Context: an optimization exercise on an open-source flow, tuned for small area. The choices shown serve that exercise and are no tape-out recipe.
Function was checked by simulation only, so behaviour that the tests miss may differ from the original.
The series may have gaps, and a smaller design here may also do less where the tests do not look.
Power figures rest on the tool's default switching activity, not on a simulated workload.

`config.mk`:
```
export PLATFORM = sky130hd
export DESIGN_NAME = puf
export DESIGN_NICKNAME = puf
export VERILOG_FILES = /design/flow/design.v
export SDC_FILE = /design/flow/constraint.sdc
export NUM_CORES = 4
export LEC_CHECK = 0
export CAP_MARGIN = 20
export CORE_MARGIN = 2
export CORE_UTILIZATION = 40
export SLEW_MARGIN = 20
```
`constraint.sdc`:
```
create_clock -name core_clock -period 8.0 [get_ports {clk}]
set_input_delay 1.6000 -clock core_clock [delete_from_list [all_inputs] [get_ports {clk}]]
set_output_delay 1.6000 -clock core_clock [all_outputs]
set_load 0.01 [all_outputs]
```
`design.v`:
```
`default_nettype none
module clock_rand (
    input  wire        clk,
    input  wire        rst_n,
    input  wire        i_en,
    input  wire [7:0]  i_seed,
    input  wire        i_load,
    input  wire        i_ser_in_valid,
    input  wire        i_ser_in,
    output wire        o_ser_out_valid,
    output wire        o_ser_out,
    output wire        o_r0,
    output wire        o_r1,
    output wire        o_r2,
    output wire        o_clk,
    output wire        o_clk_en);
    integer idx;
    reg [7:0]  state;
    reg clk_rand;
    wire fb = (
        state[6] ^
        state[5] ^
        state[1] ^
        state[0]
    ) ^ (~(|state));
    always @(posedge clk or negedge rst_n)
        if (!rst_n) begin
            state <= 0;
            clk_rand <= 0;
        end
        else begin
            if (i_load)
                state <= i_seed;
            else if (i_ser_in_valid)
                state <= {i_ser_in, state[7:1]};
            else
                state <= {fb, state[7:1]};
            if (state[0] | (~i_en))
                clk_rand <= ~clk_rand;
        end
    assign o_clk = clk_rand;
    assign o_clk_en = (~clk_rand) & (state[0] | (~i_en));
    assign o_ser_out_valid = i_ser_in_valid;
    assign o_ser_out = state[0];
    assign o_r0 = state[4];
    assign o_r1 = state[6];
    assign o_r2 = state[2];
endmodule
`default_nettype none
module casr (
    input  wire        clk,
    input  wire        rst_n,
    input  wire [10:0] i_seed,
    input  wire        i_load,
    input  wire        i_ser_in_valid,
    input  wire        i_ser_in,
    output wire        o_ser_out_valid,
    output wire        o_ser_out,
    output wire        o_r0,
    output wire        o_r1,
    output wire        o_r2);
    integer idx;
    reg [10:0] state;
    wire [10:0] nxt_state;
    always @(posedge clk or negedge rst_n)
        if (!rst_n)
            state <= 0;
        else
            if (i_load)
                state <= i_seed;
            else if (i_ser_in_valid)
                state <= {i_ser_in, state[10:1]};
            else
                for (idx = 0; idx < 11; idx = idx+1)
                    state[idx] <= (~(|state)) ? 1 : nxt_state[idx];
    genvar  i;
    generate
        for (i = 1; i <= 11; i = i+1) begin : casr_blk
            wire left  = (i > 1)  ? state[11-i+1] : 0;
            wire right = (i < 11) ? state[11-i-1] : 0;
            assign nxt_state[11-i] = (i == 1) ? left ^ right ^ state[11-1] : left ^ right;
        end
    endgenerate
    assign o_ser_out_valid = i_ser_in_valid;
    assign o_ser_out = state[0];
    assign o_r0 = state[9];
    assign o_r1 = state[3];
    assign o_r2 = state[1];
endmodule
`default_nettype none
module smp_lfsr (
    input  wire        clk,
    input  wire        rst_n,
    input  wire [55:0] i_wdata1,
    input  wire        i_load,
    input  wire        i_halt,
    output wire [55:0] o_rdata1);
    reg [55:0]  state;
    wire fb = (
        state[22] ^
        state[21] ^
        state[1] ^
        state[0]
    );
    always @(posedge clk or negedge rst_n)
        if (!rst_n) begin
            state <= 56'b0;
        end
        else begin
            if (i_load)
                state <= i_wdata1;
            else if (!i_halt)
                state <= {fb, state[55:1]};
        end
    assign o_rdata1 = state;
endmodule
`default_nettype none
module ncm_nlfsr (
    input  wire        clk,
    input  wire        i_clk_en,
    input  wire        rst_n,
    input  wire [55:0] i_wdata1,
    input  wire        i_load,
    input  wire        i_halt,
    output wire [55:0] o_rdata1);
    reg [28:0]  sh1_s29;
    reg [26:0]  sh1_s27;
    wire sh1_p27 = sh1_s27[0];
    wire sh1_p29 = sh1_s29[0];
    wire sh1_fb29 = (
        (sh1_s29[28] & sh1_s29[20]) ^
        sh1_s29[27] ^
        sh1_s29[23] ^
        sh1_s29[22] ^
        sh1_s29[19] ^
        sh1_s29[16] ^
        sh1_s29[12] ^
        sh1_s29[11] ^
        sh1_s29[6] ^
        sh1_s29[5] ^
        sh1_s29[3] ^
        sh1_s29[0]
    ) ^ sh1_p27;
    wire sh1_fb27 = (
        (sh1_s27[10] & sh1_s27[6]) ^
        sh1_s27[21] ^
        sh1_s27[19] ^
        sh1_s27[17] ^
        sh1_s27[14] ^
        sh1_s27[11] ^
        sh1_s27[10] ^
        sh1_s27[8] ^
        sh1_s27[4] ^
        sh1_s27[2] ^
        sh1_s27[1] ^
        sh1_s27[0]
    ) ^ sh1_p29;
    always @(posedge clk or negedge rst_n)
        if (!rst_n) begin
            sh1_s29 <= 0;
            sh1_s27 <= 0;
        end
        else if (i_clk_en) begin
            if (i_load)
                { sh1_s29, sh1_s27 } <= i_wdata1;
            else if (!i_halt) begin
                sh1_s29 <= {sh1_fb29, sh1_s29[28:1]};
                sh1_s27 <= {sh1_fb27, sh1_s27[26:1]};
            end
        end
    wire [55:0] sh1 = {sh1_s29, sh1_s27};
    assign o_rdata1    = sh1;
endmodule
`default_nettype none
module msk_nlfsr (
    input  wire        clk,
    input  wire        i_clk_en,
    input  wire        rst_n,
    input  wire [55:0] i_wdata1,
    input  wire [55:0] i_wdata2,
    input  wire        i_load,
    input  wire        i_halt,
    input  wire        i_ser_in_valid,
    input  wire        i_ser_in,
    input  wire        i_r1,
    input  wire        i_r2,
    input  wire        i_rxor,
    output wire [55:0] o_rdata1,
    output wire [55:0] o_rdata2,
    output wire [55:0] o_rdata_xor);
    reg [28:0]  sh1_s29;
    reg [26:0]  sh1_s27;
    reg [28:0]  sh2_s29;
    reg [26:0]  sh2_s27;
    wire sh1_p27 = sh1_s27[0];
    wire sh1_p29 = sh1_s29[0];
    wire sh2_p27 = sh2_s27[0];
    wire sh2_p29 = sh2_s29[0];
    wire sh1_fb29 = (
        (
            (sh1_s29[28] & sh1_s29[20]) ^
            (sh1_s29[28] | (~sh2_s29[20]))
        ) ^
        sh1_s29[27] ^
        sh1_s29[23] ^
        sh1_s29[22] ^
        sh1_s29[19] ^
        sh1_s29[16] ^
        sh1_s29[12] ^
        sh1_s29[11] ^
        sh1_s29[6] ^
        sh1_s29[5] ^
        sh1_s29[3] ^
        sh1_s29[0]
    ) ^ sh1_p27 ^ i_r1;
    wire sh1_fb27 = (
        (
            (sh1_s27[10] & sh1_s27[6]) ^
            (sh1_s27[10] | (~sh2_s27[6]))
        ) ^
        sh1_s27[21] ^
        sh1_s27[19] ^
        sh1_s27[17] ^
        sh1_s27[14] ^
        sh1_s27[11] ^
        sh1_s27[10] ^
        sh1_s27[8] ^
        sh1_s27[4] ^
        sh1_s27[2] ^
        sh1_s27[1] ^
        sh1_s27[0]
    ) ^ sh1_p29 ^ i_r2;
    wire sh2_fb29 = (
        (
            (sh2_s29[28] | (~sh2_s29[20])) ^
            (sh2_s29[28] & sh1_s29[20])
        ) ^
        sh2_s29[27] ^
        sh2_s29[23] ^
        sh2_s29[22] ^
        sh2_s29[19] ^
        sh2_s29[16] ^
        sh2_s29[12] ^
        sh2_s29[11] ^
        sh2_s29[6] ^
        sh2_s29[5] ^
        sh2_s29[3] ^
        sh2_s29[0]
    ) ^ sh2_p27 ^ i_r1;
    wire sh2_fb27 = (
        (
            (sh2_s27[10] | (~sh2_s27[6])) ^
            (sh2_s27[10] & sh1_s27[6])
        ) ^
        sh2_s27[21] ^
        sh2_s27[19] ^
        sh2_s27[17] ^
        sh2_s27[14] ^
        sh2_s27[11] ^
        sh2_s27[10] ^
        sh2_s27[8] ^
        sh2_s27[4] ^
        sh2_s27[2] ^
        sh2_s27[1] ^
        sh2_s27[0]
    ) ^ sh2_p29 ^ i_r2;
    always @(posedge clk or negedge rst_n)
        if (!rst_n) begin
            sh1_s29 <= 0;
            sh1_s27 <= 0;
            sh2_s29 <= 0;
            sh2_s27 <= 0;
        end
        else if (i_clk_en) begin
            if (i_load) begin
                { sh1_s29, sh1_s27 } <= i_wdata1;
                { sh2_s29, sh2_s27 } <= i_wdata2;
            end
            else if (i_ser_in_valid) begin
                { sh1_s29, sh1_s27 } <= {i_ser_in, sh1_s29, sh1_s27[26:1]};
                { sh2_s29, sh2_s27 } <= {i_ser_in, sh2_s29, sh2_s27[26:1]};
            end
            else if (!i_halt) begin
                sh1_s29 <= {sh1_fb29, sh1_s29[28:1]};
                sh1_s27 <= {sh1_fb27, sh1_s27[26:1]};
                sh2_s29 <= {sh2_fb29, sh2_s29[28:1]};
                sh2_s27 <= {sh2_fb27, sh2_s27[26:1]};
            end
        end
    wire [55:0] sh1 = {sh1_s29, sh1_s27};
    wire [55:0] sh2 = {sh2_s29, sh2_s27};
    assign o_rdata1    = sh1;
    assign o_rdata2    = sh2;
    assign o_rdata_xor = sh1 ^ (i_rxor ? sh2 : 56'b0);
endmodule
`default_nettype none
module smp_core (
    input  wire        clk,
    input  wire        rst_n,
    input  wire        i_go,
    input  wire [55:0] i_chl_seed,
    input  wire [55:0] i_key1,
    input  wire [ 7:0] i_chx,
    input  wire [ 3:0] i_rpt,
    output wire        o_apuf_a,
    output wire [55:0] o_apuf_chl,
    input  wire        i_apuf_q,
    output wire [55:0] o_state1,
    output reg         o_q,
    output reg         o_valid,
    output reg         o_done);
    reg [3:0] state;
    reg [6:0] cycl_cnter;
    reg [7:0] runs_cnter;
    reg [3:0] rpts_cnter;
    reg [2:0] apuf_cnter;
    reg [4:0] rpts_accm;
    wire [55:0] lfsr_wdata1;
    wire [55:0] lfsr_rdata1;
    reg lfsr_wpar;
    reg lfsr_halt;
    wire [55:0] chl;
    wire        q1, q0;
    reg a;
    reg apuf_done;
    reg apuf_ready;
    wire cycl_init_done  = (cycl_cnter == 'd111) ? 1'b1 : 1'b0;
    wire cycl_flush_done = (cycl_cnter ==  'd56) ? 1'b1 : 1'b0;
    wire [3:0] state_plus1 = state + 1'b1;
    wire [7:0] cycl_cnter_plus1 = cycl_cnter + 1'b1;
    wire [7:0] runs_cnter_plus1 = runs_cnter + 1'b1;
    wire [3:0] rpts_cnter_plus1 = rpts_cnter + 1'b1;
    wire load_key  = (state == 'd1) ? 1 : 0;
    always @(posedge clk or negedge rst_n)
        if (!rst_n) begin
            state <= 0;
            lfsr_wpar <= 0;
            lfsr_halt <= 0;
            runs_cnter <= 0;
            cycl_cnter <= 0;
            rpts_cnter <= 0;
            rpts_accm <= 0;
            a <= 0;
            o_q <= 0;
            o_valid <= 0;
            o_done <= 0;
        end else begin
            case (state)
                'd0: begin
                    if (i_go) begin
                        state <= state_plus1;
                        lfsr_wpar <= 1;
                        runs_cnter <= 0;
                    end
                end
                'd1: begin
                    state <= state_plus1;
                    lfsr_wpar <= 1;
                    lfsr_halt <= 0;
                    cycl_cnter <= 0;
                end
                'd2: begin
                    lfsr_wpar <= 0;
                    cycl_cnter <= cycl_cnter_plus1;
                    if (cycl_init_done) begin
                        state <= state_plus1;
                        cycl_cnter <= 0;
                    end
                end
                'd3: begin  
                    rpts_cnter <= 0;
                    rpts_accm <= 0;
                    lfsr_halt <= 0;
                    cycl_cnter <= cycl_cnter_plus1;
                    if (cycl_flush_done) begin
                        state <= state_plus1;
                        runs_cnter <= runs_cnter_plus1;
                        lfsr_halt <= 1;
                        cycl_cnter <= 0;
                    end
                end
                'd4: begin  
                    if (apuf_ready) begin
                        state <= state_plus1;
                        rpts_cnter <= rpts_cnter_plus1;
                        a <= 1;
                    end
                end
                'd5: begin
                    if (apuf_done) begin
                        a <= 0;
                        rpts_accm <= q0 ? rpts_accm + 1'b1 : rpts_accm - 1'b1;
                        if (rpts_cnter == i_rpt)
                            state <= state_plus1;
                        else
                            state <= 'd4;
                    end
                end
                'd6: begin
                    state <= state_plus1;
                    o_q <= rpts_accm[4];
                    o_valid <= 1;
                end
                'd7: begin
                    o_q <= 0;
                    o_valid <= 0;
                    if (runs_cnter == i_chx) begin
                        state <= state_plus1;
                        o_done <= 1;
                    end
                    else
                        state <= 'd3;
                end
                'd8: begin
                    if (!i_go) begin
                        state <= 0;
                        o_done <= 0;
                    end
                end
            endcase
        end
    assign lfsr_wdata1 = (load_key)  ? (i_key1) :
                          (lfsr_rdata1 ^ i_chl_seed);
    smp_lfsr U_SMP_LFSR (
        .clk            ( clk            ) ,
        .rst_n          ( rst_n          ) ,
        .i_wdata1       ( lfsr_wdata1    ) ,
        .i_load         ( lfsr_wpar      ) ,
        .i_halt         ( lfsr_halt      ) ,
        .o_rdata1       ( lfsr_rdata1    ) );
    assign chl = lfsr_rdata1;
    assign o_state1 = lfsr_rdata1;
    always @(posedge clk or negedge rst_n)
        if (!rst_n) begin
            apuf_cnter <= 0;
            apuf_done <= 0;
            apuf_ready <= 0;
        end
        else
            if (a) begin
                apuf_ready <= 0;
                if (apuf_cnter == 'd7)
                    apuf_done <= 1;
                else begin
                    apuf_done <= 0;
                    apuf_cnter <= apuf_cnter + 1'b1;
                end
            end
            else begin
                apuf_done <= 0;
                if (apuf_cnter == 0)
                    apuf_ready <= 1;
                else begin
                    apuf_ready <= 0;
                    apuf_cnter <= apuf_cnter - 1'b1;
                end
            end
    assign q0 = i_apuf_q;
    assign q1 = 1'b0;
    assign o_apuf_a = a;
    assign o_apuf_chl = chl;
endmodule
`default_nettype none
module ncm_core (
    input  wire        clk,
    input  wire        rst_n,
    input  wire        i_go,
    input  wire [55:0] i_chl_seed,
    input  wire [55:0] i_key1,
    input  wire [55:0] i_erchl,
    input  wire [ 7:0] i_seed8,
    input  wire [ 7:0] i_chx,
    input  wire [ 7:0] i_grd,
    input  wire [ 3:0] i_rpt,
    input  wire        i_use_seed,
    input  wire        i_use_clkrnd,
    output wire        o_apuf_a,
    output wire [55:0] o_apuf_chl,
    input  wire        i_apuf_q,
    output wire [55:0] o_state1,
    output reg         o_q,
    output reg         o_valid,
    output reg         o_done);
    wire clkr;
    wire clkr_en;
    reg clock_rand_load_par;
    reg clock_rand_load_ser;
    reg [3:0] state;
    reg [6:0] cycl_cnter;
    reg [7:0] runs_cnter;
    reg [3:0] rpts_cnter;
    reg [2:0] apuf_cnter;
    reg [4:0] rpts_accm;
    wire [55:0] nlfsr_wdata1;
    wire [55:0] nlfsr_rdata1;
    reg nlfsr_wpar;
    reg nlfsr_halt;
    wire [55:0] chl;
    wire        q1, q0;
    reg a;
    reg apuf_done;
    reg apuf_ready;
    wire cycl_init_done  = (cycl_cnter == 'd111) ? 1'b1 : 1'b0;
    wire cycl_flush_done = (cycl_cnter ==  'd56) ? 1'b1 : 1'b0;
    wire [3:0] state_plus1 = state + 1'b1;
    wire [7:0] cycl_cnter_plus1 = cycl_cnter + 1'b1;
    wire [7:0] runs_cnter_plus1 = runs_cnter + 1'b1;
    wire [3:0] rpts_cnter_plus1 = rpts_cnter + 1'b1;
    wire init_mode = (state <  'd5) ? 1 : 0;
    wire load_key  = (state == 'd5) ? 1 : 0;
    always @(posedge clk or negedge rst_n)
        if (!rst_n) begin
            state <= 0;
            clock_rand_load_par <= 0;
            clock_rand_load_ser <= 0;
            nlfsr_wpar <= 0;
            nlfsr_halt <= 0;
            runs_cnter <= 0;
            cycl_cnter <= 0;
            rpts_cnter <= 0;
            rpts_accm <= 0;
            a <= 0;
            o_q <= 0;
            o_valid <= 0;
            o_done <= 0;
        end else if (clkr_en) begin
            case (state)
                'd0: begin
                    if (i_go) begin
                        state <= state_plus1;
                        runs_cnter <= 0;
                        nlfsr_halt <= 1;
                        cycl_cnter <= 0;
                        if (i_use_seed) begin
                            clock_rand_load_par <= 1;
                            nlfsr_wpar <= 1;
                            state <= 'd4;  
                        end
                    end
                end
                'd1: begin  
                    if (apuf_ready) begin
                        state <= state_plus1;
                        cycl_cnter <= cycl_cnter_plus1;
                        a <= 1;
                    end
                end
                'd2: begin
                    if (apuf_done) begin
                        state <= state_plus1;
                        clock_rand_load_ser <= 1;
                    end
                end
                'd3: begin
                    a <= 0;
                    clock_rand_load_ser <= 0;
                    if (cycl_cnter == (8 + 11)) begin
                        state <= state_plus1;
                        nlfsr_wpar <= 1;
                    end
                    else
                        state <= 'd1;
                end
                'd4: begin  
                    state <= state_plus1;
                    clock_rand_load_par <= 0;
                    nlfsr_wpar <= 1;
                end
                'd5: begin
                    state <= state_plus1;
                    clock_rand_load_par <= 0;
                    nlfsr_wpar <= 0;
                    cycl_cnter <= 0;
                end
                'd6: begin
                    nlfsr_halt <= 0;
                    cycl_cnter <= cycl_cnter_plus1;
                    if (cycl_cnter == i_grd | (~i_use_clkrnd)) begin
                        state <= state_plus1;
                        cycl_cnter <= 0;
                        nlfsr_wpar <= 1;
                    end
                end
                'd7: begin
                    nlfsr_wpar <= 0;
                    cycl_cnter <= cycl_cnter_plus1;
                    if (cycl_init_done) begin
                        state <= state_plus1;
                        cycl_cnter <= 0;
                    end
                end
                'd8: begin  
                    rpts_cnter <= 0;
                    rpts_accm <= 0;
                    nlfsr_halt <= 0;
                    cycl_cnter <= cycl_cnter_plus1;
                    if (cycl_flush_done) begin
                        state <= state_plus1;
                        runs_cnter <= runs_cnter_plus1;
                        nlfsr_halt <= 1;
                        cycl_cnter <= 0;
                    end
                end
                'd9: begin  
                    if (apuf_ready) begin
                        state <= state_plus1;
                        rpts_cnter <= rpts_cnter_plus1;
                        a <= 1;
                    end
                end
                'd10: begin
                    if (apuf_done) begin
                        a <= 0;
                        rpts_accm <= q0 ? rpts_accm + 1'b1 : rpts_accm - 1'b1;
                        if (rpts_cnter == i_rpt)
                            state <= state_plus1;
                        else
                            state <= 'd9;  
                    end
                end
                'd11: begin
                    state <= state_plus1;
                    o_q <= rpts_accm[4];
                    o_valid <= 1;
                end
                'd12: begin
                    o_q <= 0;
                    o_valid <= 0;
                    if (runs_cnter == i_chx) begin
                        state <= state_plus1;
                        o_done <= 1;
                    end
                    else
                        state <= 'd8;  
                end
                'd13: begin
                    if (!i_go) begin
                        state <= 0;
                        o_done <= 0;
                    end
                end
            endcase
        end
    clock_rand U_CLOCK_RAND (
        .clk             ( clk                         ) ,
        .rst_n           ( rst_n                       ) ,
        .i_en            ( i_use_clkrnd & (~init_mode) ) ,
        .i_seed          ( i_seed8                     ) ,
        .i_load          ( clock_rand_load_par         ) ,
        .i_ser_in_valid  ( clock_rand_load_ser         ) ,
        .i_ser_in        ( q0                          ) ,
        .o_ser_out_valid (                             ) ,
        .o_ser_out       (                             ) ,
        .o_clk           ( clkr                        ) ,
        .o_clk_en        ( clkr_en                     ) ,
        .o_r0            (                             ) ,
        .o_r1            (                             ) ,
        .o_r2            (                             ) );
    assign nlfsr_wdata1 = (load_key)  ? (i_key1) :
                          (nlfsr_rdata1 ^ i_chl_seed);
    ncm_nlfsr U_NCM_NLFSR (
        .clk            ( clk                ) ,
        .i_clk_en       ( clkr_en            ) ,
        .rst_n          ( rst_n           ) ,
        .i_wdata1       ( nlfsr_wdata1    ) ,
        .i_load         ( nlfsr_wpar      ) ,
        .i_halt         ( nlfsr_halt      ) ,
        .o_rdata1       ( nlfsr_rdata1    ) );
    assign chl = init_mode ? i_erchl : nlfsr_rdata1;
    assign o_state1 = nlfsr_rdata1;
    always @(posedge clk or negedge rst_n)
        if (!rst_n) begin
            apuf_cnter <= 0;
            apuf_done <= 0;
            apuf_ready <= 0;
        end
        else
            if (a) begin
                apuf_ready <= 0;
                if (apuf_cnter == 'd7)
                    apuf_done <= 1;
                else begin
                    apuf_done <= 0;
                    apuf_cnter <= apuf_cnter + 1'b1;
                end
            end
            else begin
                apuf_done <= 0;
                if (apuf_cnter == 0)
                    apuf_ready <= 1;
                else begin
                    apuf_ready <= 0;
                    apuf_cnter <= apuf_cnter - 1'b1;
                end
            end
    assign q0 = i_apuf_q;
    assign q1 = 1'b0;
    assign o_apuf_a = a;
    assign o_apuf_chl = chl;
endmodule
`default_nettype none
module msk_core (
    input  wire        clk,
    input  wire        rst_n,
    input  wire        i_go,
    input  wire [55:0] i_chl_seed,
    input  wire [55:0] i_key1,
    input  wire [55:0] i_key2,
    input  wire [55:0] i_erchl,
    input  wire [55:0] i_seed56,
    input  wire [ 7:0] i_seed8,
    input  wire [10:0] i_seed11,
    input  wire [ 7:0] i_chx,
    input  wire [ 7:0] i_grd,
    input  wire [ 3:0] i_rpt,
    input  wire        i_use_seed,
    input  wire        i_use_clkrnd,
    output wire        o_apuf_a,
    output wire [55:0] o_apuf_chl,
    input  wire        i_apuf_q,
    output wire [55:0] o_state1,
    output wire [55:0] o_state2,
    output reg         o_q,
    output reg         o_valid,
    output reg         o_done);
    wire clkr;
    wire clkr_en;
    wire r0, r1, r2;
    wire clock_rand_ser_out_valid;
    wire clock_rand_ser_out;
    reg  clock_rand_load_par;
    reg  clock_rand_load_ser;
    wire clock_rand_r0;
    wire clock_rand_r1;
    wire clock_rand_r2;
    wire casr_load_par;
    wire casr_r0;
    wire casr_r1;
    wire casr_r2;
    reg [3:0] state;
    reg [6:0] cycl_cnter;
    reg [7:0] runs_cnter;
    reg [3:0] rpts_cnter;
    reg [2:0] apuf_cnter;
    reg [4:0] rpts_accm;
    wire [55:0] nlfsr_wdata1;
    wire [55:0] nlfsr_wdata2;
    wire [55:0] nlfsr_rdata1;
    wire [55:0] nlfsr_rdata2;
    wire [55:0] nlfsr_rdata_xor;
    reg nlfsr_wpar;
    reg nlfsr_wser;
    reg nlfsr_rxor;
    reg nlfsr_halt;
    wire [55:0] chl;
    wire        q1, q0;
    reg a;
    reg apuf_done;
    reg apuf_ready;
    wire cycl_init_done  = (cycl_cnter == 'd111) ? 1'b1 : 1'b0;
    wire cycl_flush_done = (cycl_cnter ==  'd56) ? 1'b1 : 1'b0;
    wire [3:0] state_plus1 = state + 1'b1;
    wire [7:0] cycl_cnter_plus1 = cycl_cnter + 1'b1;
    wire [7:0] runs_cnter_plus1 = runs_cnter + 1'b1;
    wire [3:0] rpts_cnter_plus1 = rpts_cnter + 1'b1;
    wire init_mode = (state <  'd6) ? 1 : 0;
    wire load_key  = (state == 'd6) ? 1 : 0;
    always @(posedge clk or negedge rst_n)
        if (!rst_n) begin
            state <= 0;
            clock_rand_load_par <= 0;
            clock_rand_load_ser <= 0;
            nlfsr_wpar <= 0;
            nlfsr_wser <= 0;
            nlfsr_rxor <= 0;
            nlfsr_halt <= 0;
            runs_cnter <= 0;
            cycl_cnter <= 0;
            rpts_cnter <= 0;
            rpts_accm <= 0;
            a <= 0;
            o_q <= 0;
            o_valid <= 0;
            o_done <= 0;
        end else if (clkr_en) begin
            case (state)
                'd0: begin
                    if (i_go) begin
                        state <= state_plus1;
                        runs_cnter <= 0;
                        nlfsr_halt <= 1;
                        cycl_cnter <= 0;
                        if (i_use_seed) begin
                            clock_rand_load_par <= 1;
                            nlfsr_wpar <= 1;
                            state <= 'd5;  
                        end
                    end
                end
                'd1: begin  
                    if (apuf_ready) begin
                        state <= state_plus1;
                        cycl_cnter <= cycl_cnter_plus1;
                        a <= 1;
                    end
                end
                'd2: begin
                    if (apuf_done) begin
                        state <= state_plus1;
                        clock_rand_load_ser <= 1;
                    end
                end
                'd3: begin
                    a <= 0;
                    clock_rand_load_ser <= 0;
                    if (cycl_cnter == (8 + 11)) begin
                        state <= state_plus1;
                        nlfsr_wser <= 1;
                        cycl_cnter <= 0;
                    end
                    else
                        state <= 'd1;
                end
                'd4: begin
                    cycl_cnter <= cycl_cnter_plus1;
                    if (cycl_cnter == 56) begin
                        state <= state_plus1;
                        nlfsr_wser <= 0;
                    end
                end
                'd5: begin  
                    state <= state_plus1;
                    clock_rand_load_par <= 0;
                    nlfsr_wpar <= 1;
                end
                'd6: begin
                    state <= state_plus1;
                    nlfsr_wpar <= 0;
                    cycl_cnter <= 0;
                end
                'd7: begin
                    nlfsr_halt <= 0;
                    cycl_cnter <= cycl_cnter_plus1;
                    if (cycl_cnter == i_grd | (~i_use_clkrnd)) begin
                        state <= state_plus1;
                        cycl_cnter <= 0;
                        nlfsr_wpar <= 1;
                    end
                end
                'd8: begin
                    nlfsr_wpar <= 0;
                    cycl_cnter <= cycl_cnter_plus1;
                    if (cycl_init_done) begin
                        state <= state_plus1;
                        cycl_cnter <= 0;
                    end
                end
                'd9: begin  
                    rpts_cnter <= 0;
                    rpts_accm <= 0;
                    nlfsr_halt <= 0;
                    nlfsr_rxor <= 0;
                    cycl_cnter <= cycl_cnter_plus1;
                    if (cycl_flush_done) begin
                        state <= state_plus1;
                        runs_cnter <= runs_cnter_plus1;
                        nlfsr_halt <= 1;
                        nlfsr_rxor <= 1;
                        cycl_cnter <= 0;
                    end
                end
                'd10: begin  
                    if (apuf_ready) begin
                        state <= state_plus1;
                        rpts_cnter <= rpts_cnter_plus1;
                        a <= 1;
                    end
                end
                'd11: begin
                    if (apuf_done) begin
                        a <= 0;
                        rpts_accm <= q0 ? rpts_accm + 1'b1 : rpts_accm - 1'b1;
                        if (rpts_cnter == i_rpt)
                            state <= state_plus1;
                        else
                            state <= 'd10;  
                    end
                end
                'd12: begin
                    state <= state_plus1;
                    o_q <= rpts_accm[4];
                    o_valid <= 1;
                end
                'd13: begin
                    o_q <= 0;
                    o_valid <= 0;
                    if (runs_cnter == i_chx) begin
                        state <= state_plus1;
                        o_done <= 1;
                    end
                    else
                        state <= 'd9;  
                end
                'd14: begin
                    if (!i_go) begin
                        state <= 0;
                        o_done <= 0;
                    end
                end
            endcase
        end
    clock_rand U_CLOCK_RAND (
        .clk             ( clk                         ) ,
        .rst_n           ( rst_n                       ) ,
        .i_en            ( i_use_clkrnd & (~init_mode) ) ,
        .i_seed          ( i_seed8                     ) ,
        .i_load          ( clock_rand_load_par         ) ,
        .i_ser_in_valid  ( clock_rand_load_ser         ) ,
        .i_ser_in        ( q0                          ) ,
        .o_ser_out_valid ( clock_rand_ser_out_valid    ) ,
        .o_ser_out       ( clock_rand_ser_out          ) ,
        .o_clk           ( clkr                        ) ,
        .o_clk_en        ( clkr_en                     ) ,
        .o_r0            ( clock_rand_r0               ) ,
        .o_r1            ( clock_rand_r1               ) ,
        .o_r2            ( clock_rand_r2               ) );
    assign casr_load_par = clock_rand_load_par;
    casr U_CASR (
        .clk             ( clk                         ) ,
        .rst_n           ( rst_n                       ) ,
        .i_seed          ( i_seed11                    ) ,
        .i_load          ( casr_load_par               ) ,
        .i_ser_in_valid  ( clock_rand_ser_out_valid    ) ,
        .i_ser_in        ( clock_rand_ser_out          ) ,
        .o_ser_out_valid (                             ) ,
        .o_ser_out       (                             ) ,
        .o_r0            ( casr_r0                     ) ,
        .o_r1            ( casr_r1                     ) ,
        .o_r2            ( casr_r2                     ) );
    assign r0 = clock_rand_r0 ^ casr_r0;
    assign r1 = clock_rand_r1 ^ casr_r1;
    assign r2 = clock_rand_r2 ^ casr_r2;
    assign nlfsr_wdata1 = (init_mode) ? i_seed56 : 
                          (load_key)  ? (nlfsr_rdata1 ^ i_key1) :
                          (nlfsr_rdata1 ^ i_chl_seed);
    assign nlfsr_wdata2 = (init_mode) ? i_seed56 :
                          (load_key)  ? (nlfsr_rdata2 ^ i_key2)  :
                          (nlfsr_rdata2);
    msk_nlfsr U_MSK_NLFSR (
        .clk            ( clk                ) ,
        .i_clk_en       ( clkr_en            ) ,
        .rst_n          ( rst_n              ) ,
        .i_wdata1       ( nlfsr_wdata1       ) ,
        .i_wdata2       ( nlfsr_wdata2       ) ,
        .i_load         ( nlfsr_wpar         ) ,
        .i_halt         ( nlfsr_halt         ) ,
        .i_ser_in_valid ( nlfsr_wser         ) ,
        .i_ser_in       ( r0                 ) ,
        .i_r1           ( r1                 ) ,
        .i_r2           ( r2                 ) ,
        .i_rxor         ( nlfsr_rxor         ) ,
        .o_rdata1       ( nlfsr_rdata1       ) ,
        .o_rdata2       ( nlfsr_rdata2       ) ,
        .o_rdata_xor    ( nlfsr_rdata_xor    ) );
    assign chl = init_mode ? i_erchl : nlfsr_rdata_xor;
    assign o_state1 = nlfsr_rdata1;
    assign o_state2 = nlfsr_rdata2;
    always @(posedge clk or negedge rst_n)
        if (!rst_n) begin
            apuf_cnter <= 0;
            apuf_done <= 0;
            apuf_ready <= 0;
        end
        else
            if (a) begin
                apuf_ready <= 0;
                if (apuf_cnter == 'd7)
                    apuf_done <= 1;
                else begin
                    apuf_done <= 0;
                    apuf_cnter <= apuf_cnter + 1'b1;
                end
            end
            else begin
                apuf_done <= 0;
                if (apuf_cnter == 0)
                    apuf_ready <= 1;
                else begin
                    apuf_ready <= 0;
                    apuf_cnter <= apuf_cnter - 1'b1;
                end
            end
    assign q0 = i_apuf_q;
    assign q1 = 1'b0;
    assign o_apuf_a = a;
    assign o_apuf_chl = chl;
endmodule
`default_nettype none
module puf(
    input  wire         clk,
    input  wire         rst_n,
    input  wire         i_go,           
    input  wire [ 55:0] i_chl_seed,     
    input  wire [ 55:0] i_key1,         
    input  wire [ 55:0] i_key2,         
    input  wire [ 55:0] i_erchl,        
    input  wire [ 55:0] i_seed56,       
    input  wire [  7:0] i_seed8,        
    input  wire [ 10:0] i_seed11,       
    input  wire [ 15:0] i_scc_end,      
    input  wire [ 15:0] i_scc_begin,    
    input  wire [ 15:0] i_evx,          
    input  wire [  7:0] i_chx,          
    input  wire [  7:0] i_grd,          
    input  wire [  3:0] i_rpt,          
    input  wire         i_use_seed,     
    input  wire         i_use_clkrnd,   
    input  wire [  1:0] i_arc,          
    output wire         o_apuf_smp_a,    
    output wire [ 55:0] o_apuf_smp_chl,  
    input  wire         i_apuf_smp_q,    
    output wire         o_apuf_ncm_a,    
    output wire [ 55:0] o_apuf_ncm_chl,  
    input  wire         i_apuf_ncm_q,    
    output wire         o_apuf_msk_a,    
    output wire [ 55:0] o_apuf_msk_chl,  
    input  wire         i_apuf_msk_q,    
    output wire [ 55:0] o_state1,       
    output wire [ 55:0] o_state2,       
    output wire [ 15:0] o_stat,         
    output wire [127:0] o_auth,         
    output reg          o_save,         
    output reg          o_done);        
    reg [3:0] state;
    reg [127:0] auth;
    reg [ 15:0] stat;
    reg [1:0] valid_trans;
    reg       q_last;
    reg [15:0] evx_cnter;
    reg [15:0] scc_cnter;
    wire [ 3:0] state_plus1 = state + 1'b1;
    wire [15:0] evx_cnter_plus1 = evx_cnter + 1'b1;
    wire [ 7:0] scc_cnter_plus1 = scc_cnter + 1'b1;
    reg  go    [0:2];
    wire q     [0:2];
    wire valid [0:2];
    wire done  [0:2];
    wire [55:0] state1 [0:2];
    wire [55:0] state2;
    reg [1:0] i_go_meta; 
    wire      i_go_sync = i_go_meta[1];
    always @(posedge clk or negedge rst_n)
        if (!rst_n) i_go_meta <= 2'b0;
        else        i_go_meta <= {i_go_meta[0], i_go};
    always @(posedge clk or negedge rst_n)
        if (!rst_n) begin
            state <= 0;
            auth <= 128'b0;
            stat <= 0;
            evx_cnter <= 0;
            scc_cnter <= 0;
            valid_trans <= 0;
            q_last <= 0;
            go[0] <= 0; 
            go[1] <= 0;
            go[2] <= 0;
            o_save <= 0;
            o_done <= 0;
        end
        else begin
            valid_trans <= {valid_trans[0], valid[i_arc]};
            q_last <= q[i_arc];
            if (valid_trans == 2'b01) begin
                stat <= stat + q_last;
                auth <= {auth[126:0], q_last};
            end
            case (state)
                'd0: begin
                    if (i_go_sync) begin
                        state <= state_plus1;
                        stat <= 0;
                        auth <= 128'b0;
                        evx_cnter <= 0;
                    end
                end
                'd1: begin
                    state <= state_plus1;
                    evx_cnter <= evx_cnter_plus1;
                    scc_cnter <= 0;
                    go[i_arc] <= 1;
                end
                'd2: begin
                    if (scc_cnter == i_scc_end)
                        o_save <= 0;
                    else begin
                        scc_cnter <= scc_cnter_plus1;
                        if (scc_cnter == i_scc_begin)
                            o_save <= 1;
                    end
                    if (done[i_arc]) begin
                        state <= state_plus1;
                        go[i_arc] <= 0;
                    end
                end
                'd3: begin
                    if (!done[i_arc]) begin
                        if (evx_cnter == i_evx)
                            state <= state_plus1;
                        else
                            state <= 'd1;
                    end
                end
                'd4: begin
                    state <= state_plus1;
                    o_done <= 1;
                    o_save <= 0;
                end
                'd5: begin
                    if (!i_go_sync) begin
                        state <= 0;
                        o_done <= 0;
                    end
                end
                default: begin
                    state <= state_plus1;
                end
            endcase
        end
    smp_core U_SMP_CORE (
        .clk          ( clk          ) ,
        .rst_n        ( rst_n        ) ,
        .i_go         ( go[0]        ) ,
        .i_chl_seed   ( i_chl_seed   ) ,
        .i_key1       ( i_key1       ) ,
        .i_chx        ( i_chx        ) ,
        .i_rpt        ( i_rpt        ) ,
        .o_apuf_a     ( o_apuf_smp_a   ) ,
        .o_apuf_chl   ( o_apuf_smp_chl ) ,
        .i_apuf_q     ( i_apuf_smp_q   ) ,
        .o_state1     ( state1[0]    ) ,
        .o_q          ( q[0]         ) ,
        .o_valid      ( valid[0]     ) ,
        .o_done       ( done[0]      ) );
    ncm_core U_NCM_CORE (
        .clk          ( clk          ) ,
        .rst_n        ( rst_n        ) ,
        .i_go         ( go[1]        ) ,
        .i_chl_seed   ( i_chl_seed   ) ,
        .i_key1       ( i_key1       ) ,
        .i_erchl      ( i_erchl      ) ,
        .i_seed8      ( i_seed8      ) ,
        .i_chx        ( i_chx        ) ,
        .i_grd        ( i_grd        ) ,
        .i_rpt        ( i_rpt        ) ,
        .i_use_seed   ( i_use_seed   ) ,
        .i_use_clkrnd ( i_use_clkrnd ) ,
        .o_apuf_a     ( o_apuf_ncm_a   ) ,
        .o_apuf_chl   ( o_apuf_ncm_chl ) ,
        .i_apuf_q     ( i_apuf_ncm_q   ) ,
        .o_state1     ( state1[1]    ) ,
        .o_q          ( q[1]         ) ,
        .o_valid      ( valid[1]     ) ,
        .o_done       ( done[1]      ) );
    msk_core U_MSK_CORE (
        .clk          ( clk          ) ,
        .rst_n        ( rst_n        ) ,
        .i_go         ( go[2]        ) ,
        .i_chl_seed   ( i_chl_seed   ) ,
        .i_key1       ( i_key1       ) ,
        .i_key2       ( i_key2       ) ,
        .i_erchl      ( i_erchl      ) ,
        .i_seed56     ( i_seed56     ) ,
        .i_seed8      ( i_seed8      ) ,
        .i_seed11     ( i_seed11     ) ,
        .i_chx        ( i_chx        ) ,
        .i_grd        ( i_grd        ) ,
        .i_rpt        ( i_rpt        ) ,
        .i_use_seed   ( i_use_seed   ) ,
        .i_use_clkrnd ( i_use_clkrnd ) ,
        .o_apuf_a     ( o_apuf_msk_a   ) ,
        .o_apuf_chl   ( o_apuf_msk_chl ) ,
        .i_apuf_q     ( i_apuf_msk_q   ) ,
        .o_state1     ( state1[2]    ) ,
        .o_state2     ( state2       ) ,
        .o_q          ( q[2]         ) ,
        .o_valid      ( valid[2]     ) ,
        .o_done       ( done[2]      ) );
    assign o_state1 = state1[i_arc];
    assign o_state2 = state2;
    assign o_auth = auth;
    assign o_stat = stat;
endmodule
```
`run.sh`:
```
#!/bin/bash
# synth_recipe.tcl (not shown) runs the flow's synth.tcl, then flattens the netlist and writes it again
# the make line also repeats each setting of config.mk as NAME=value (left out here)
make -C /OpenROAD-flow-scripts/flow DESIGN_CONFIG=/design/flow/config.mk WORK_HOME=/design/flow/orfs CLKGATE_MAP_FILE= SYNTH_SCRIPT=/design/flow/synth_recipe.tcl finish
```
Figure 1. Sequential cells grouped by signal name (run 1).
(1 px per micron) Other sequential cells in the stronger grey, the rest of the logic in the fainter grey.
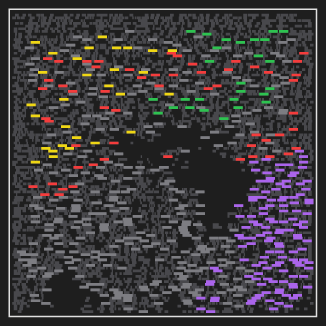
[`U_MSK_CORE.U_MSK_NLFSR.sh1_s29`] yellow | sequential cells: 29
[`U_MSK_CORE.U_MSK_NLFSR.sh2_s27`] green | sequential cells: 27
[`auth`] purple | sequential cells: 128
[`U_SMP_CORE.U_SMP_LFSR.state`] red | sequential cells: 56
Seq power: 0.00464 W
Layout Utilization: 52.6%
sequential share of cell area: 29.5%
storage element area: 14000 sq um

Figure 2. A small window of the routed layout (run 1).
Window x 133 to 173, y 133 to 173 microns. Cells in grey, sequential cells in the stronger grey; small squares are vias.
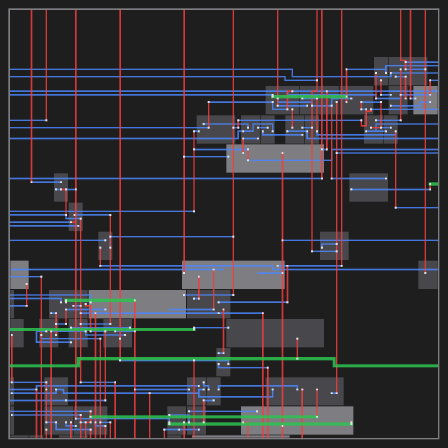
[metal 2] red
[metal 1] blue
[metal 3] green
cells with their middle in the window: 37
most frequent: nand2_1 (6), o21ai_0 (4), a21oi_1 (4)
sequential cells in the window: 4

==> results.txt, run 1 <==
reg2reg start=U_MSK_CORE.state[0]; Synth Register Bits=approximately 560; Largest register FFs=128; Antenna Violating Nets Remaining=0; # DRC=0; Die Ht=306 microns; Worst path max stage delay=between 0.6 and 0.7 ns; GP Congestion=roughly 0.94; Unique masters post-synth=86; vias=approximately 36k; Syn. warnings=11; Post-synth EDFFs=0; register area share after synthesis=roughly two fifths; met2 GRT Util=approximately half; root buffer cell=clkbuf_16; post-synth top area share=a little under two fifths; Clock transition at path regs=0.05 ns; relative slew slack=a little under a quarter; Port Buffers=roughly 800; CP top delay family=buffers and inverters; Critical Path End Type=output port; VDD IR max=around 0.00038 V; Synth top cells by count=nand2_1, dfrtp_1, a21oi_1; worst reg-to-reg setup slack=approximately 4.4 ns; TritonRoute pass-1 iters=9; Setup crit start kind=input pin; crit path from=i_arc[0]; M1 GR Usage=40.3%; largest registers=auth (128), U_SMP_CORE.U_SMP_LFSR.state (56); placed insts=approximately 6k; routed wire length=roughly 150000 microns; DR vias/cell=5.70; combinational family with the most area after synthesis=compound AO/OA/AOI/OAI gates; most frequent cells in the layout=clkdlybuf4s50_1, nand2_1, dfrtp_1; r2r endpoint=U_MSK_CORE.U_MSK_NLFSR.sh2_s27[6]; post-synthesis adder-cell area fraction=around 1.9%; Leak Pwr=18.9 nW; most frequent CP cell=clkdlybuf4s50_1; f_max=between 150 and 200 MHz; crit path cell chain=clkdlybuf4s50_1 -> inv_1 -> ha_4 -> buf_12 -> nor2_1 -> a21oi_1 -> clkdlybuf4s50_1; switch share=approximately 44%; vias in the first global route=about 33k; combinational share of power=about half; Post-Syn Area=about 36000 sq um; Top FF cell, synth=dfrtp_1; Critical Path Sink=o_state1[5]; Clock Power Share=21.2%; post-CTS setup buffer count=0; GR peak layer=met2; Sw Pwr=around 0.0068 W; status=no timing/DRC/antenna violations; row count=110; initial antenna violation count=52; wire length on met1=a little over 60000 microns; CP Max Fanout=79
Figure 3. Critical path on the layout (run 1).
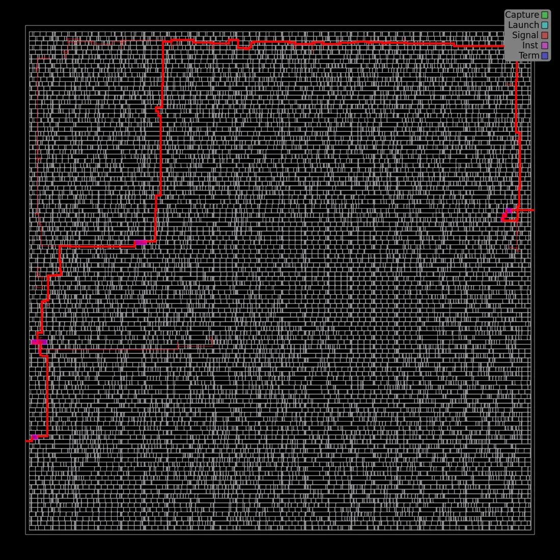
post-route insts no fill: 6226
Post-Route Setup TNS: 0 ns
worst setup margin: 2.20 ns
fin crit period: 5.80 ns

Figure 4. Gate families picked out (run 1).
(1.5 px per micron)
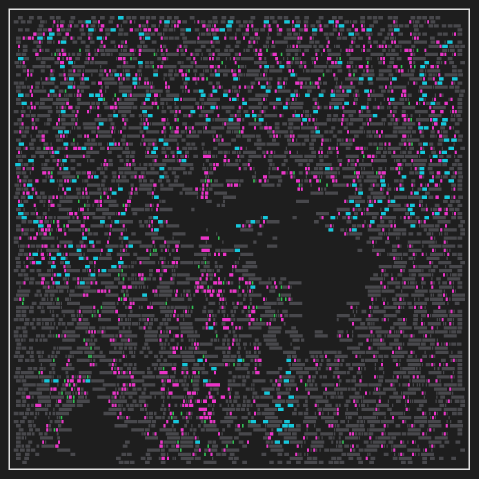
[mux cells] cyan | cells: 256 | most used: mux2i_1 | where: widely spread
[aoi and oai cells] magenta | cells: 1163 | most used: a21oi_1 | where: widely spread
[inv cells] green | cells: 124 | most used: inv_1 | where: widely spread
most common cell after layout, fill and taps aside: clkdlybuf4s50_1
multi-input gate share of total cell area: 43.7%

## run 1: power by group through the flow
| stage | logic, W | registers (W) | clock network (W) |
|---|---|---|---|
| final | 0.00752 | 0.00464 | 0.00327 |
| after global routing | 0.00816 | 0.00471 | 0.00344 |
| after CTS | 0.00745 | 0.00460 | 0.00333 |
| after detailed placement | 0.00741 | 0.00465 | 0 |
| after global placement | 0.00734 | 0.00466 | 0 |
| after floorplan | 0.00475 | 0.00421 | 0 |
## run 1: worst register-to-register path: cells and delay by family (launching register included)
kind | cells | cell delay [ns]
buf+inv | 3 | 1.23
compound gates | 3 | 0.79
fa+ha+maj | 1 | 0.60
simple gates | 1 | 0.45
flops | 1 | 0.43
## run 1: final cells by class
type	instances	share of cell area, %
Antenna cell	34	0.179
Clock buffer	92	4.05
Clock inverter	31	0.912
Inverter	124	0.981
Multi-Input combinational cell	3372	43.7
Sequential cell	558	29.5
Tap cell	1176	3.10
Timing Repair Buffer	839	17.7
Figure 5. Signal wires on met3 (run 1).
(1 px per micron)
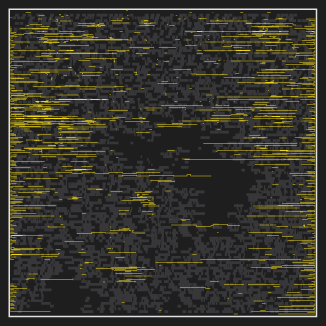

==> run 2: a larger rewrite; changed files in full <==
==> design.v <==
`default_nettype none
module puf(
    input  wire         clk,
    input  wire         rst_n,
    input  wire         i_go,           
    input  wire [ 55:0] i_chl_seed,     
    input  wire [ 55:0] i_key1,         
    input  wire [ 55:0] i_key2,         
    input  wire [ 55:0] i_erchl,        
    input  wire [ 55:0] i_seed56,       
    input  wire [  7:0] i_seed8,        
    input  wire [ 10:0] i_seed11,       
    input  wire [ 15:0] i_scc_end,      
    input  wire [ 15:0] i_scc_begin,    
    input  wire [ 15:0] i_evx,          
    input  wire [  7:0] i_chx,          
    input  wire [  7:0] i_grd,          
    input  wire [  3:0] i_rpt,          
    input  wire         i_use_seed,     
    input  wire         i_use_clkrnd,   
    input  wire [  1:0] i_arc,          
    output wire         o_apuf_smp_a,    
    output wire [ 55:0] o_apuf_smp_chl,  
    input  wire         i_apuf_smp_q,    
    output wire         o_apuf_ncm_a,    
    output wire [ 55:0] o_apuf_ncm_chl,  
    input  wire         i_apuf_ncm_q,    
    output wire         o_apuf_msk_a,    
    output wire [ 55:0] o_apuf_msk_chl,  
    input  wire         i_apuf_msk_q,    
    output wire [ 55:0] o_state1,       
    output wire [ 55:0] o_state2,       
    output wire [ 15:0] o_stat,         
    output wire [127:0] o_auth,         
    output reg          o_save,         
    output wire         o_done);        
    wire act0 = (i_arc == 2'd0);
    wire act1 = (i_arc == 2'd1);
    wire act2 = i_arc[1];
    genvar gi;
    localparam T_IDLE = 3'd0, T_START = 3'd1, T_RUN = 3'd2, T_WAIT = 3'd3,
               T_FIN = 3'd4, T_DONE = 3'd5;
    reg [2:0] tst;
    reg [1:0] go_meta;
    wire      go_sync = go_meta[1];
    wire t_idle  = (tst == T_IDLE);
    wire t_start = (tst == T_START);
    wire t_run   = (tst == T_RUN);
    wire t_fin   = (tst == T_FIN);
    wire go = t_run;                 
    assign o_done = (tst == T_DONE);
    wire run_go = t_idle & go_sync;  
    localparam C_IDLE = 4'd0,  C_RNG1 = 4'd1,  C_RNG2 = 4'd2,  C_RNG3 = 4'd3,
               C_SER  = 4'd4,  C_SEED = 4'd5,  C_KEY  = 4'd6,  C_GRD  = 4'd7,
               C_INIT = 4'd8,  C_FLS1 = 4'd9,  C_FLSH = 4'd10, C_RDY  = 4'd11,
               C_EVAL = 4'd12, C_OUT  = 4'd13, C_NEXT = 4'd14, C_WGO  = 4'd15;
    reg [3:0] cst;
    reg [6:0] cycl;      
    reg [7:0] runs;      
    reg [3:0] rpts;      
    reg [4:0] accm;      
    reg [3:0] acnt;      
    wire ready = (acnt == 4'd0);
    wire adone = acnt[3];
    wire st_idle = (cst == C_IDLE);
    wire st_rng1 = (cst == C_RNG1);
    wire st_rng2 = (cst == C_RNG2);
    wire st_rng3 = (cst == C_RNG3);
    wire st_ser  = (cst == C_SER);
    wire st_seed = (cst == C_SEED);
    wire st_key  = (cst == C_KEY);
    wire st_grd  = (cst == C_GRD);
    wire st_init = (cst == C_INIT);
    wire st_fls1 = (cst == C_FLS1);
    wire st_flsh = (cst == C_FLSH);
    wire st_fls  = st_fls1 | st_flsh;
    wire st_rdy  = (cst == C_RDY);
    wire st_eval = (cst == C_EVAL);
    wire st_next = (cst == C_NEXT);
    wire st_wgo  = (cst == C_WGO);
    wire a       = st_rng2 | st_rng3 | st_eval;
    wire c_valid = st_next;
    wire c_q     = accm[4];
    wire c_done  = st_wgo;
    wire init_md = (cst < C_KEY);
    wire cyc0    = (cycl == 7'd0);
    wire c19     = (cycl == 7'd19);
    wire c56     = (cycl == 7'd56);
    wire c111    = (cycl == 7'd111);
    wire gdone   = ({1'b0, cycl} == i_grd) | ~i_use_clkrnd;
    wire rlast   = &rpts;
    wire nlast   = &runs;
    wire en1, en2;
    wire en = act0 ? 1'b1 : act1 ? en1 : en2;
    wire q_sel = act0 ? i_apuf_smp_q : act1 ? i_apuf_ncm_q : i_apuf_msk_q;
    wire ld = (st_seed & (act1 | i_use_seed)) | st_key | (st_init & cyc0);
    wire sh = ((st_grd | st_init | st_flsh) & ~cyc0) | st_fls1;
    reg [3:0] cst_nx;
    always @(*) begin
        cst_nx = cst;
        case (cst)
            C_IDLE: if (go) cst_nx = act0 ? C_KEY : i_use_seed ? C_SEED : C_RNG1;
            C_RNG1: if (ready) cst_nx = C_RNG2;
            C_RNG2: if (adone) cst_nx = C_RNG3;
            C_RNG3: cst_nx = c19 ? (act1 ? C_SEED : C_SER) : C_RNG1;
            C_SER:  if (c56) cst_nx = C_SEED;
            C_SEED: cst_nx = C_KEY;
            C_KEY:  cst_nx = act0 ? C_INIT : C_GRD;
            C_GRD:  if (gdone) cst_nx = C_INIT;
            C_INIT: if (c111) cst_nx = C_FLS1;
            C_FLS1: if (c56) cst_nx = C_RDY;
            C_FLSH: if (c56) cst_nx = C_RDY;
            C_RDY:  if (ready) cst_nx = C_EVAL;
            C_EVAL: if (adone) cst_nx = rlast ? C_OUT : C_RDY;
            C_OUT:  cst_nx = C_NEXT;
            C_NEXT: cst_nx = nlast ? C_WGO : C_FLSH;
            C_WGO:  if (!go) cst_nx = C_IDLE;
        endcase
    end
    always @(posedge clk or negedge rst_n)
        if (!rst_n)
            cst <= C_IDLE;
        else if (en)
            cst <= cst_nx;
    wire cyc_clr = en & ((st_idle & go) | (st_rng3 & c19) | st_key |
                         (st_grd & gdone) | (st_init & c111) | (st_fls & c56));
    wire cyc_inc = en & ((st_rng1 & ready) | st_ser | (st_grd & ~gdone) |
                         (st_init & ~c111) | (st_fls & ~c56));
    wire [6:0] cycl_nx;
    wire [7:0] cycl_k;
    assign cycl_k[0] = cyc_inc;
    generate
        for (gi = 0; gi < 7; gi = gi + 1) begin : g_cycl
            cel_cntc U_C (.c(cycl[gi]), .k(cycl_k[gi]), .clr(cyc_clr),
                          .n(cycl_nx[gi]), .ko(cycl_k[gi+1]));
        end
    endgenerate
    wire runs_ld  = en & st_idle & go;
    wire runs_inc = en & st_fls & c56;
    wire [7:0] runs_nx;
    wire [8:0] runs_k;
    assign runs_k[0] = runs_inc;
    generate
        for (gi = 0; gi < 8; gi = gi + 1) begin : g_runs
            cel_cnt U_C (.c(runs[gi]), .k(runs_k[gi]), .ld(runs_ld), .e(i_chx[gi]),
                         .n(runs_nx[gi]), .ko(runs_k[gi+1]));
        end
    endgenerate
    wire rpts_ld  = en & st_fls;
    wire rpts_inc = en & st_rdy & ready;
    wire [3:0] rpts_nx;
    wire [4:0] rpts_k;
    assign rpts_k[0] = rpts_inc;
    generate
        for (gi = 0; gi < 4; gi = gi + 1) begin : g_rpts
            cel_cnt U_C (.c(rpts[gi]), .k(rpts_k[gi]), .ld(rpts_ld), .e(i_rpt[gi]),
                         .n(rpts_nx[gi]), .ko(rpts_k[gi+1]));
        end
    endgenerate
    always @(posedge clk or negedge rst_n)
        if (!rst_n) begin
            cycl <= 0;
            runs <= 0;
            rpts <= 0;
            accm <= 0;
        end else begin
            cycl <= cycl_nx;
            runs <= runs_nx;
            rpts <= rpts_nx;
            if (en & st_fls)
                accm <= 0;
            else if (en & st_eval & adone)
                accm <= q_sel ? accm + 1'b1 : accm - 1'b1;
        end
    always @(posedge clk or negedge rst_n)
        if (!rst_n)
            acnt <= 0;
        else if (a) begin
            if (!adone) acnt <= acnt + 1'b1;
        end else if (!ready)
            acnt <= acnt - 1'b1;
    wire ien1 = i_use_clkrnd & act1 & ~init_md;
    wire ien2 = i_use_clkrnd & act2 & ~init_md;
    wire lpar = st_seed & i_use_seed;
    wire lser = st_rng3;
    reg  [7:0] cr1, cr2;
    reg        ck1, ck2;
    reg [10:0] casr;
    wire cr1_fb = cr1[6] ^ cr1[5] ^ cr1[1] ^ cr1[0] ^ ~(|cr1);
    wire cr2_fb = cr2[6] ^ cr2[5] ^ cr2[1] ^ cr2[0] ^ ~(|cr2);
    wire tg1 = cr1[0] | ~ien1;
    wire tg2 = cr2[0] | ~ien2;
    assign en1 = ~ck1 & tg1;
    assign en2 = ~ck2 & tg2;
    wire l1  = lpar & act1;
    wire l2  = lpar & act2;
    wire nl1 = ~l1;
    wire nl2 = ~l2;
    wire [7:0] cr1_up = {((lser & act1) ? i_apuf_ncm_q : cr1_fb), cr1[7:1]};
    wire [7:0] cr2_up = {((lser & act2) ? i_apuf_msk_q : cr2_fb), cr2[7:1]};
    wire [7:0] cr1_nx, cr2_nx;
    generate
        for (gi = 0; gi < 8; gi = gi + 1) begin : g_cr
            c_ao22 U_1 (.a1(l1), .a2(i_seed8[gi]), .b1(nl1), .b2(cr1_up[gi]), .y(cr1_nx[gi]));
            c_ao22 U_2 (.a1(l2), .a2(i_seed8[gi]), .b1(nl2), .b2(cr2_up[gi]), .y(cr2_nx[gi]));
        end
    endgenerate
    wire cs_l  = l2;
    wire cs_s  = lser & act2;
    wire cs_z  = ~(|casr);
    wire cs_LS = ~cs_l & cs_s;
    wire cs_NZ = cs_l | cs_s | ~cs_z;
    wire cs_LN = ~cs_l & ~cs_s & ~cs_z;
    wire [10:0] casr_up = {cr2[0], casr[10:1]};
    wire [10:0] casr_x  = {casr[9] ^ casr[10], casr[10:2] ^ casr[8:0], casr[1]};
    wire [10:0] casr_nx;
    generate
        for (gi = 0; gi < 11; gi = gi + 1) begin : g_casr
            cel_casr U_C (.l(cs_l), .d(i_seed11[gi]), .s(cs_LS), .u(casr_up[gi]),
                          .nz(cs_NZ), .x(cs_LN), .v(casr_x[gi]), .n(casr_nx[gi]));
        end
    endgenerate
    always @(posedge clk or negedge rst_n)
        if (!rst_n) begin
            cr1  <= 0;
            cr2  <= 0;
            ck1  <= 0;
            ck2  <= 0;
            casr <= 0;
        end else begin
            cr1  <= cr1_nx;
            cr2  <= cr2_nx;
            casr <= casr_nx;
            if (tg1) ck1 <= ~ck1;
            if (tg2) ck2 <= ~ck2;
        end
    wire r0 = cr2[4] ^ casr[9];
    wire r1 = cr2[6] ^ casr[3];
    wire r2 = cr2[2] ^ casr[1];
    reg [55:0] smp;
    reg [55:0] ncm;      
    reg [55:0] msk1;     
    reg [55:0] msk2;     
    reg        rxor;
    wire smp_fb = smp[22] ^ smp[21] ^ smp[1] ^ smp[0];
    wire s_L  = act0 & st_key;
    wire s_X  = act0 & st_init & cyc0;
    wire s_S  = act0 & sh;
    wire s_HX = ~(s_L | s_S);
    wire [55:0] smp_up = {smp_fb, smp[55:1]};
    wire [55:0] smp_nx;
    wire [28:0] n29 = ncm[55:27];
    wire [26:0] n27 = ncm[26:0];
    wire n_fb29 = (n29[28] & n29[20]) ^ n29[27] ^ n29[23] ^ n29[22] ^ n29[19] ^
                  n29[16] ^ n29[12] ^ n29[11] ^ n29[6] ^ n29[5] ^ n29[3] ^
                  n29[0] ^ n27[0];
    wire n_fb27 = (n27[10] & n27[6]) ^ n27[21] ^ n27[19] ^ n27[17] ^ n27[14] ^
                  n27[11] ^ n27[10] ^ n27[8] ^ n27[4] ^ n27[2] ^ n27[1] ^
                  n27[0] ^ n29[0];
    wire n_en = act1 & en1;
    wire n_L  = n_en & st_key;
    wire n_X  = n_en & (st_seed | (st_init & cyc0));
    wire n_S  = n_en & sh;
    wire n_HX = ~(n_L | n_S);
    wire [55:0] ncm_up = {n_fb29, ncm[55:28], n_fb27, ncm[26:1]};
    wire [55:0] ncm_nx;
    wire [28:0] a29 = msk1[55:27];
    wire [26:0] a27 = msk1[26:0];
    wire [28:0] b29 = msk2[55:27];
    wire [26:0] b27 = msk2[26:0];
    wire a_fb29 = ((a29[28] & a29[20]) ^ (a29[28] | ~b29[20])) ^
                  a29[27] ^ a29[23] ^ a29[22] ^ a29[19] ^ a29[16] ^ a29[12] ^
                  a29[11] ^ a29[6] ^ a29[5] ^ a29[3] ^ a29[0] ^ a27[0] ^ r1;
    wire a_fb27 = ((a27[10] & a27[6]) ^ (a27[10] | ~b27[6])) ^
                  a27[21] ^ a27[19] ^ a27[17] ^ a27[14] ^ a27[11] ^ a27[10] ^
                  a27[8] ^ a27[4] ^ a27[2] ^ a27[1] ^ a27[0] ^ a29[0] ^ r2;
    wire b_fb29 = ((b29[28] | ~b29[20]) ^ (b29[28] & a29[20])) ^
                  b29[27] ^ b29[23] ^ b29[22] ^ b29[19] ^ b29[16] ^ b29[12] ^
                  b29[11] ^ b29[6] ^ b29[5] ^ b29[3] ^ b29[0] ^ b27[0] ^ r1;
    wire b_fb27 = ((b27[10] | ~b27[6]) ^ (b27[10] & a27[6])) ^
                  b27[21] ^ b27[19] ^ b27[17] ^ b27[14] ^ b27[11] ^ b27[10] ^
                  b27[8] ^ b27[4] ^ b27[2] ^ b27[1] ^ b27[0] ^ b29[0] ^ r2;
    wire m_run = act2 & ~st_idle;
    wire m_ser = m_run & st_ser;
    wire m_L   = en2 & m_run & st_seed & i_use_seed;
    wire m_XK  = en2 & m_run & st_key;
    wire m_XC  = en2 & m_run & st_init & cyc0;
    wire m_S   = en2 & (m_run ? (st_ser | sh) : ~rxor);
    wire m_HX  = ~(m_L | m_S);
    wire [55:0] msk1_up = {(m_ser ? r0 : a_fb29), msk1[55:28],
                           (m_ser ? msk1[27] : a_fb27), msk1[26:1]};
    wire [55:0] msk2_up = {(m_ser ? r0 : b_fb29), msk2[55:28],
                           (m_ser ? msk2[27] : b_fb27), msk2[26:1]};
    wire [55:0] msk1_nx, msk2_nx;
    generate
        for (gi = 0; gi < 56; gi = gi + 1) begin : g_bit
            cel_lsx U_SMP (.l(s_L), .d(i_key1[gi]), .s(s_S), .u(smp_up[gi]),
                           .hx(s_HX), .x(s_X), .c(i_chl_seed[gi]), .q(smp[gi]),
                           .n(smp_nx[gi]));
            cel_lsx U_NCM (.l(n_L), .d(i_key1[gi]), .s(n_S), .u(ncm_up[gi]),
                           .hx(n_HX), .x(n_X), .c(i_chl_seed[gi]), .q(ncm[gi]),
                           .n(ncm_nx[gi]));
            cel_lsxx U_M1 (.l(m_L), .d(i_seed56[gi]), .s(m_S), .u(msk1_up[gi]),
                           .hx(m_HX), .x1(m_XK), .c1(i_key1[gi]), .x2(m_XC),
                           .c2(i_chl_seed[gi]), .q(msk1[gi]), .n(msk1_nx[gi]));
            cel_lsx U_M2 (.l(m_L), .d(i_seed56[gi]), .s(m_S), .u(msk2_up[gi]),
                          .hx(m_HX), .x(m_XK), .c(i_key2[gi]), .q(msk2[gi]),
                          .n(msk2_nx[gi]));
        end
    endgenerate
    always @(posedge clk or negedge rst_n)
        if (!rst_n) begin
            smp  <= 0;
            ncm  <= 0;
            msk1 <= 0;
            msk2 <= 0;
        end else begin
            smp  <= smp_nx;
            ncm  <= ncm_nx;
            msk1 <= msk1_nx;
            msk2 <= msk2_nx;
        end
    always @(posedge clk or negedge rst_n)
        if (!rst_n)
            rxor <= 1'b0;
        else if (en2 & m_run & st_fls)
            rxor <= c56;
    reg [127:0] auth;
    reg [ 15:0] stat;
    reg [  1:0] vt;
    reg [ 15:0] evx;     
    reg [  7:0] scc;     
    wire vt01 = (vt == 2'b01);
    wire a_sh = vt01 & ~run_go;
    wire a_hd = ~vt01 & ~run_go;
    wire [127:0] auth_up = {auth[126:0], c_q};
    wire [127:0] auth_nx;
    generate
        for (gi = 0; gi < 128; gi = gi + 1) begin : g_auth
            c_ao22 U_A (.a1(a_sh), .a2(auth_up[gi]), .b1(a_hd), .b2(auth[gi]),
                        .y(auth_nx[gi]));
        end
    endgenerate
    wire [15:0] stat_nx;
    wire [16:0] stat_k;
    assign stat_k[0] = vt01 & c_q;
    generate
        for (gi = 0; gi < 16; gi = gi + 1) begin : g_stat
            cel_cntc U_C (.c(stat[gi]), .k(stat_k[gi]), .clr(run_go),
                          .n(stat_nx[gi]), .ko(stat_k[gi+1]));
        end
    endgenerate
    wire [15:0] evx_nx;
    wire [16:0] evx_k;
    assign evx_k[0] = t_start;
    generate
        for (gi = 0; gi < 16; gi = gi + 1) begin : g_evx
            cel_cnt U_C (.c(evx[gi]), .k(evx_k[gi]), .ld(run_go), .e(i_evx[gi]),
                         .n(evx_nx[gi]), .ko(evx_k[gi+1]));
        end
    endgenerate
    wire evx_last = &evx;
    wire eq_end = (scc == i_scc_end[7:0]) & ~(|i_scc_end[15:8]);
    wire eq_beg = (scc == i_scc_begin[7:0]) & ~(|i_scc_begin[15:8]);
    wire [7:0] scc_nx;
    wire [8:0] scc_k;
    assign scc_k[0] = t_run & ~eq_end;
    generate
        for (gi = 0; gi < 8; gi = gi + 1) begin : g_scc
            cel_cntc U_C (.c(scc[gi]), .k(scc_k[gi]), .clr(t_start),
                          .n(scc_nx[gi]), .ko(scc_k[gi+1]));
        end
    endgenerate
    always @(posedge clk or negedge rst_n)
        if (!rst_n) go_meta <= 2'b0;
        else        go_meta <= {go_meta[0], i_go};
    reg [2:0] tst_nx;
    always @(*) begin
        tst_nx = tst;
        case (tst)
            T_IDLE:  if (go_sync) tst_nx = T_START;
            T_START: tst_nx = T_RUN;
            T_RUN:   if (c_done) tst_nx = T_WAIT;
            T_WAIT:  if (!c_done) tst_nx = evx_last ? T_FIN : T_START;
            T_FIN:   tst_nx = T_DONE;
            T_DONE:  if (!go_sync) tst_nx = T_IDLE;
            default: tst_nx = T_IDLE;
        endcase
    end
    always @(posedge clk or negedge rst_n)
        if (!rst_n) begin
            tst    <= T_IDLE;
            auth   <= 128'b0;
            stat   <= 0;
            evx    <= 0;
            scc    <= 0;
            vt     <= 0;
            o_save <= 0;
        end else begin
            tst  <= tst_nx;
            vt   <= {vt[0], c_valid};
            auth <= auth_nx;
            stat <= stat_nx;
            evx  <= evx_nx;
            scc  <= scc_nx;
            if ((t_run & eq_end) | t_fin)
                o_save <= 1'b0;
            else if (t_run & eq_beg)
                o_save <= 1'b1;
        end
    assign o_apuf_smp_a   = a & act0;
    assign o_apuf_ncm_a   = a & act1;
    assign o_apuf_msk_a   = a & act2;
    assign o_apuf_smp_chl = smp;
    assign o_state2       = msk2;
    assign o_stat         = stat;
    assign o_auth         = auth;
    wire g1  = act1 & ~init_md;
    wire g2  = act2 & ~init_md;
    wire ng1 = ~g1;
    wire ng2 = ~g2;
    wire sel1 = act0;
    wire sel2 = act1;
    wire sel3 = ~act0 & ~act1;
    wire [55:0] mx, s1n;
    generate
        for (gi = 0; gi < 56; gi = gi + 1) begin : g_out
            c_ao22   U_NC (.a1(g1), .a2(ncm[gi]), .b1(ng1), .b2(i_erchl[gi]),
                           .y(o_apuf_ncm_chl[gi]));
            c_xq     U_MX (.q(msk1[gi]), .x(rxor), .c(msk2[gi]), .y(mx[gi]));
            c_ao22   U_MC (.a1(g2), .a2(mx[gi]), .b1(ng2), .b2(i_erchl[gi]),
                           .y(o_apuf_msk_chl[gi]));
            c_aoi222 U_S1 (.a1(sel1), .a2(smp[gi]), .b1(sel2), .b2(ncm[gi]),
                           .c1(sel3), .c2(msk1[gi]), .y(s1n[gi]));
            c_inv    U_S1N (.a(s1n[gi]), .y(o_state1[gi]));
        end
    endgenerate
endmodule
module cel_cnt (input wire c, input wire k, input wire ld, input wire e,
                output wire n, output wire ko);
    assign n  = ld ? ~e : (c ^ k);
    assign ko = c & k;
endmodule
module cel_cntc (input wire c, input wire k, input wire clr,
                 output wire n, output wire ko);
    wire xn;
    c_xnor U_X (.a(c), .b(k), .y(xn));
    c_nor2 U_N (.a(clr), .b(xn), .y(n));
    c_and2 U_K (.a(c), .b(k), .y(ko));
endmodule
module c_xnor (input wire a, input wire b, output wire y);
    assign y = ~(a ^ b);
endmodule
module c_nor2 (input wire a, input wire b, output wire y);
    assign y = ~(a | b);
endmodule
module c_and2 (input wire a, input wire b, output wire y);
    assign y = a & b;
endmodule
module cel_casr (input wire l, input wire d, input wire s, input wire u,
                 input wire nz, input wire x, input wire v, output wire n);
    assign n = (l & d) | (s & u) | (x & v) | ~nz;
endmodule
module cel_lsx (
    input  wire l, input wire d, input wire s, input wire u,
    input  wire hx, input wire x, input wire c, input wire q,
    output wire n);
    wire t, y;
    c_xq     U_T (.q(q), .x(x), .c(c), .y(t));
    c_aoi222 U_Y (.a1(l), .a2(d), .b1(s), .b2(u), .c1(hx), .c2(t), .y(y));
    c_inv    U_N (.a(y), .y(n));
endmodule
module cel_lsxx (
    input  wire l, input wire d, input wire s, input wire u,
    input  wire hx, input wire x1, input wire c1, input wire x2, input wire c2,
    input  wire q,
    output wire n);
    wire t, y;
    c_xq2    U_T (.q(q), .x1(x1), .c1(c1), .x2(x2), .c2(c2), .y(t));
    c_aoi222 U_Y (.a1(l), .a2(d), .b1(s), .b2(u), .c1(hx), .c2(t), .y(y));
    c_inv    U_N (.a(y), .y(n));
endmodule
module c_aoi222 (input wire a1, input wire a2, input wire b1, input wire b2,
                 input wire c1, input wire c2, output wire y);
    assign y = ~((a1 & a2) | (b1 & b2) | (c1 & c2));
endmodule
module c_ao22 (input wire a1, input wire a2, input wire b1, input wire b2,
               output wire y);
    assign y = (a1 & a2) | (b1 & b2);
endmodule
module c_xq (input wire q, input wire x, input wire c, output wire y);
    assign y = q ^ (x & c);
endmodule
module c_xq2 (input wire q, input wire x1, input wire c1, input wire x2,
              input wire c2, output wire y);
    wire v;
    c_ao22 U_V (.a1(x1), .a2(c1), .b1(x2), .b2(c2), .y(v));
    c_xor  U_Y (.a(q), .b(v), .y(y));
endmodule
module c_xor (input wire a, input wire b, output wire y);
    assign y = a ^ b;
endmodule
module c_inv (input wire a, output wire y);
    assign y = ~a;
endmodule
==> config.mk <==
export PLATFORM = sky130hd
export DESIGN_NAME = puf
export DESIGN_NICKNAME = puf
export VERILOG_FILES = /design/flow/design.v
export SDC_FILE = /design/flow/constraint.sdc
export NUM_CORES = 4
export LEC_CHECK = 0
export CAP_MARGIN = 20
export CORE_MARGIN = 2
export CORE_UTILIZATION = 50
export SLEW_MARGIN = 20
export SYNTH_HIERARCHICAL = 1
export SYNTH_MINIMUM_KEEP_SIZE = 0
Figure 6. Signal wires on met3 (run 2).
(1.5 px per micron)
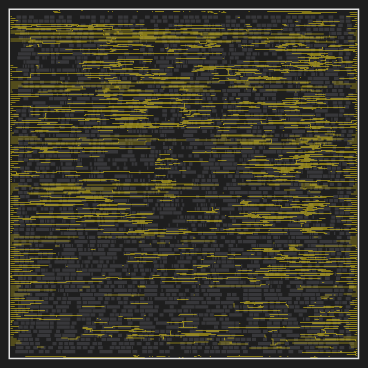
longest straight run: 173 microns
nets with wire on the layer: 764
main direction: horizontal
share of all routed wire: 12%

Figure 7. A small window of the routed layout (run 2).
Window x 96 to 136, y 96 to 136 microns. Cells in grey, sequential cells in the stronger grey; small squares are vias.
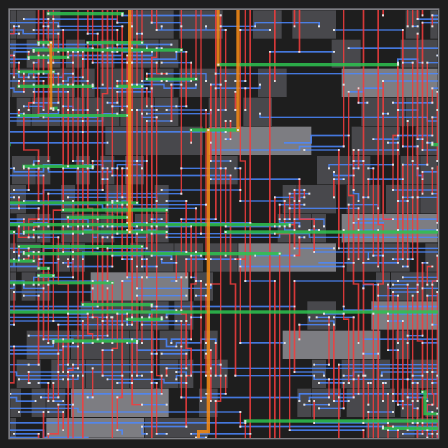
[metal 2] red
[metal 1] blue
[metal 4] orange
[metal 3] green
sequential cells in the window: 9
cells with their middle in the window: 119
netlist names of flops here include: `accm` (3), `cst` (3), `acnt` (2)
most frequent: nor2_1 (14), nand2_1 (13), a21oi_1 (10)

==> results.txt, run 2 <==
status=no timing/DRC/antenna violations; Max power group=combinational logic; routed wire length=122000 microns (-17%); TritonRoute pass-1 iters=13 (+4); post-route insts no fill=4080 (-34%); Port Buffers=805 (unchanged); Least-Margin Pin Slew=between 1 and 1.5 ns; hpwl dp=approximately 87000 microns; worst setup margin=1.64 ns (-0.565 ns); Power Clock=0.00250 W (-24%); root buffer cell=clkbuf_16; f_max=157 MHz (-8.9%); post-CTS setup buffer count=0 (unchanged); crit path from=i_arc[0]; RSZ-0062 raised after global routing=no; Critical Path End Type=output port; most common cell after layout, fill and taps aside=clkdlybuf4s50_1; row count=83 (-25%); combinational share of power=41.8% (-6.9 points); Crit-path slowest cell=inv_2; Die Ht=232 microns (-24%); vias in the first global route=25.5k (-24%); most frequent CP cell=clkdlybuf4s50_1; fin crit period=6.36 ns (+0.565 ns); Clock Power Share=21.9% (+0.7 points); switch share=40.2% (-3.8 points); Global Route Usage Sum=a little over two fifths; GP Congestion=1.01 (+7.9%); DR vias/cell=6.55 (+15%); reg2reg start=cycl[2]; Leak Pwr=17.0 nW (-10%); Hold Crit Class=reg2reg; Seq power=0.00413 W (-11%); Clock transition at path regs=0.06 ns (about the same); most frequent cells in the layout=clkdlybuf4s50_1, dfrtp_1, xnor2_1; VDD IR max=0.000229 V (-40%); power in combinational cells=0.00477 W (-37%); # DRC=0 (unchanged); crit path cell chain=clkdlybuf4s50_1 -> or2_2 -> inv_2 -> buf_4 -> a222oi_1 -> inv_1 -> clkdlybuf4s50_1; initial antenna violation count=45 (-13%); vias=26.7k (-25%); Antenna Violating Nets Remaining=0 (unchanged); Sw Pwr=0.00457 W (-33%); CP Max Fanout=33 (-58%); Post-Route Setup TNS=0 ns (unchanged); Post-Syn Area=26000 sq um (-29%); Syn. warnings=7 (-4); Layout Utilization=71.5% (+19 points); Largest register FFs=128 (unchanged); Setup crit start kind=input pin; Worst path max stage delay=0.67 ns (+0.05 ns)
Figure 8. Gate families picked out (run 2).
(2 px per micron)
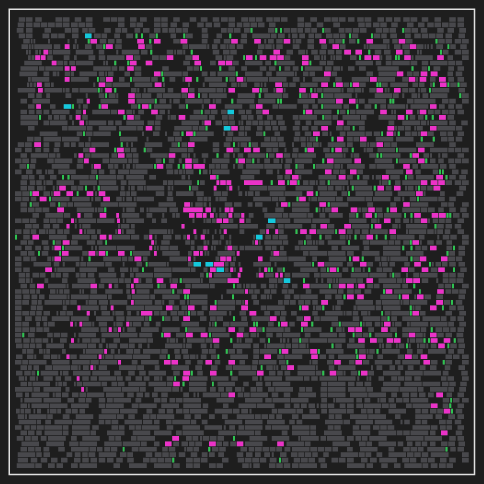
[inv cells] green | cells: 293 | most used: inv_1 | where: widely spread
[mux cells] cyan | cells: 10 | most used: mux2i_1
[aoi and oai cells] magenta | cells: 385 | most used: a222oi_1 | where: widely spread

[run 2: layout make-up]
cell class	instances	area (sq um)
Clock buffer	75	1500
Fill cell	3913	14600
Timing Repair Buffer	838	8350
Multi-Input combinational cell	1673	13000
Inverter	293	1100
Antenna cell	42	105
Sequential cell	462	11600
Clock inverter	17	258
Tap cell	680	851
[run 2: critical path: cells and delay by family]
family,cells,cell delay (ns)
AND/OR/NAND/NOR,1,0.48
buffers and inverters,5,2.45
AO/OA/AOI/OAI,1,0.21
[run 2: final timing paths]
path | to | slack [ns] | depth (start not counted)
worst max-delay path | o_state1[4] | 1.64 | 7
worst min-delay path | go_meta[1] | 0.38 | 0
worst max register to register | msk2[8] | 3.80 | 9
worst min register to register | go_meta[1] | 0.38 | 0
max in group asynchronous | smp[9] | 5.43 | 2
min in group asynchronous | auth[37] | 1.03 | 1
[run 2: routing by layer]
metal	global-route usage [%]	vias to the layer above	wire length, microns
met5	0	-	57
met4	22.4	8	6580
met3	13.4	357	15100
met2	67.4	1997	56100
met1	55.3	13325	44200
li1	-	11045	-
Figure 9. Sequential cells grouped by signal name (run 2).
(1.5 px per micron) Other sequential cells in the stronger grey, the rest of the logic in the fainter grey.
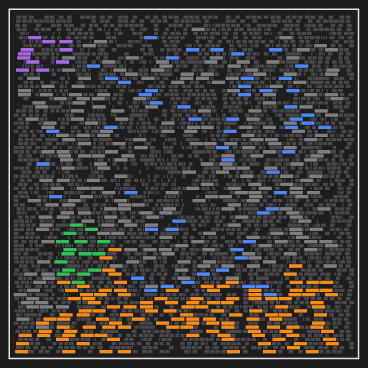

--- run 3 (diff from run 2) ---
--- a/design.v
+++ b/design.v
@@ -61,5 +61,4 @@
     reg [4:0] accm;      
-    reg [3:0] acnt;      
-    wire ready = (acnt == 4'd0);
-    wire adone = acnt[3];
+    wire ready = (cycl[3:0] == 4'd0);
+    wire adone = cycl[3];
     wire st_idle = (cst == C_IDLE);
@@ -80,2 +79,3 @@
     wire st_wgo  = (cst == C_WGO);
+    wire st_out  = (cst == C_OUT);
     wire a       = st_rng2 | st_rng3 | st_eval;
@@ -86,3 +86,2 @@
     wire cyc0    = (cycl == 7'd0);
-    wire c19     = (cycl == 7'd19);
     wire c56     = (cycl == 7'd56);
@@ -104,3 +103,3 @@
             C_RNG2: if (adone) cst_nx = C_RNG3;
-            C_RNG3: cst_nx = c19 ? (act1 ? C_SEED : C_SER) : C_RNG1;
+            C_RNG3: cst_nx = nlast ? (act1 ? C_SEED : C_SER) : C_RNG1;
             C_SER:  if (c56) cst_nx = C_SEED;
@@ -124,17 +123,21 @@
             cst <= cst_nx;
-    wire cyc_clr = en & ((st_idle & go) | (st_rng3 & c19) | st_key |
-                         (st_grd & gdone) | (st_init & c111) | (st_fls & c56));
-    wire cyc_inc = en & ((st_rng1 & ready) | st_ser | (st_grd & ~gdone) |
-                         (st_init & ~c111) | (st_fls & ~c56));
-    wire [6:0] cycl_nx;
-    wire [7:0] cycl_k;
-    assign cycl_k[0] = cyc_inc;
-    generate
-        for (gi = 0; gi < 7; gi = gi + 1) begin : g_cycl
-            cel_cntc U_C (.c(cycl[gi]), .k(cycl_k[gi]), .clr(cyc_clr),
-                          .n(cycl_nx[gi]), .ko(cycl_k[gi+1]));
-        end
-    endgenerate
-    wire runs_ld  = en & st_idle & go;
-    wire runs_inc = en & st_fls & c56;
+    wire st_acm  = st_rng1 | st_rng2 | st_rng3 | st_rdy | st_eval;
+    wire cyc_clr = (en & ((st_idle & go) | (st_rng3 & nlast) | st_key |
+                          (st_grd & gdone) | (st_init & c111) | (st_fls & c56))) |
+                   st_out | st_next;
+    wire cyc_inc = en & (st_ser | (st_grd & ~gdone) | (st_init & ~c111) |
+                         (st_fls & ~c56));
+    always @(posedge clk)
+        if (cyc_clr)
+            cycl <= 7'd0;
+        else if (st_acm) begin
+            if (a) begin
+                if (!adone) cycl <= cycl + 1'b1;
+            end else if (!ready)
+                cycl <= cycl - 1'b1;
+        end else if (cyc_inc)
+            cycl <= cycl + 1'b1;
+    wire runs_ld  = en & ((st_idle & go) | st_key);
+    wire runs_inc = en & ((st_fls & c56) | (st_rng1 & ready));
+    wire [7:0] runs_e = st_idle ? 8'd19 : i_chx;
     wire [7:0] runs_nx;
@@ -144,3 +147,3 @@
         for (gi = 0; gi < 8; gi = gi + 1) begin : g_runs
-            cel_cnt U_C (.c(runs[gi]), .k(runs_k[gi]), .ld(runs_ld), .e(i_chx[gi]),
+            cel_cnt U_C (.c(runs[gi]), .k(runs_k[gi]), .ld(runs_ld), .e(runs_e[gi]),
                          .n(runs_nx[gi]), .ko(runs_k[gi+1]));
@@ -159,24 +162,10 @@
     endgenerate
-    always @(posedge clk or negedge rst_n)
-        if (!rst_n) begin
-            cycl <= 0;
-            runs <= 0;
-            rpts <= 0;
+    always @(posedge clk) begin
+        runs <= runs_nx;
+        rpts <= rpts_nx;
+        if (en & st_fls)
             accm <= 0;
-        end else begin
-            cycl <= cycl_nx;
-            runs <= runs_nx;
-            rpts <= rpts_nx;
-            if (en & st_fls)
-                accm <= 0;
-            else if (en & st_eval & adone)
-                accm <= q_sel ? accm + 1'b1 : accm - 1'b1;
-        end
-    always @(posedge clk or negedge rst_n)
-        if (!rst_n)
-            acnt <= 0;
-        else if (a) begin
-            if (!adone) acnt <= acnt + 1'b1;
-        end else if (!ready)
-            acnt <= acnt - 1'b1;
+        else if (en & st_eval & adone)
+            accm <= q_sel ? accm + 1'b1 : accm - 1'b1;
+    end
     wire ien1 = i_use_clkrnd & act1 & ~init_md;
@@ -239,7 +228,11 @@
     wire r2 = cr2[2] ^ casr[1];
-    reg [55:0] smp;
-    reg [55:0] ncm;      
-    reg [55:0] msk1;     
-    reg [55:0] msk2;     
+    localparam [55:0] PM = {28{2'b01}};     
+    reg [55:0] smp_q, ncm_q, m1_q, m2_q;    
     reg        rxor;
+    wire [55:0] smp  = smp_q ^ PM;
+    wire [55:0] ncm  = ncm_q ^ PM;           
+    wire [55:0] msk1 = m1_q ^ PM;            
+    wire [55:0] msk2 = m2_q ^ PM;            
+    wire [55:0] key1_p = i_key1   ^ ~PM;
+    wire [55:0] sd56_p = i_seed56 ^ ~PM;
     wire smp_fb = smp[22] ^ smp[21] ^ smp[1] ^ smp[0];
@@ -249,3 +242,3 @@
     wire s_HX = ~(s_L | s_S);
-    wire [55:0] smp_up = {smp_fb, smp[55:1]};
+    wire [55:0] smp_up = {~smp_fb, smp_q[55:1]};
     wire [55:0] smp_nx;
@@ -264,3 +257,3 @@
     wire n_HX = ~(n_L | n_S);
-    wire [55:0] ncm_up = {n_fb29, ncm[55:28], n_fb27, ncm[26:1]};
+    wire [55:0] ncm_up = {~n_fb29, ncm_q[55:28], n_fb27, ncm_q[26:1]};
     wire [55:0] ncm_nx;
@@ -289,6 +282,6 @@
     wire m_HX  = ~(m_L | m_S);
-    wire [55:0] msk1_up = {(m_ser ? r0 : a_fb29), msk1[55:28],
-                           (m_ser ? msk1[27] : a_fb27), msk1[26:1]};
-    wire [55:0] msk2_up = {(m_ser ? r0 : b_fb29), msk2[55:28],
-                           (m_ser ? msk2[27] : b_fb27), msk2[26:1]};
+    wire [55:0] msk1_up = {~(m_ser ? r0 : a_fb29), m1_q[55:28],
+                           (m_ser ? m1_q[27] : a_fb27), m1_q[26:1]};
+    wire [55:0] msk2_up = {~(m_ser ? r0 : b_fb29), m2_q[55:28],
+                           (m_ser ? m2_q[27] : b_fb27), m2_q[26:1]};
     wire [55:0] msk1_nx, msk2_nx;
@@ -296,13 +289,13 @@
         for (gi = 0; gi < 56; gi = gi + 1) begin : g_bit
-            cel_lsx U_SMP (.l(s_L), .d(i_key1[gi]), .s(s_S), .u(smp_up[gi]),
-                           .hx(s_HX), .x(s_X), .c(i_chl_seed[gi]), .q(smp[gi]),
+            cel_lsx U_SMP (.l(s_L), .d(key1_p[gi]), .s(s_S), .u(smp_up[gi]),
+                           .hx(s_HX), .x(s_X), .c(i_chl_seed[gi]), .q(smp_q[gi]),
                            .n(smp_nx[gi]));
-            cel_lsx U_NCM (.l(n_L), .d(i_key1[gi]), .s(n_S), .u(ncm_up[gi]),
-                           .hx(n_HX), .x(n_X), .c(i_chl_seed[gi]), .q(ncm[gi]),
+            cel_lsx U_NCM (.l(n_L), .d(key1_p[gi]), .s(n_S), .u(ncm_up[gi]),
+                           .hx(n_HX), .x(n_X), .c(i_chl_seed[gi]), .q(ncm_q[gi]),
                            .n(ncm_nx[gi]));
-            cel_lsxx U_M1 (.l(m_L), .d(i_seed56[gi]), .s(m_S), .u(msk1_up[gi]),
+            cel_lsxx U_M1 (.l(m_L), .d(sd56_p[gi]), .s(m_S), .u(msk1_up[gi]),
                            .hx(m_HX), .x1(m_XK), .c1(i_key1[gi]), .x2(m_XC),
-                           .c2(i_chl_seed[gi]), .q(msk1[gi]), .n(msk1_nx[gi]));
-            cel_lsx U_M2 (.l(m_L), .d(i_seed56[gi]), .s(m_S), .u(msk2_up[gi]),
-                          .hx(m_HX), .x(m_XK), .c(i_key2[gi]), .q(msk2[gi]),
+                           .c2(i_chl_seed[gi]), .q(m1_q[gi]), .n(msk1_nx[gi]));
+            cel_lsx U_M2 (.l(m_L), .d(sd56_p[gi]), .s(m_S), .u(msk2_up[gi]),
+                          .hx(m_HX), .x(m_XK), .c(i_key2[gi]), .q(m2_q[gi]),
                           .n(msk2_nx[gi]));
@@ -312,11 +305,11 @@
         if (!rst_n) begin
-            smp  <= 0;
-            ncm  <= 0;
-            msk1 <= 0;
-            msk2 <= 0;
+            smp_q <= PM;
+            ncm_q <= PM;
+            m1_q  <= PM;
+            m2_q  <= PM;
         end else begin
-            smp  <= smp_nx;
-            ncm  <= ncm_nx;
-            msk1 <= msk1_nx;
-            msk2 <= msk2_nx;
+            smp_q <= smp_nx;
+            ncm_q <= ncm_nx;
+            m1_q  <= msk1_nx;
+            m2_q  <= msk2_nx;
         end
@@ -373,2 +366,6 @@
     endgenerate
+    always @(posedge clk) begin
+        evx <= evx_nx;
+        scc <= scc_nx;
+    end
     always @(posedge clk or negedge rst_n)
@@ -394,4 +391,2 @@
             stat   <= 0;
-            evx    <= 0;
-            scc    <= 0;
             vt     <= 0;
@@ -403,4 +398,2 @@
             stat <= stat_nx;
-            evx  <= evx_nx;
-            scc  <= scc_nx;
             if ((t_run & eq_end) | t_fin)
@@ -413,10 +406,9 @@
     assign o_apuf_msk_a   = a & act2;
-    assign o_apuf_smp_chl = smp;
-    assign o_state2       = msk2;
     assign o_stat         = stat;
     assign o_auth         = auth;
-    wire g1  = act1 & ~init_md;
-    wire g2  = act2 & ~init_md;
-    wire ng1 = ~g1;
-    wire ng2 = ~g2;
+    wire g1   = act1 & ~init_md;
+    wire g2   = act2 & ~init_md;
+    wire ng1  = ~g1;
+    wire ng2  = ~g2;
+    wire nrx  = ~rxor;
     wire sel1 = act0;
@@ -427,10 +419,23 @@
         for (gi = 0; gi < 56; gi = gi + 1) begin : g_out
-            c_ao22   U_NC (.a1(g1), .a2(ncm[gi]), .b1(ng1), .b2(i_erchl[gi]),
-                           .y(o_apuf_ncm_chl[gi]));
-            c_xq     U_MX (.q(msk1[gi]), .x(rxor), .c(msk2[gi]), .y(mx[gi]));
-            c_ao22   U_MC (.a1(g2), .a2(mx[gi]), .b1(ng2), .b2(i_erchl[gi]),
-                           .y(o_apuf_msk_chl[gi]));
-            c_aoi222 U_S1 (.a1(sel1), .a2(smp[gi]), .b1(sel2), .b2(ncm[gi]),
-                           .c1(sel3), .c2(msk1[gi]), .y(s1n[gi]));
-            c_inv    U_S1N (.a(s1n[gi]), .y(o_state1[gi]));
+            if (gi % 2 == 1) begin : g_t
+                assign o_apuf_smp_chl[gi] = smp_q[gi];
+                assign o_state2[gi]       = m2_q[gi];
+                c_ao22   U_NC (.a1(g1), .a2(ncm_q[gi]), .b1(ng1), .b2(i_erchl[gi]),
+                               .y(o_apuf_ncm_chl[gi]));
+                c_xq     U_MX (.q(m1_q[gi]), .x(rxor), .c(m2_q[gi]), .y(mx[gi]));
+                c_aoi222 U_S1 (.a1(sel1), .a2(smp_q[gi]), .b1(sel2), .b2(ncm_q[gi]),
+                               .c1(sel3), .c2(m1_q[gi]), .y(s1n[gi]));
+                c_inv    U_S1N (.a(s1n[gi]), .y(o_state1[gi]));
+            end else begin : g_c
+                c_inv    U_SC (.a(smp_q[gi]), .y(o_apuf_smp_chl[gi]));
+                c_inv    U_S2 (.a(m2_q[gi]), .y(o_state2[gi]));
+                c_mxn    U_NC (.s(g1), .ns(ng1), .qn(ncm_q[gi]), .b(i_erchl[gi]),
+                               .y(o_apuf_ncm_chl[gi]));
+                c_xqn    U_MX (.qn(m1_q[gi]), .nx(nrx), .cn(m2_q[gi]), .y(mx[gi]));
+                c_aoi222 U_S1 (.a1(sel1), .a2(smp_q[gi]), .b1(sel2), .b2(ncm_q[gi]),
+                               .c1(sel3), .c2(m1_q[gi]), .y(o_state1[gi]));
+                assign s1n[gi] = 1'b0;
+            end
+            c_ao22 U_MC (.a1(g2), .a2(mx[gi]), .b1(ng2), .b2(i_erchl[gi]),
+                         .y(o_apuf_msk_chl[gi]));
         end
@@ -467,6 +472,5 @@
     output wire n);
-    wire t, y;
-    c_xq     U_T (.q(q), .x(x), .c(c), .y(t));
-    c_aoi222 U_Y (.a1(l), .a2(d), .b1(s), .b2(u), .c1(hx), .c2(t), .y(y));
-    c_inv    U_N (.a(y), .y(n));
+    wire t;
+    c_xqi    U_T (.q(q), .x(x), .c(c), .y(t));
+    c_aoi222 U_Y (.a1(l), .a2(d), .b1(s), .b2(u), .c1(hx), .c2(t), .y(n));
 endmodule
@@ -477,6 +481,5 @@
     output wire n);
-    wire t, y;
+    wire t;
     c_xq2    U_T (.q(q), .x1(x1), .c1(c1), .x2(x2), .c2(c2), .y(t));
-    c_aoi222 U_Y (.a1(l), .a2(d), .b1(s), .b2(u), .c1(hx), .c2(t), .y(y));
-    c_inv    U_N (.a(y), .y(n));
+    c_aoi222 U_Y (.a1(l), .a2(d), .b1(s), .b2(u), .c1(hx), .c2(t), .y(n));
 endmodule
@@ -493,2 +496,14 @@
 endmodule
+module c_xqi (input wire q, input wire x, input wire c, output wire y);
+    assign y = ~(q ^ (x & c));
+endmodule
+module c_xqn (input wire qn, input wire nx, input wire cn, output wire y);
+    wire w;
+    c_nor2 U_W (.a(nx), .b(cn), .y(w));
+    c_xnor U_Y (.a(qn), .b(w), .y(y));
+endmodule
+module c_mxn (input wire s, input wire ns, input wire qn, input wire b,
+              output wire y);
+    assign y = (~ns & ~qn) | (ns & b);
+endmodule
 module c_xq2 (input wire q, input wire x1, input wire c1, input wire x2,
@@ -497,3 +512,3 @@
     c_ao22 U_V (.a1(x1), .a2(c1), .b1(x2), .b2(c2), .y(v));
-    c_xor  U_Y (.a(q), .b(v), .y(y));
+    c_xnor U_Y (.a(q), .b(v), .y(y));
 endmodule
==> flow/run.sh (new file) <==
#!/bin/bash
# Layout flow: the standard ORFS flow (standard.sh), with two changes to
# how the layout is made:
#  - ports are buffered with the smallest buffer (buf_1) instead of the
#    default pick (clkdlybuf4s50_1); every port still gets its buffer;
#  - clock tree: clkbuf_8 buffers, sink clusters of at most 12 flops within
#    50 um, no dummy loads.
# standard.sh's full output goes to standard.log here (ORFS also keeps each
# step's log under orfs/logs).
set -euo pipefail
export BUFFER_PORTS_ARGS="-buffer_cell sky130_fd_sc_hd__buf_1"
export CTS_ARGS="-sink_clustering_enable -repair_clock_nets -dont_use_dummy_load -buf_list sky130_fd_sc_hd__clkbuf_8 -sink_clustering_size 12 -sink_clustering_max_diameter 50"
bash standard.sh > standard.log 2>&1
==> standard.sh (new file) <==
#!/bin/bash
# synth_recipe.tcl (not shown) runs the flow's synth.tcl, then flattens the netlist and writes it again
# the make line also repeats each setting of config.mk as NAME=value (left out here)
make -C /OpenROAD-flow-scripts/flow DESIGN_CONFIG=/design/flow/config.mk WORK_HOME=/design/flow/orfs CLKGATE_MAP_FILE= SYNTH_SCRIPT=/design/flow/synth_recipe.tcl "${@:-finish}"
removed: run.sh
Figure 10. Sequential cells grouped by signal name (run 3).
(1.5 px per micron) Other sequential cells in the stronger grey, the rest of the logic in the fainter grey.
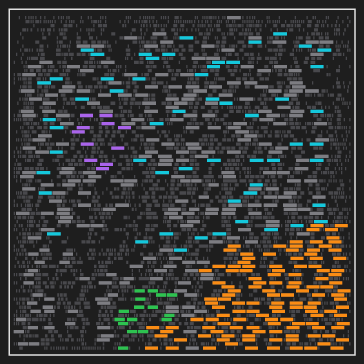
[`m1_q`] cyan | sequential cells: 56
[`casr`] purple | sequential cells: 11
[`evx`] green | sequential cells: 16
[`auth`] orange | sequential cells: 128

Figure 11. Routing congestion (run 3).
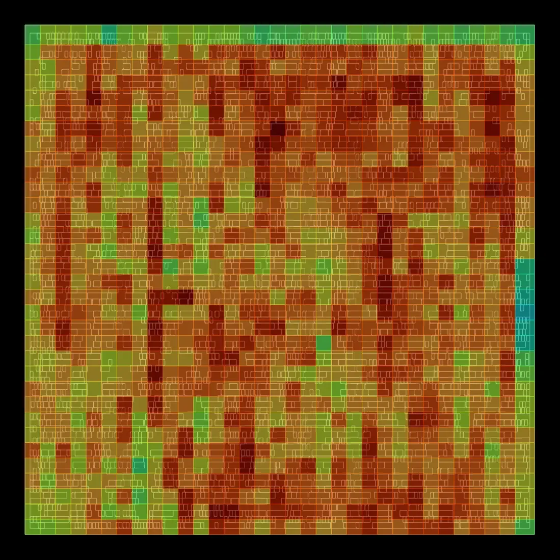
Wirelength per Cell: 30.1 microns
met3 Usage GRT: 13.7%
met2 GRT Util: 67.5%

Figure 12. Signal wires on met3 (run 3).
(1.5 px per micron)
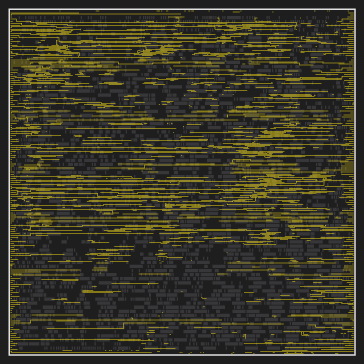
share of all routed wire: 13%
nets with wire on the layer: 736
main direction: horizontal
wire length on this layer: 15500 microns

==> results.txt, run 3 <==
status=no timing/DRC/antenna violations; Clock buf/inv share=2.47% (-2.3 points); vias in the first global route=24.8k (-2.6%); Diodes inserted=34 (-19%); worst reg-to-reg setup slack=3.01 ns (-0.79 ns); Reg2Reg Depth=12 (+3); VDD IR max=0.000211 V (-7.8%); Antenna Violating Nets Remaining=0 (unchanged); worst setup margin=1.52 ns (-0.119 ns); Buf/Inv on CP=4 (-1); GR peak layer=met2; post-CTS setup buffer count=0 (unchanged); Layout Utilization=59.9% (-12 points); Leak Pwr=11.9 nW (-30%); r2r endpoint=m2_q[43]; sequential share of cell area=37.8% (+6.3 points); WHS Path Cells=0 (unchanged); f_max=154 MHz (-1.8%); Syn. warnings=7 (unchanged); post-route insts no fill=3946 (-3.3%); tap cells=672 (-1.2%); Critical Path End Type=output port; Least-Margin Pin Slew=1.14 ns (+0.00968 ns); worst hold endpoint=go_meta[1]; Post-Syn Area=25400 sq um (-2.1%); Die Ht=229 microns (-1.0%); fillers=4570 (+17%); fin crit period=6.48 ns (+0.119 ns); initial antenna violation count=35 (-22%); Non-clock inverters=156 (-47%); clock buffer count=54 (-28%); Crit-path slowest cell=inv_2; DR vias/cell=6.60 (+0.71%); storage element area=11400 sq um (-1.7%); dominant kind of cell=multi-input combinational cells; met3 routed WL=15500 microns (+2.5%); wire length on met1=42600 microns (-3.8%); # DRC=0 (unchanged); Clock transition at path regs=0.08 ns (+0.02 ns); Multi-input gate area=13100 sq um (+1.3%); GP Congestion=1.01 (-0.18%); CP top delay family=buffers and inverters; combinational share of power=49.4% (+7.6 points); Largest register FFs=128 (unchanged); Setup crit start kind=input pin; M1 GR Usage=53.8% (-1.6 points); Sw Pwr=0.00599 W (+31%); vias=26.0k (-2.6%); most frequent CP cell=inv_2; Port Buffers=805 (unchanged); most common cell after layout, fill and taps aside=buf_1; multi-input gates=1736 (+3.8%); root buffer cell=clkbuf_8; multi-input gate share of total cell area=43.7% (+8.4 points); RSZ-0062 raised after global routing=no; switch share=47.9% (+7.7 points)
run 3: cell count changes in the layout (fill, tap and decap cells not counted), sizes merged, moves of 19 or more:
cell / previous run / this run
o21ai: 17 / 51
xnor2: 341 / 231
dfrtp: 462 / 298
nor2: 96 / 126
a22o: 315 / 286
clkdlybuf4s50: 803 / 0
inv: 294 / 155
dfxtp: 0 / 48
xor2: 91 / 198
dfstp: 0 / 112
clkbuf: 75 / 56
buf: 35 / 834
run 3: worst max path at each step:
stage                  from                 end  cells past startpoint
6_report           i_arc[1]  o_apuf_ncm_chl[53]                      7
5_1_grt            i_arc[1]  o_apuf_ncm_chl[53]                      7
4_1_cts            i_arc[1]  o_apuf_ncm_chl[53]                      7
3_5_place_dp       i_arc[1]  o_apuf_ncm_chl[53]                      7
3_3_place_gp       i_arc[1]  o_apuf_ncm_chl[53]                      7
2_1_floorplan  i_use_clkrnd             m1_q[0]                      6
run 3: power by group through the flow:
stage,sequential (W),combinational (W),clock (W)
global route,0.00496,0.00660,0.00153
floorplan,0.00419,0.00436,0
finish,0.00490,0.00618,0.00143
CTS,0.00483,0.00602,0.00144
global placement,0.00486,0.00588,0
detailed placement,0.00486,0.00599,0
--- run 4 (diff from run 3) ---
==> flow/run.sh (replaced) <==
#!/bin/bash
# Layout flow: the standard ORFS flow (standard.sh), with two changes to
# how the layout is made:
#  - ports are buffered with the smallest buffer (buf_1) instead of the
#    default pick (clkdlybuf4s50_1); every port still gets its buffer;
#  - clock tree: clkbuf_4 buffers, sink clusters of at most 8 flops within
#    40 um, no dummy loads.
# standard.sh's full output goes to standard.log here (ORFS also keeps each
# step's log under orfs/logs).
set -euo pipefail
export BUFFER_PORTS_ARGS="-buffer_cell sky130_fd_sc_hd__buf_1"
export CTS_ARGS="-sink_clustering_enable -repair_clock_nets -dont_use_dummy_load -buf_list sky130_fd_sc_hd__clkbuf_4 -sink_clustering_size 8 -sink_clustering_max_diameter 40"
bash standard.sh > standard.log 2>&1
Figure 13. A small window of the routed layout (run 4).
Window x 95 to 135, y 95 to 135 microns. Cells in grey, sequential cells in the stronger grey; small squares are vias.
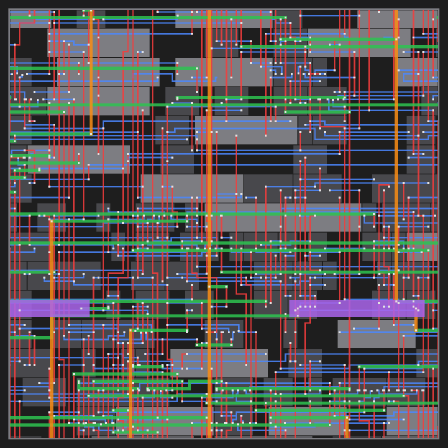
[metal 3] green
[metal 4] orange
[metal 1] blue
[metal 5] purple
[metal 2] red
cells with their middle in the window: 97
most frequent: a222oi_1 (14), xnor2_1 (11)
sequential cells in the window: 17
netlist names of flops here include: `ncm_q` (5), `accm` (4), `smp_q` (4)

Figure 14. Routing congestion (run 4).
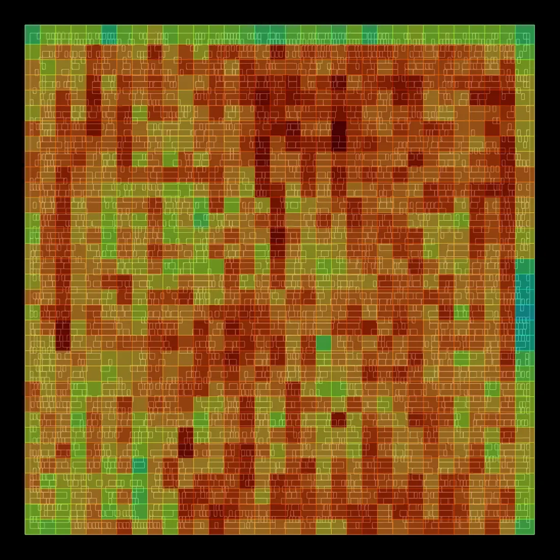
GR peak layer: met2
Layout Utilization: 59.6%
M1 GR Usage: 54.4%
Global Route Usage Sum: 43.5%
met3 Usage GRT: 14.1%

Figure 15. Signal wires on met3 (run 4).
(1.5 px per micron)
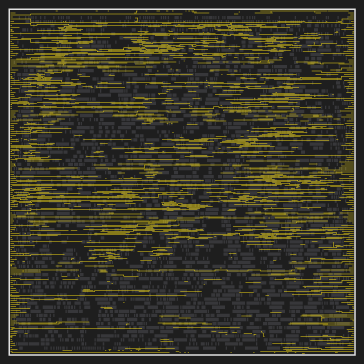
nets with wire on the layer: 738
share of all routed wire: 13%
longest straight run: 181 microns

==> results.txt, run 4 <==
tap cells=672 (unchanged); Clock buf/inv share=2.03% (-0.44 points); Least-Margin Pin Slew=1.18 ns (+0.0320 ns); GP Congestion=1.01 (unchanged); Non-clock inverters=156 (unchanged); met2 GRT Util=67.7% (+0.17 points); post-CTS setup buffer count=0 (unchanged); combinational share of power=49.8% (+0.4 points); Buf/Inv on CP=4 (unchanged); fillers=4583 (+0.28%); H-Tree Depth=3; DR vias/cell=6.61 (+0.15%); Leak Pwr=11.8 nW (-0.16%); Congestion Overflow GR=0; VDD IR max=0.000246 V (+16%); RSZ-0062 raised after global routing=no; storage element area=11400 sq um (unchanged); # DRC=0 (unchanged); Post-Syn Area=25400 sq um (unchanged); status=no timing/DRC/antenna violations; Multi-input gate area=13100 sq um (unchanged); Largest register FFs=128 (unchanged); power in combinational cells=0.00617 W (about the same); hpwl dp=between 80000 and 90000 microns; fin crit period=6.47 ns (-0.0111 ns); Max power group=combinational logic; Non-clock buffers, area share=roughly 11%; WHS Path Cells=0 (unchanged); most frequent CP cell=inv_2; Crit-path slowest cell=inv_2; WP depth=7 (unchanged); multi-input gate share of total cell area=43.9% (+0.23 points); Wirelength per Cell=29.9 microns (-0.55%); switch share=48.4% (+0.57 points); Reg2Reg Depth=12 (unchanged); Power Clock=0.00131 W (-8%); initial antenna violation count=33 (-5.7%); most common cell after layout, fill and taps aside=buf_1; Antenna Violating Nets Remaining=0 (unchanged); Die Ht=229 microns (unchanged); CP top delay family=buffers and inverters; cts bufs inserted=between 80 and 90; dominant kind of cell=multi-input combinational cells; Sw Pwr=0.00599 W (+0.10%); met3 routed WL=15100 microns (-2.1%); Port Buffers=805 (unchanged); Syn. warnings=7 (unchanged); arrival time at the worst endpoint=a little under 5 ns; sequential share of cell area=38.0% (+0.20 points); root buffer cell=clkbuf_4; Clock transition at path regs=0.08 ns (about the same); Setup crit start kind=input pin; DR top layer=met5; multi-input gates=1736 (unchanged); Critical Path End Type=output port; Seq power=0.00490 W (about the same); f_max=155 MHz (+0.17%)
==> run 4: changes by cell type in the layout (fill, tap and decap cells not counted) <==
cell and change:
clkbuf_8 -54, clkbuf_4 +81, buf_16 -1, buf_12 +1
diode_2 -6
==> run 4: per-stage QoR <==
step | total power [W] | setup slack, ns | hold WS [ns] | utilization (%) | cells
after detailed placement | 0.0109 | 1.61 | 0.343 | 58.2 | 3857
after global placement | 0.0107 | 1.72 | 0.344 | 58.2 | 3857
after global routing | 0.0130 | 1.54 | 0.386 | 59.6 | 3961
after CTS | 0.0122 | 1.62 | 0.372 | 59.4 | 3938
final | 0.0124 | 1.53 | 0.372 | 59.6 | 3967
after floorplan | 0.00855 | 0.447 | 0.331 | - | 2425
==> run 4: final timing paths <==
path / from / end / slack (ns)
worst max-delay path: i_arc[1] / o_apuf_ncm_chl[53] / 1.53
worst min register to register: go_meta[0] / go_meta[1] / 0.37
worst max register to register: cycl[0] / m2_q[11] / 2.87
min in group asynchronous: rst_n / cr1[6] / 0.78
worst min-delay path: go_meta[0] / go_meta[1] / 0.37
max in group asynchronous: rst_n / ck2 / 5.16

static timing again, ports no longer ideal:
The results above use ideal ports. As a check the final layouts listed here were re-extracted and re-timed, cells and wires unchanged.
Step 1 (the two cells are an assumption about what drives the block):
set clk [get_ports {clk}]
set_driving_cell -lib_cell sky130_fd_sc_hd__clkbuf_16 $clk
set_driving_cell -lib_cell sky130_fd_sc_hd__buf_2 [delete_from_list [all_inputs] $clk]
Step 2, shift: input delay + t, output delay - t, t = (earliest + latest rising clock arrival at the registers) / 2. This alone moves slack from input paths to output paths.
Slacks: ideal / step 1 / step 2; pairs: ideal / step 1.
run	shift t [ns]	setup slack, ns	worst register clock-pin slew, ns
run 1	0.694	2.200 / 2.177 / 2.177	0.07 / 0.07
run 2	0.663	1.636 / 1.613 / 1.613	0.06 / 0.06
run 3	0.719	1.517 / 1.490 / 1.490	0.09 / 0.09
run 4	0.867	1.528 / 1.501 / 1.501	0.10 / 0.10
After both steps setup and hold are still met in every run listed.
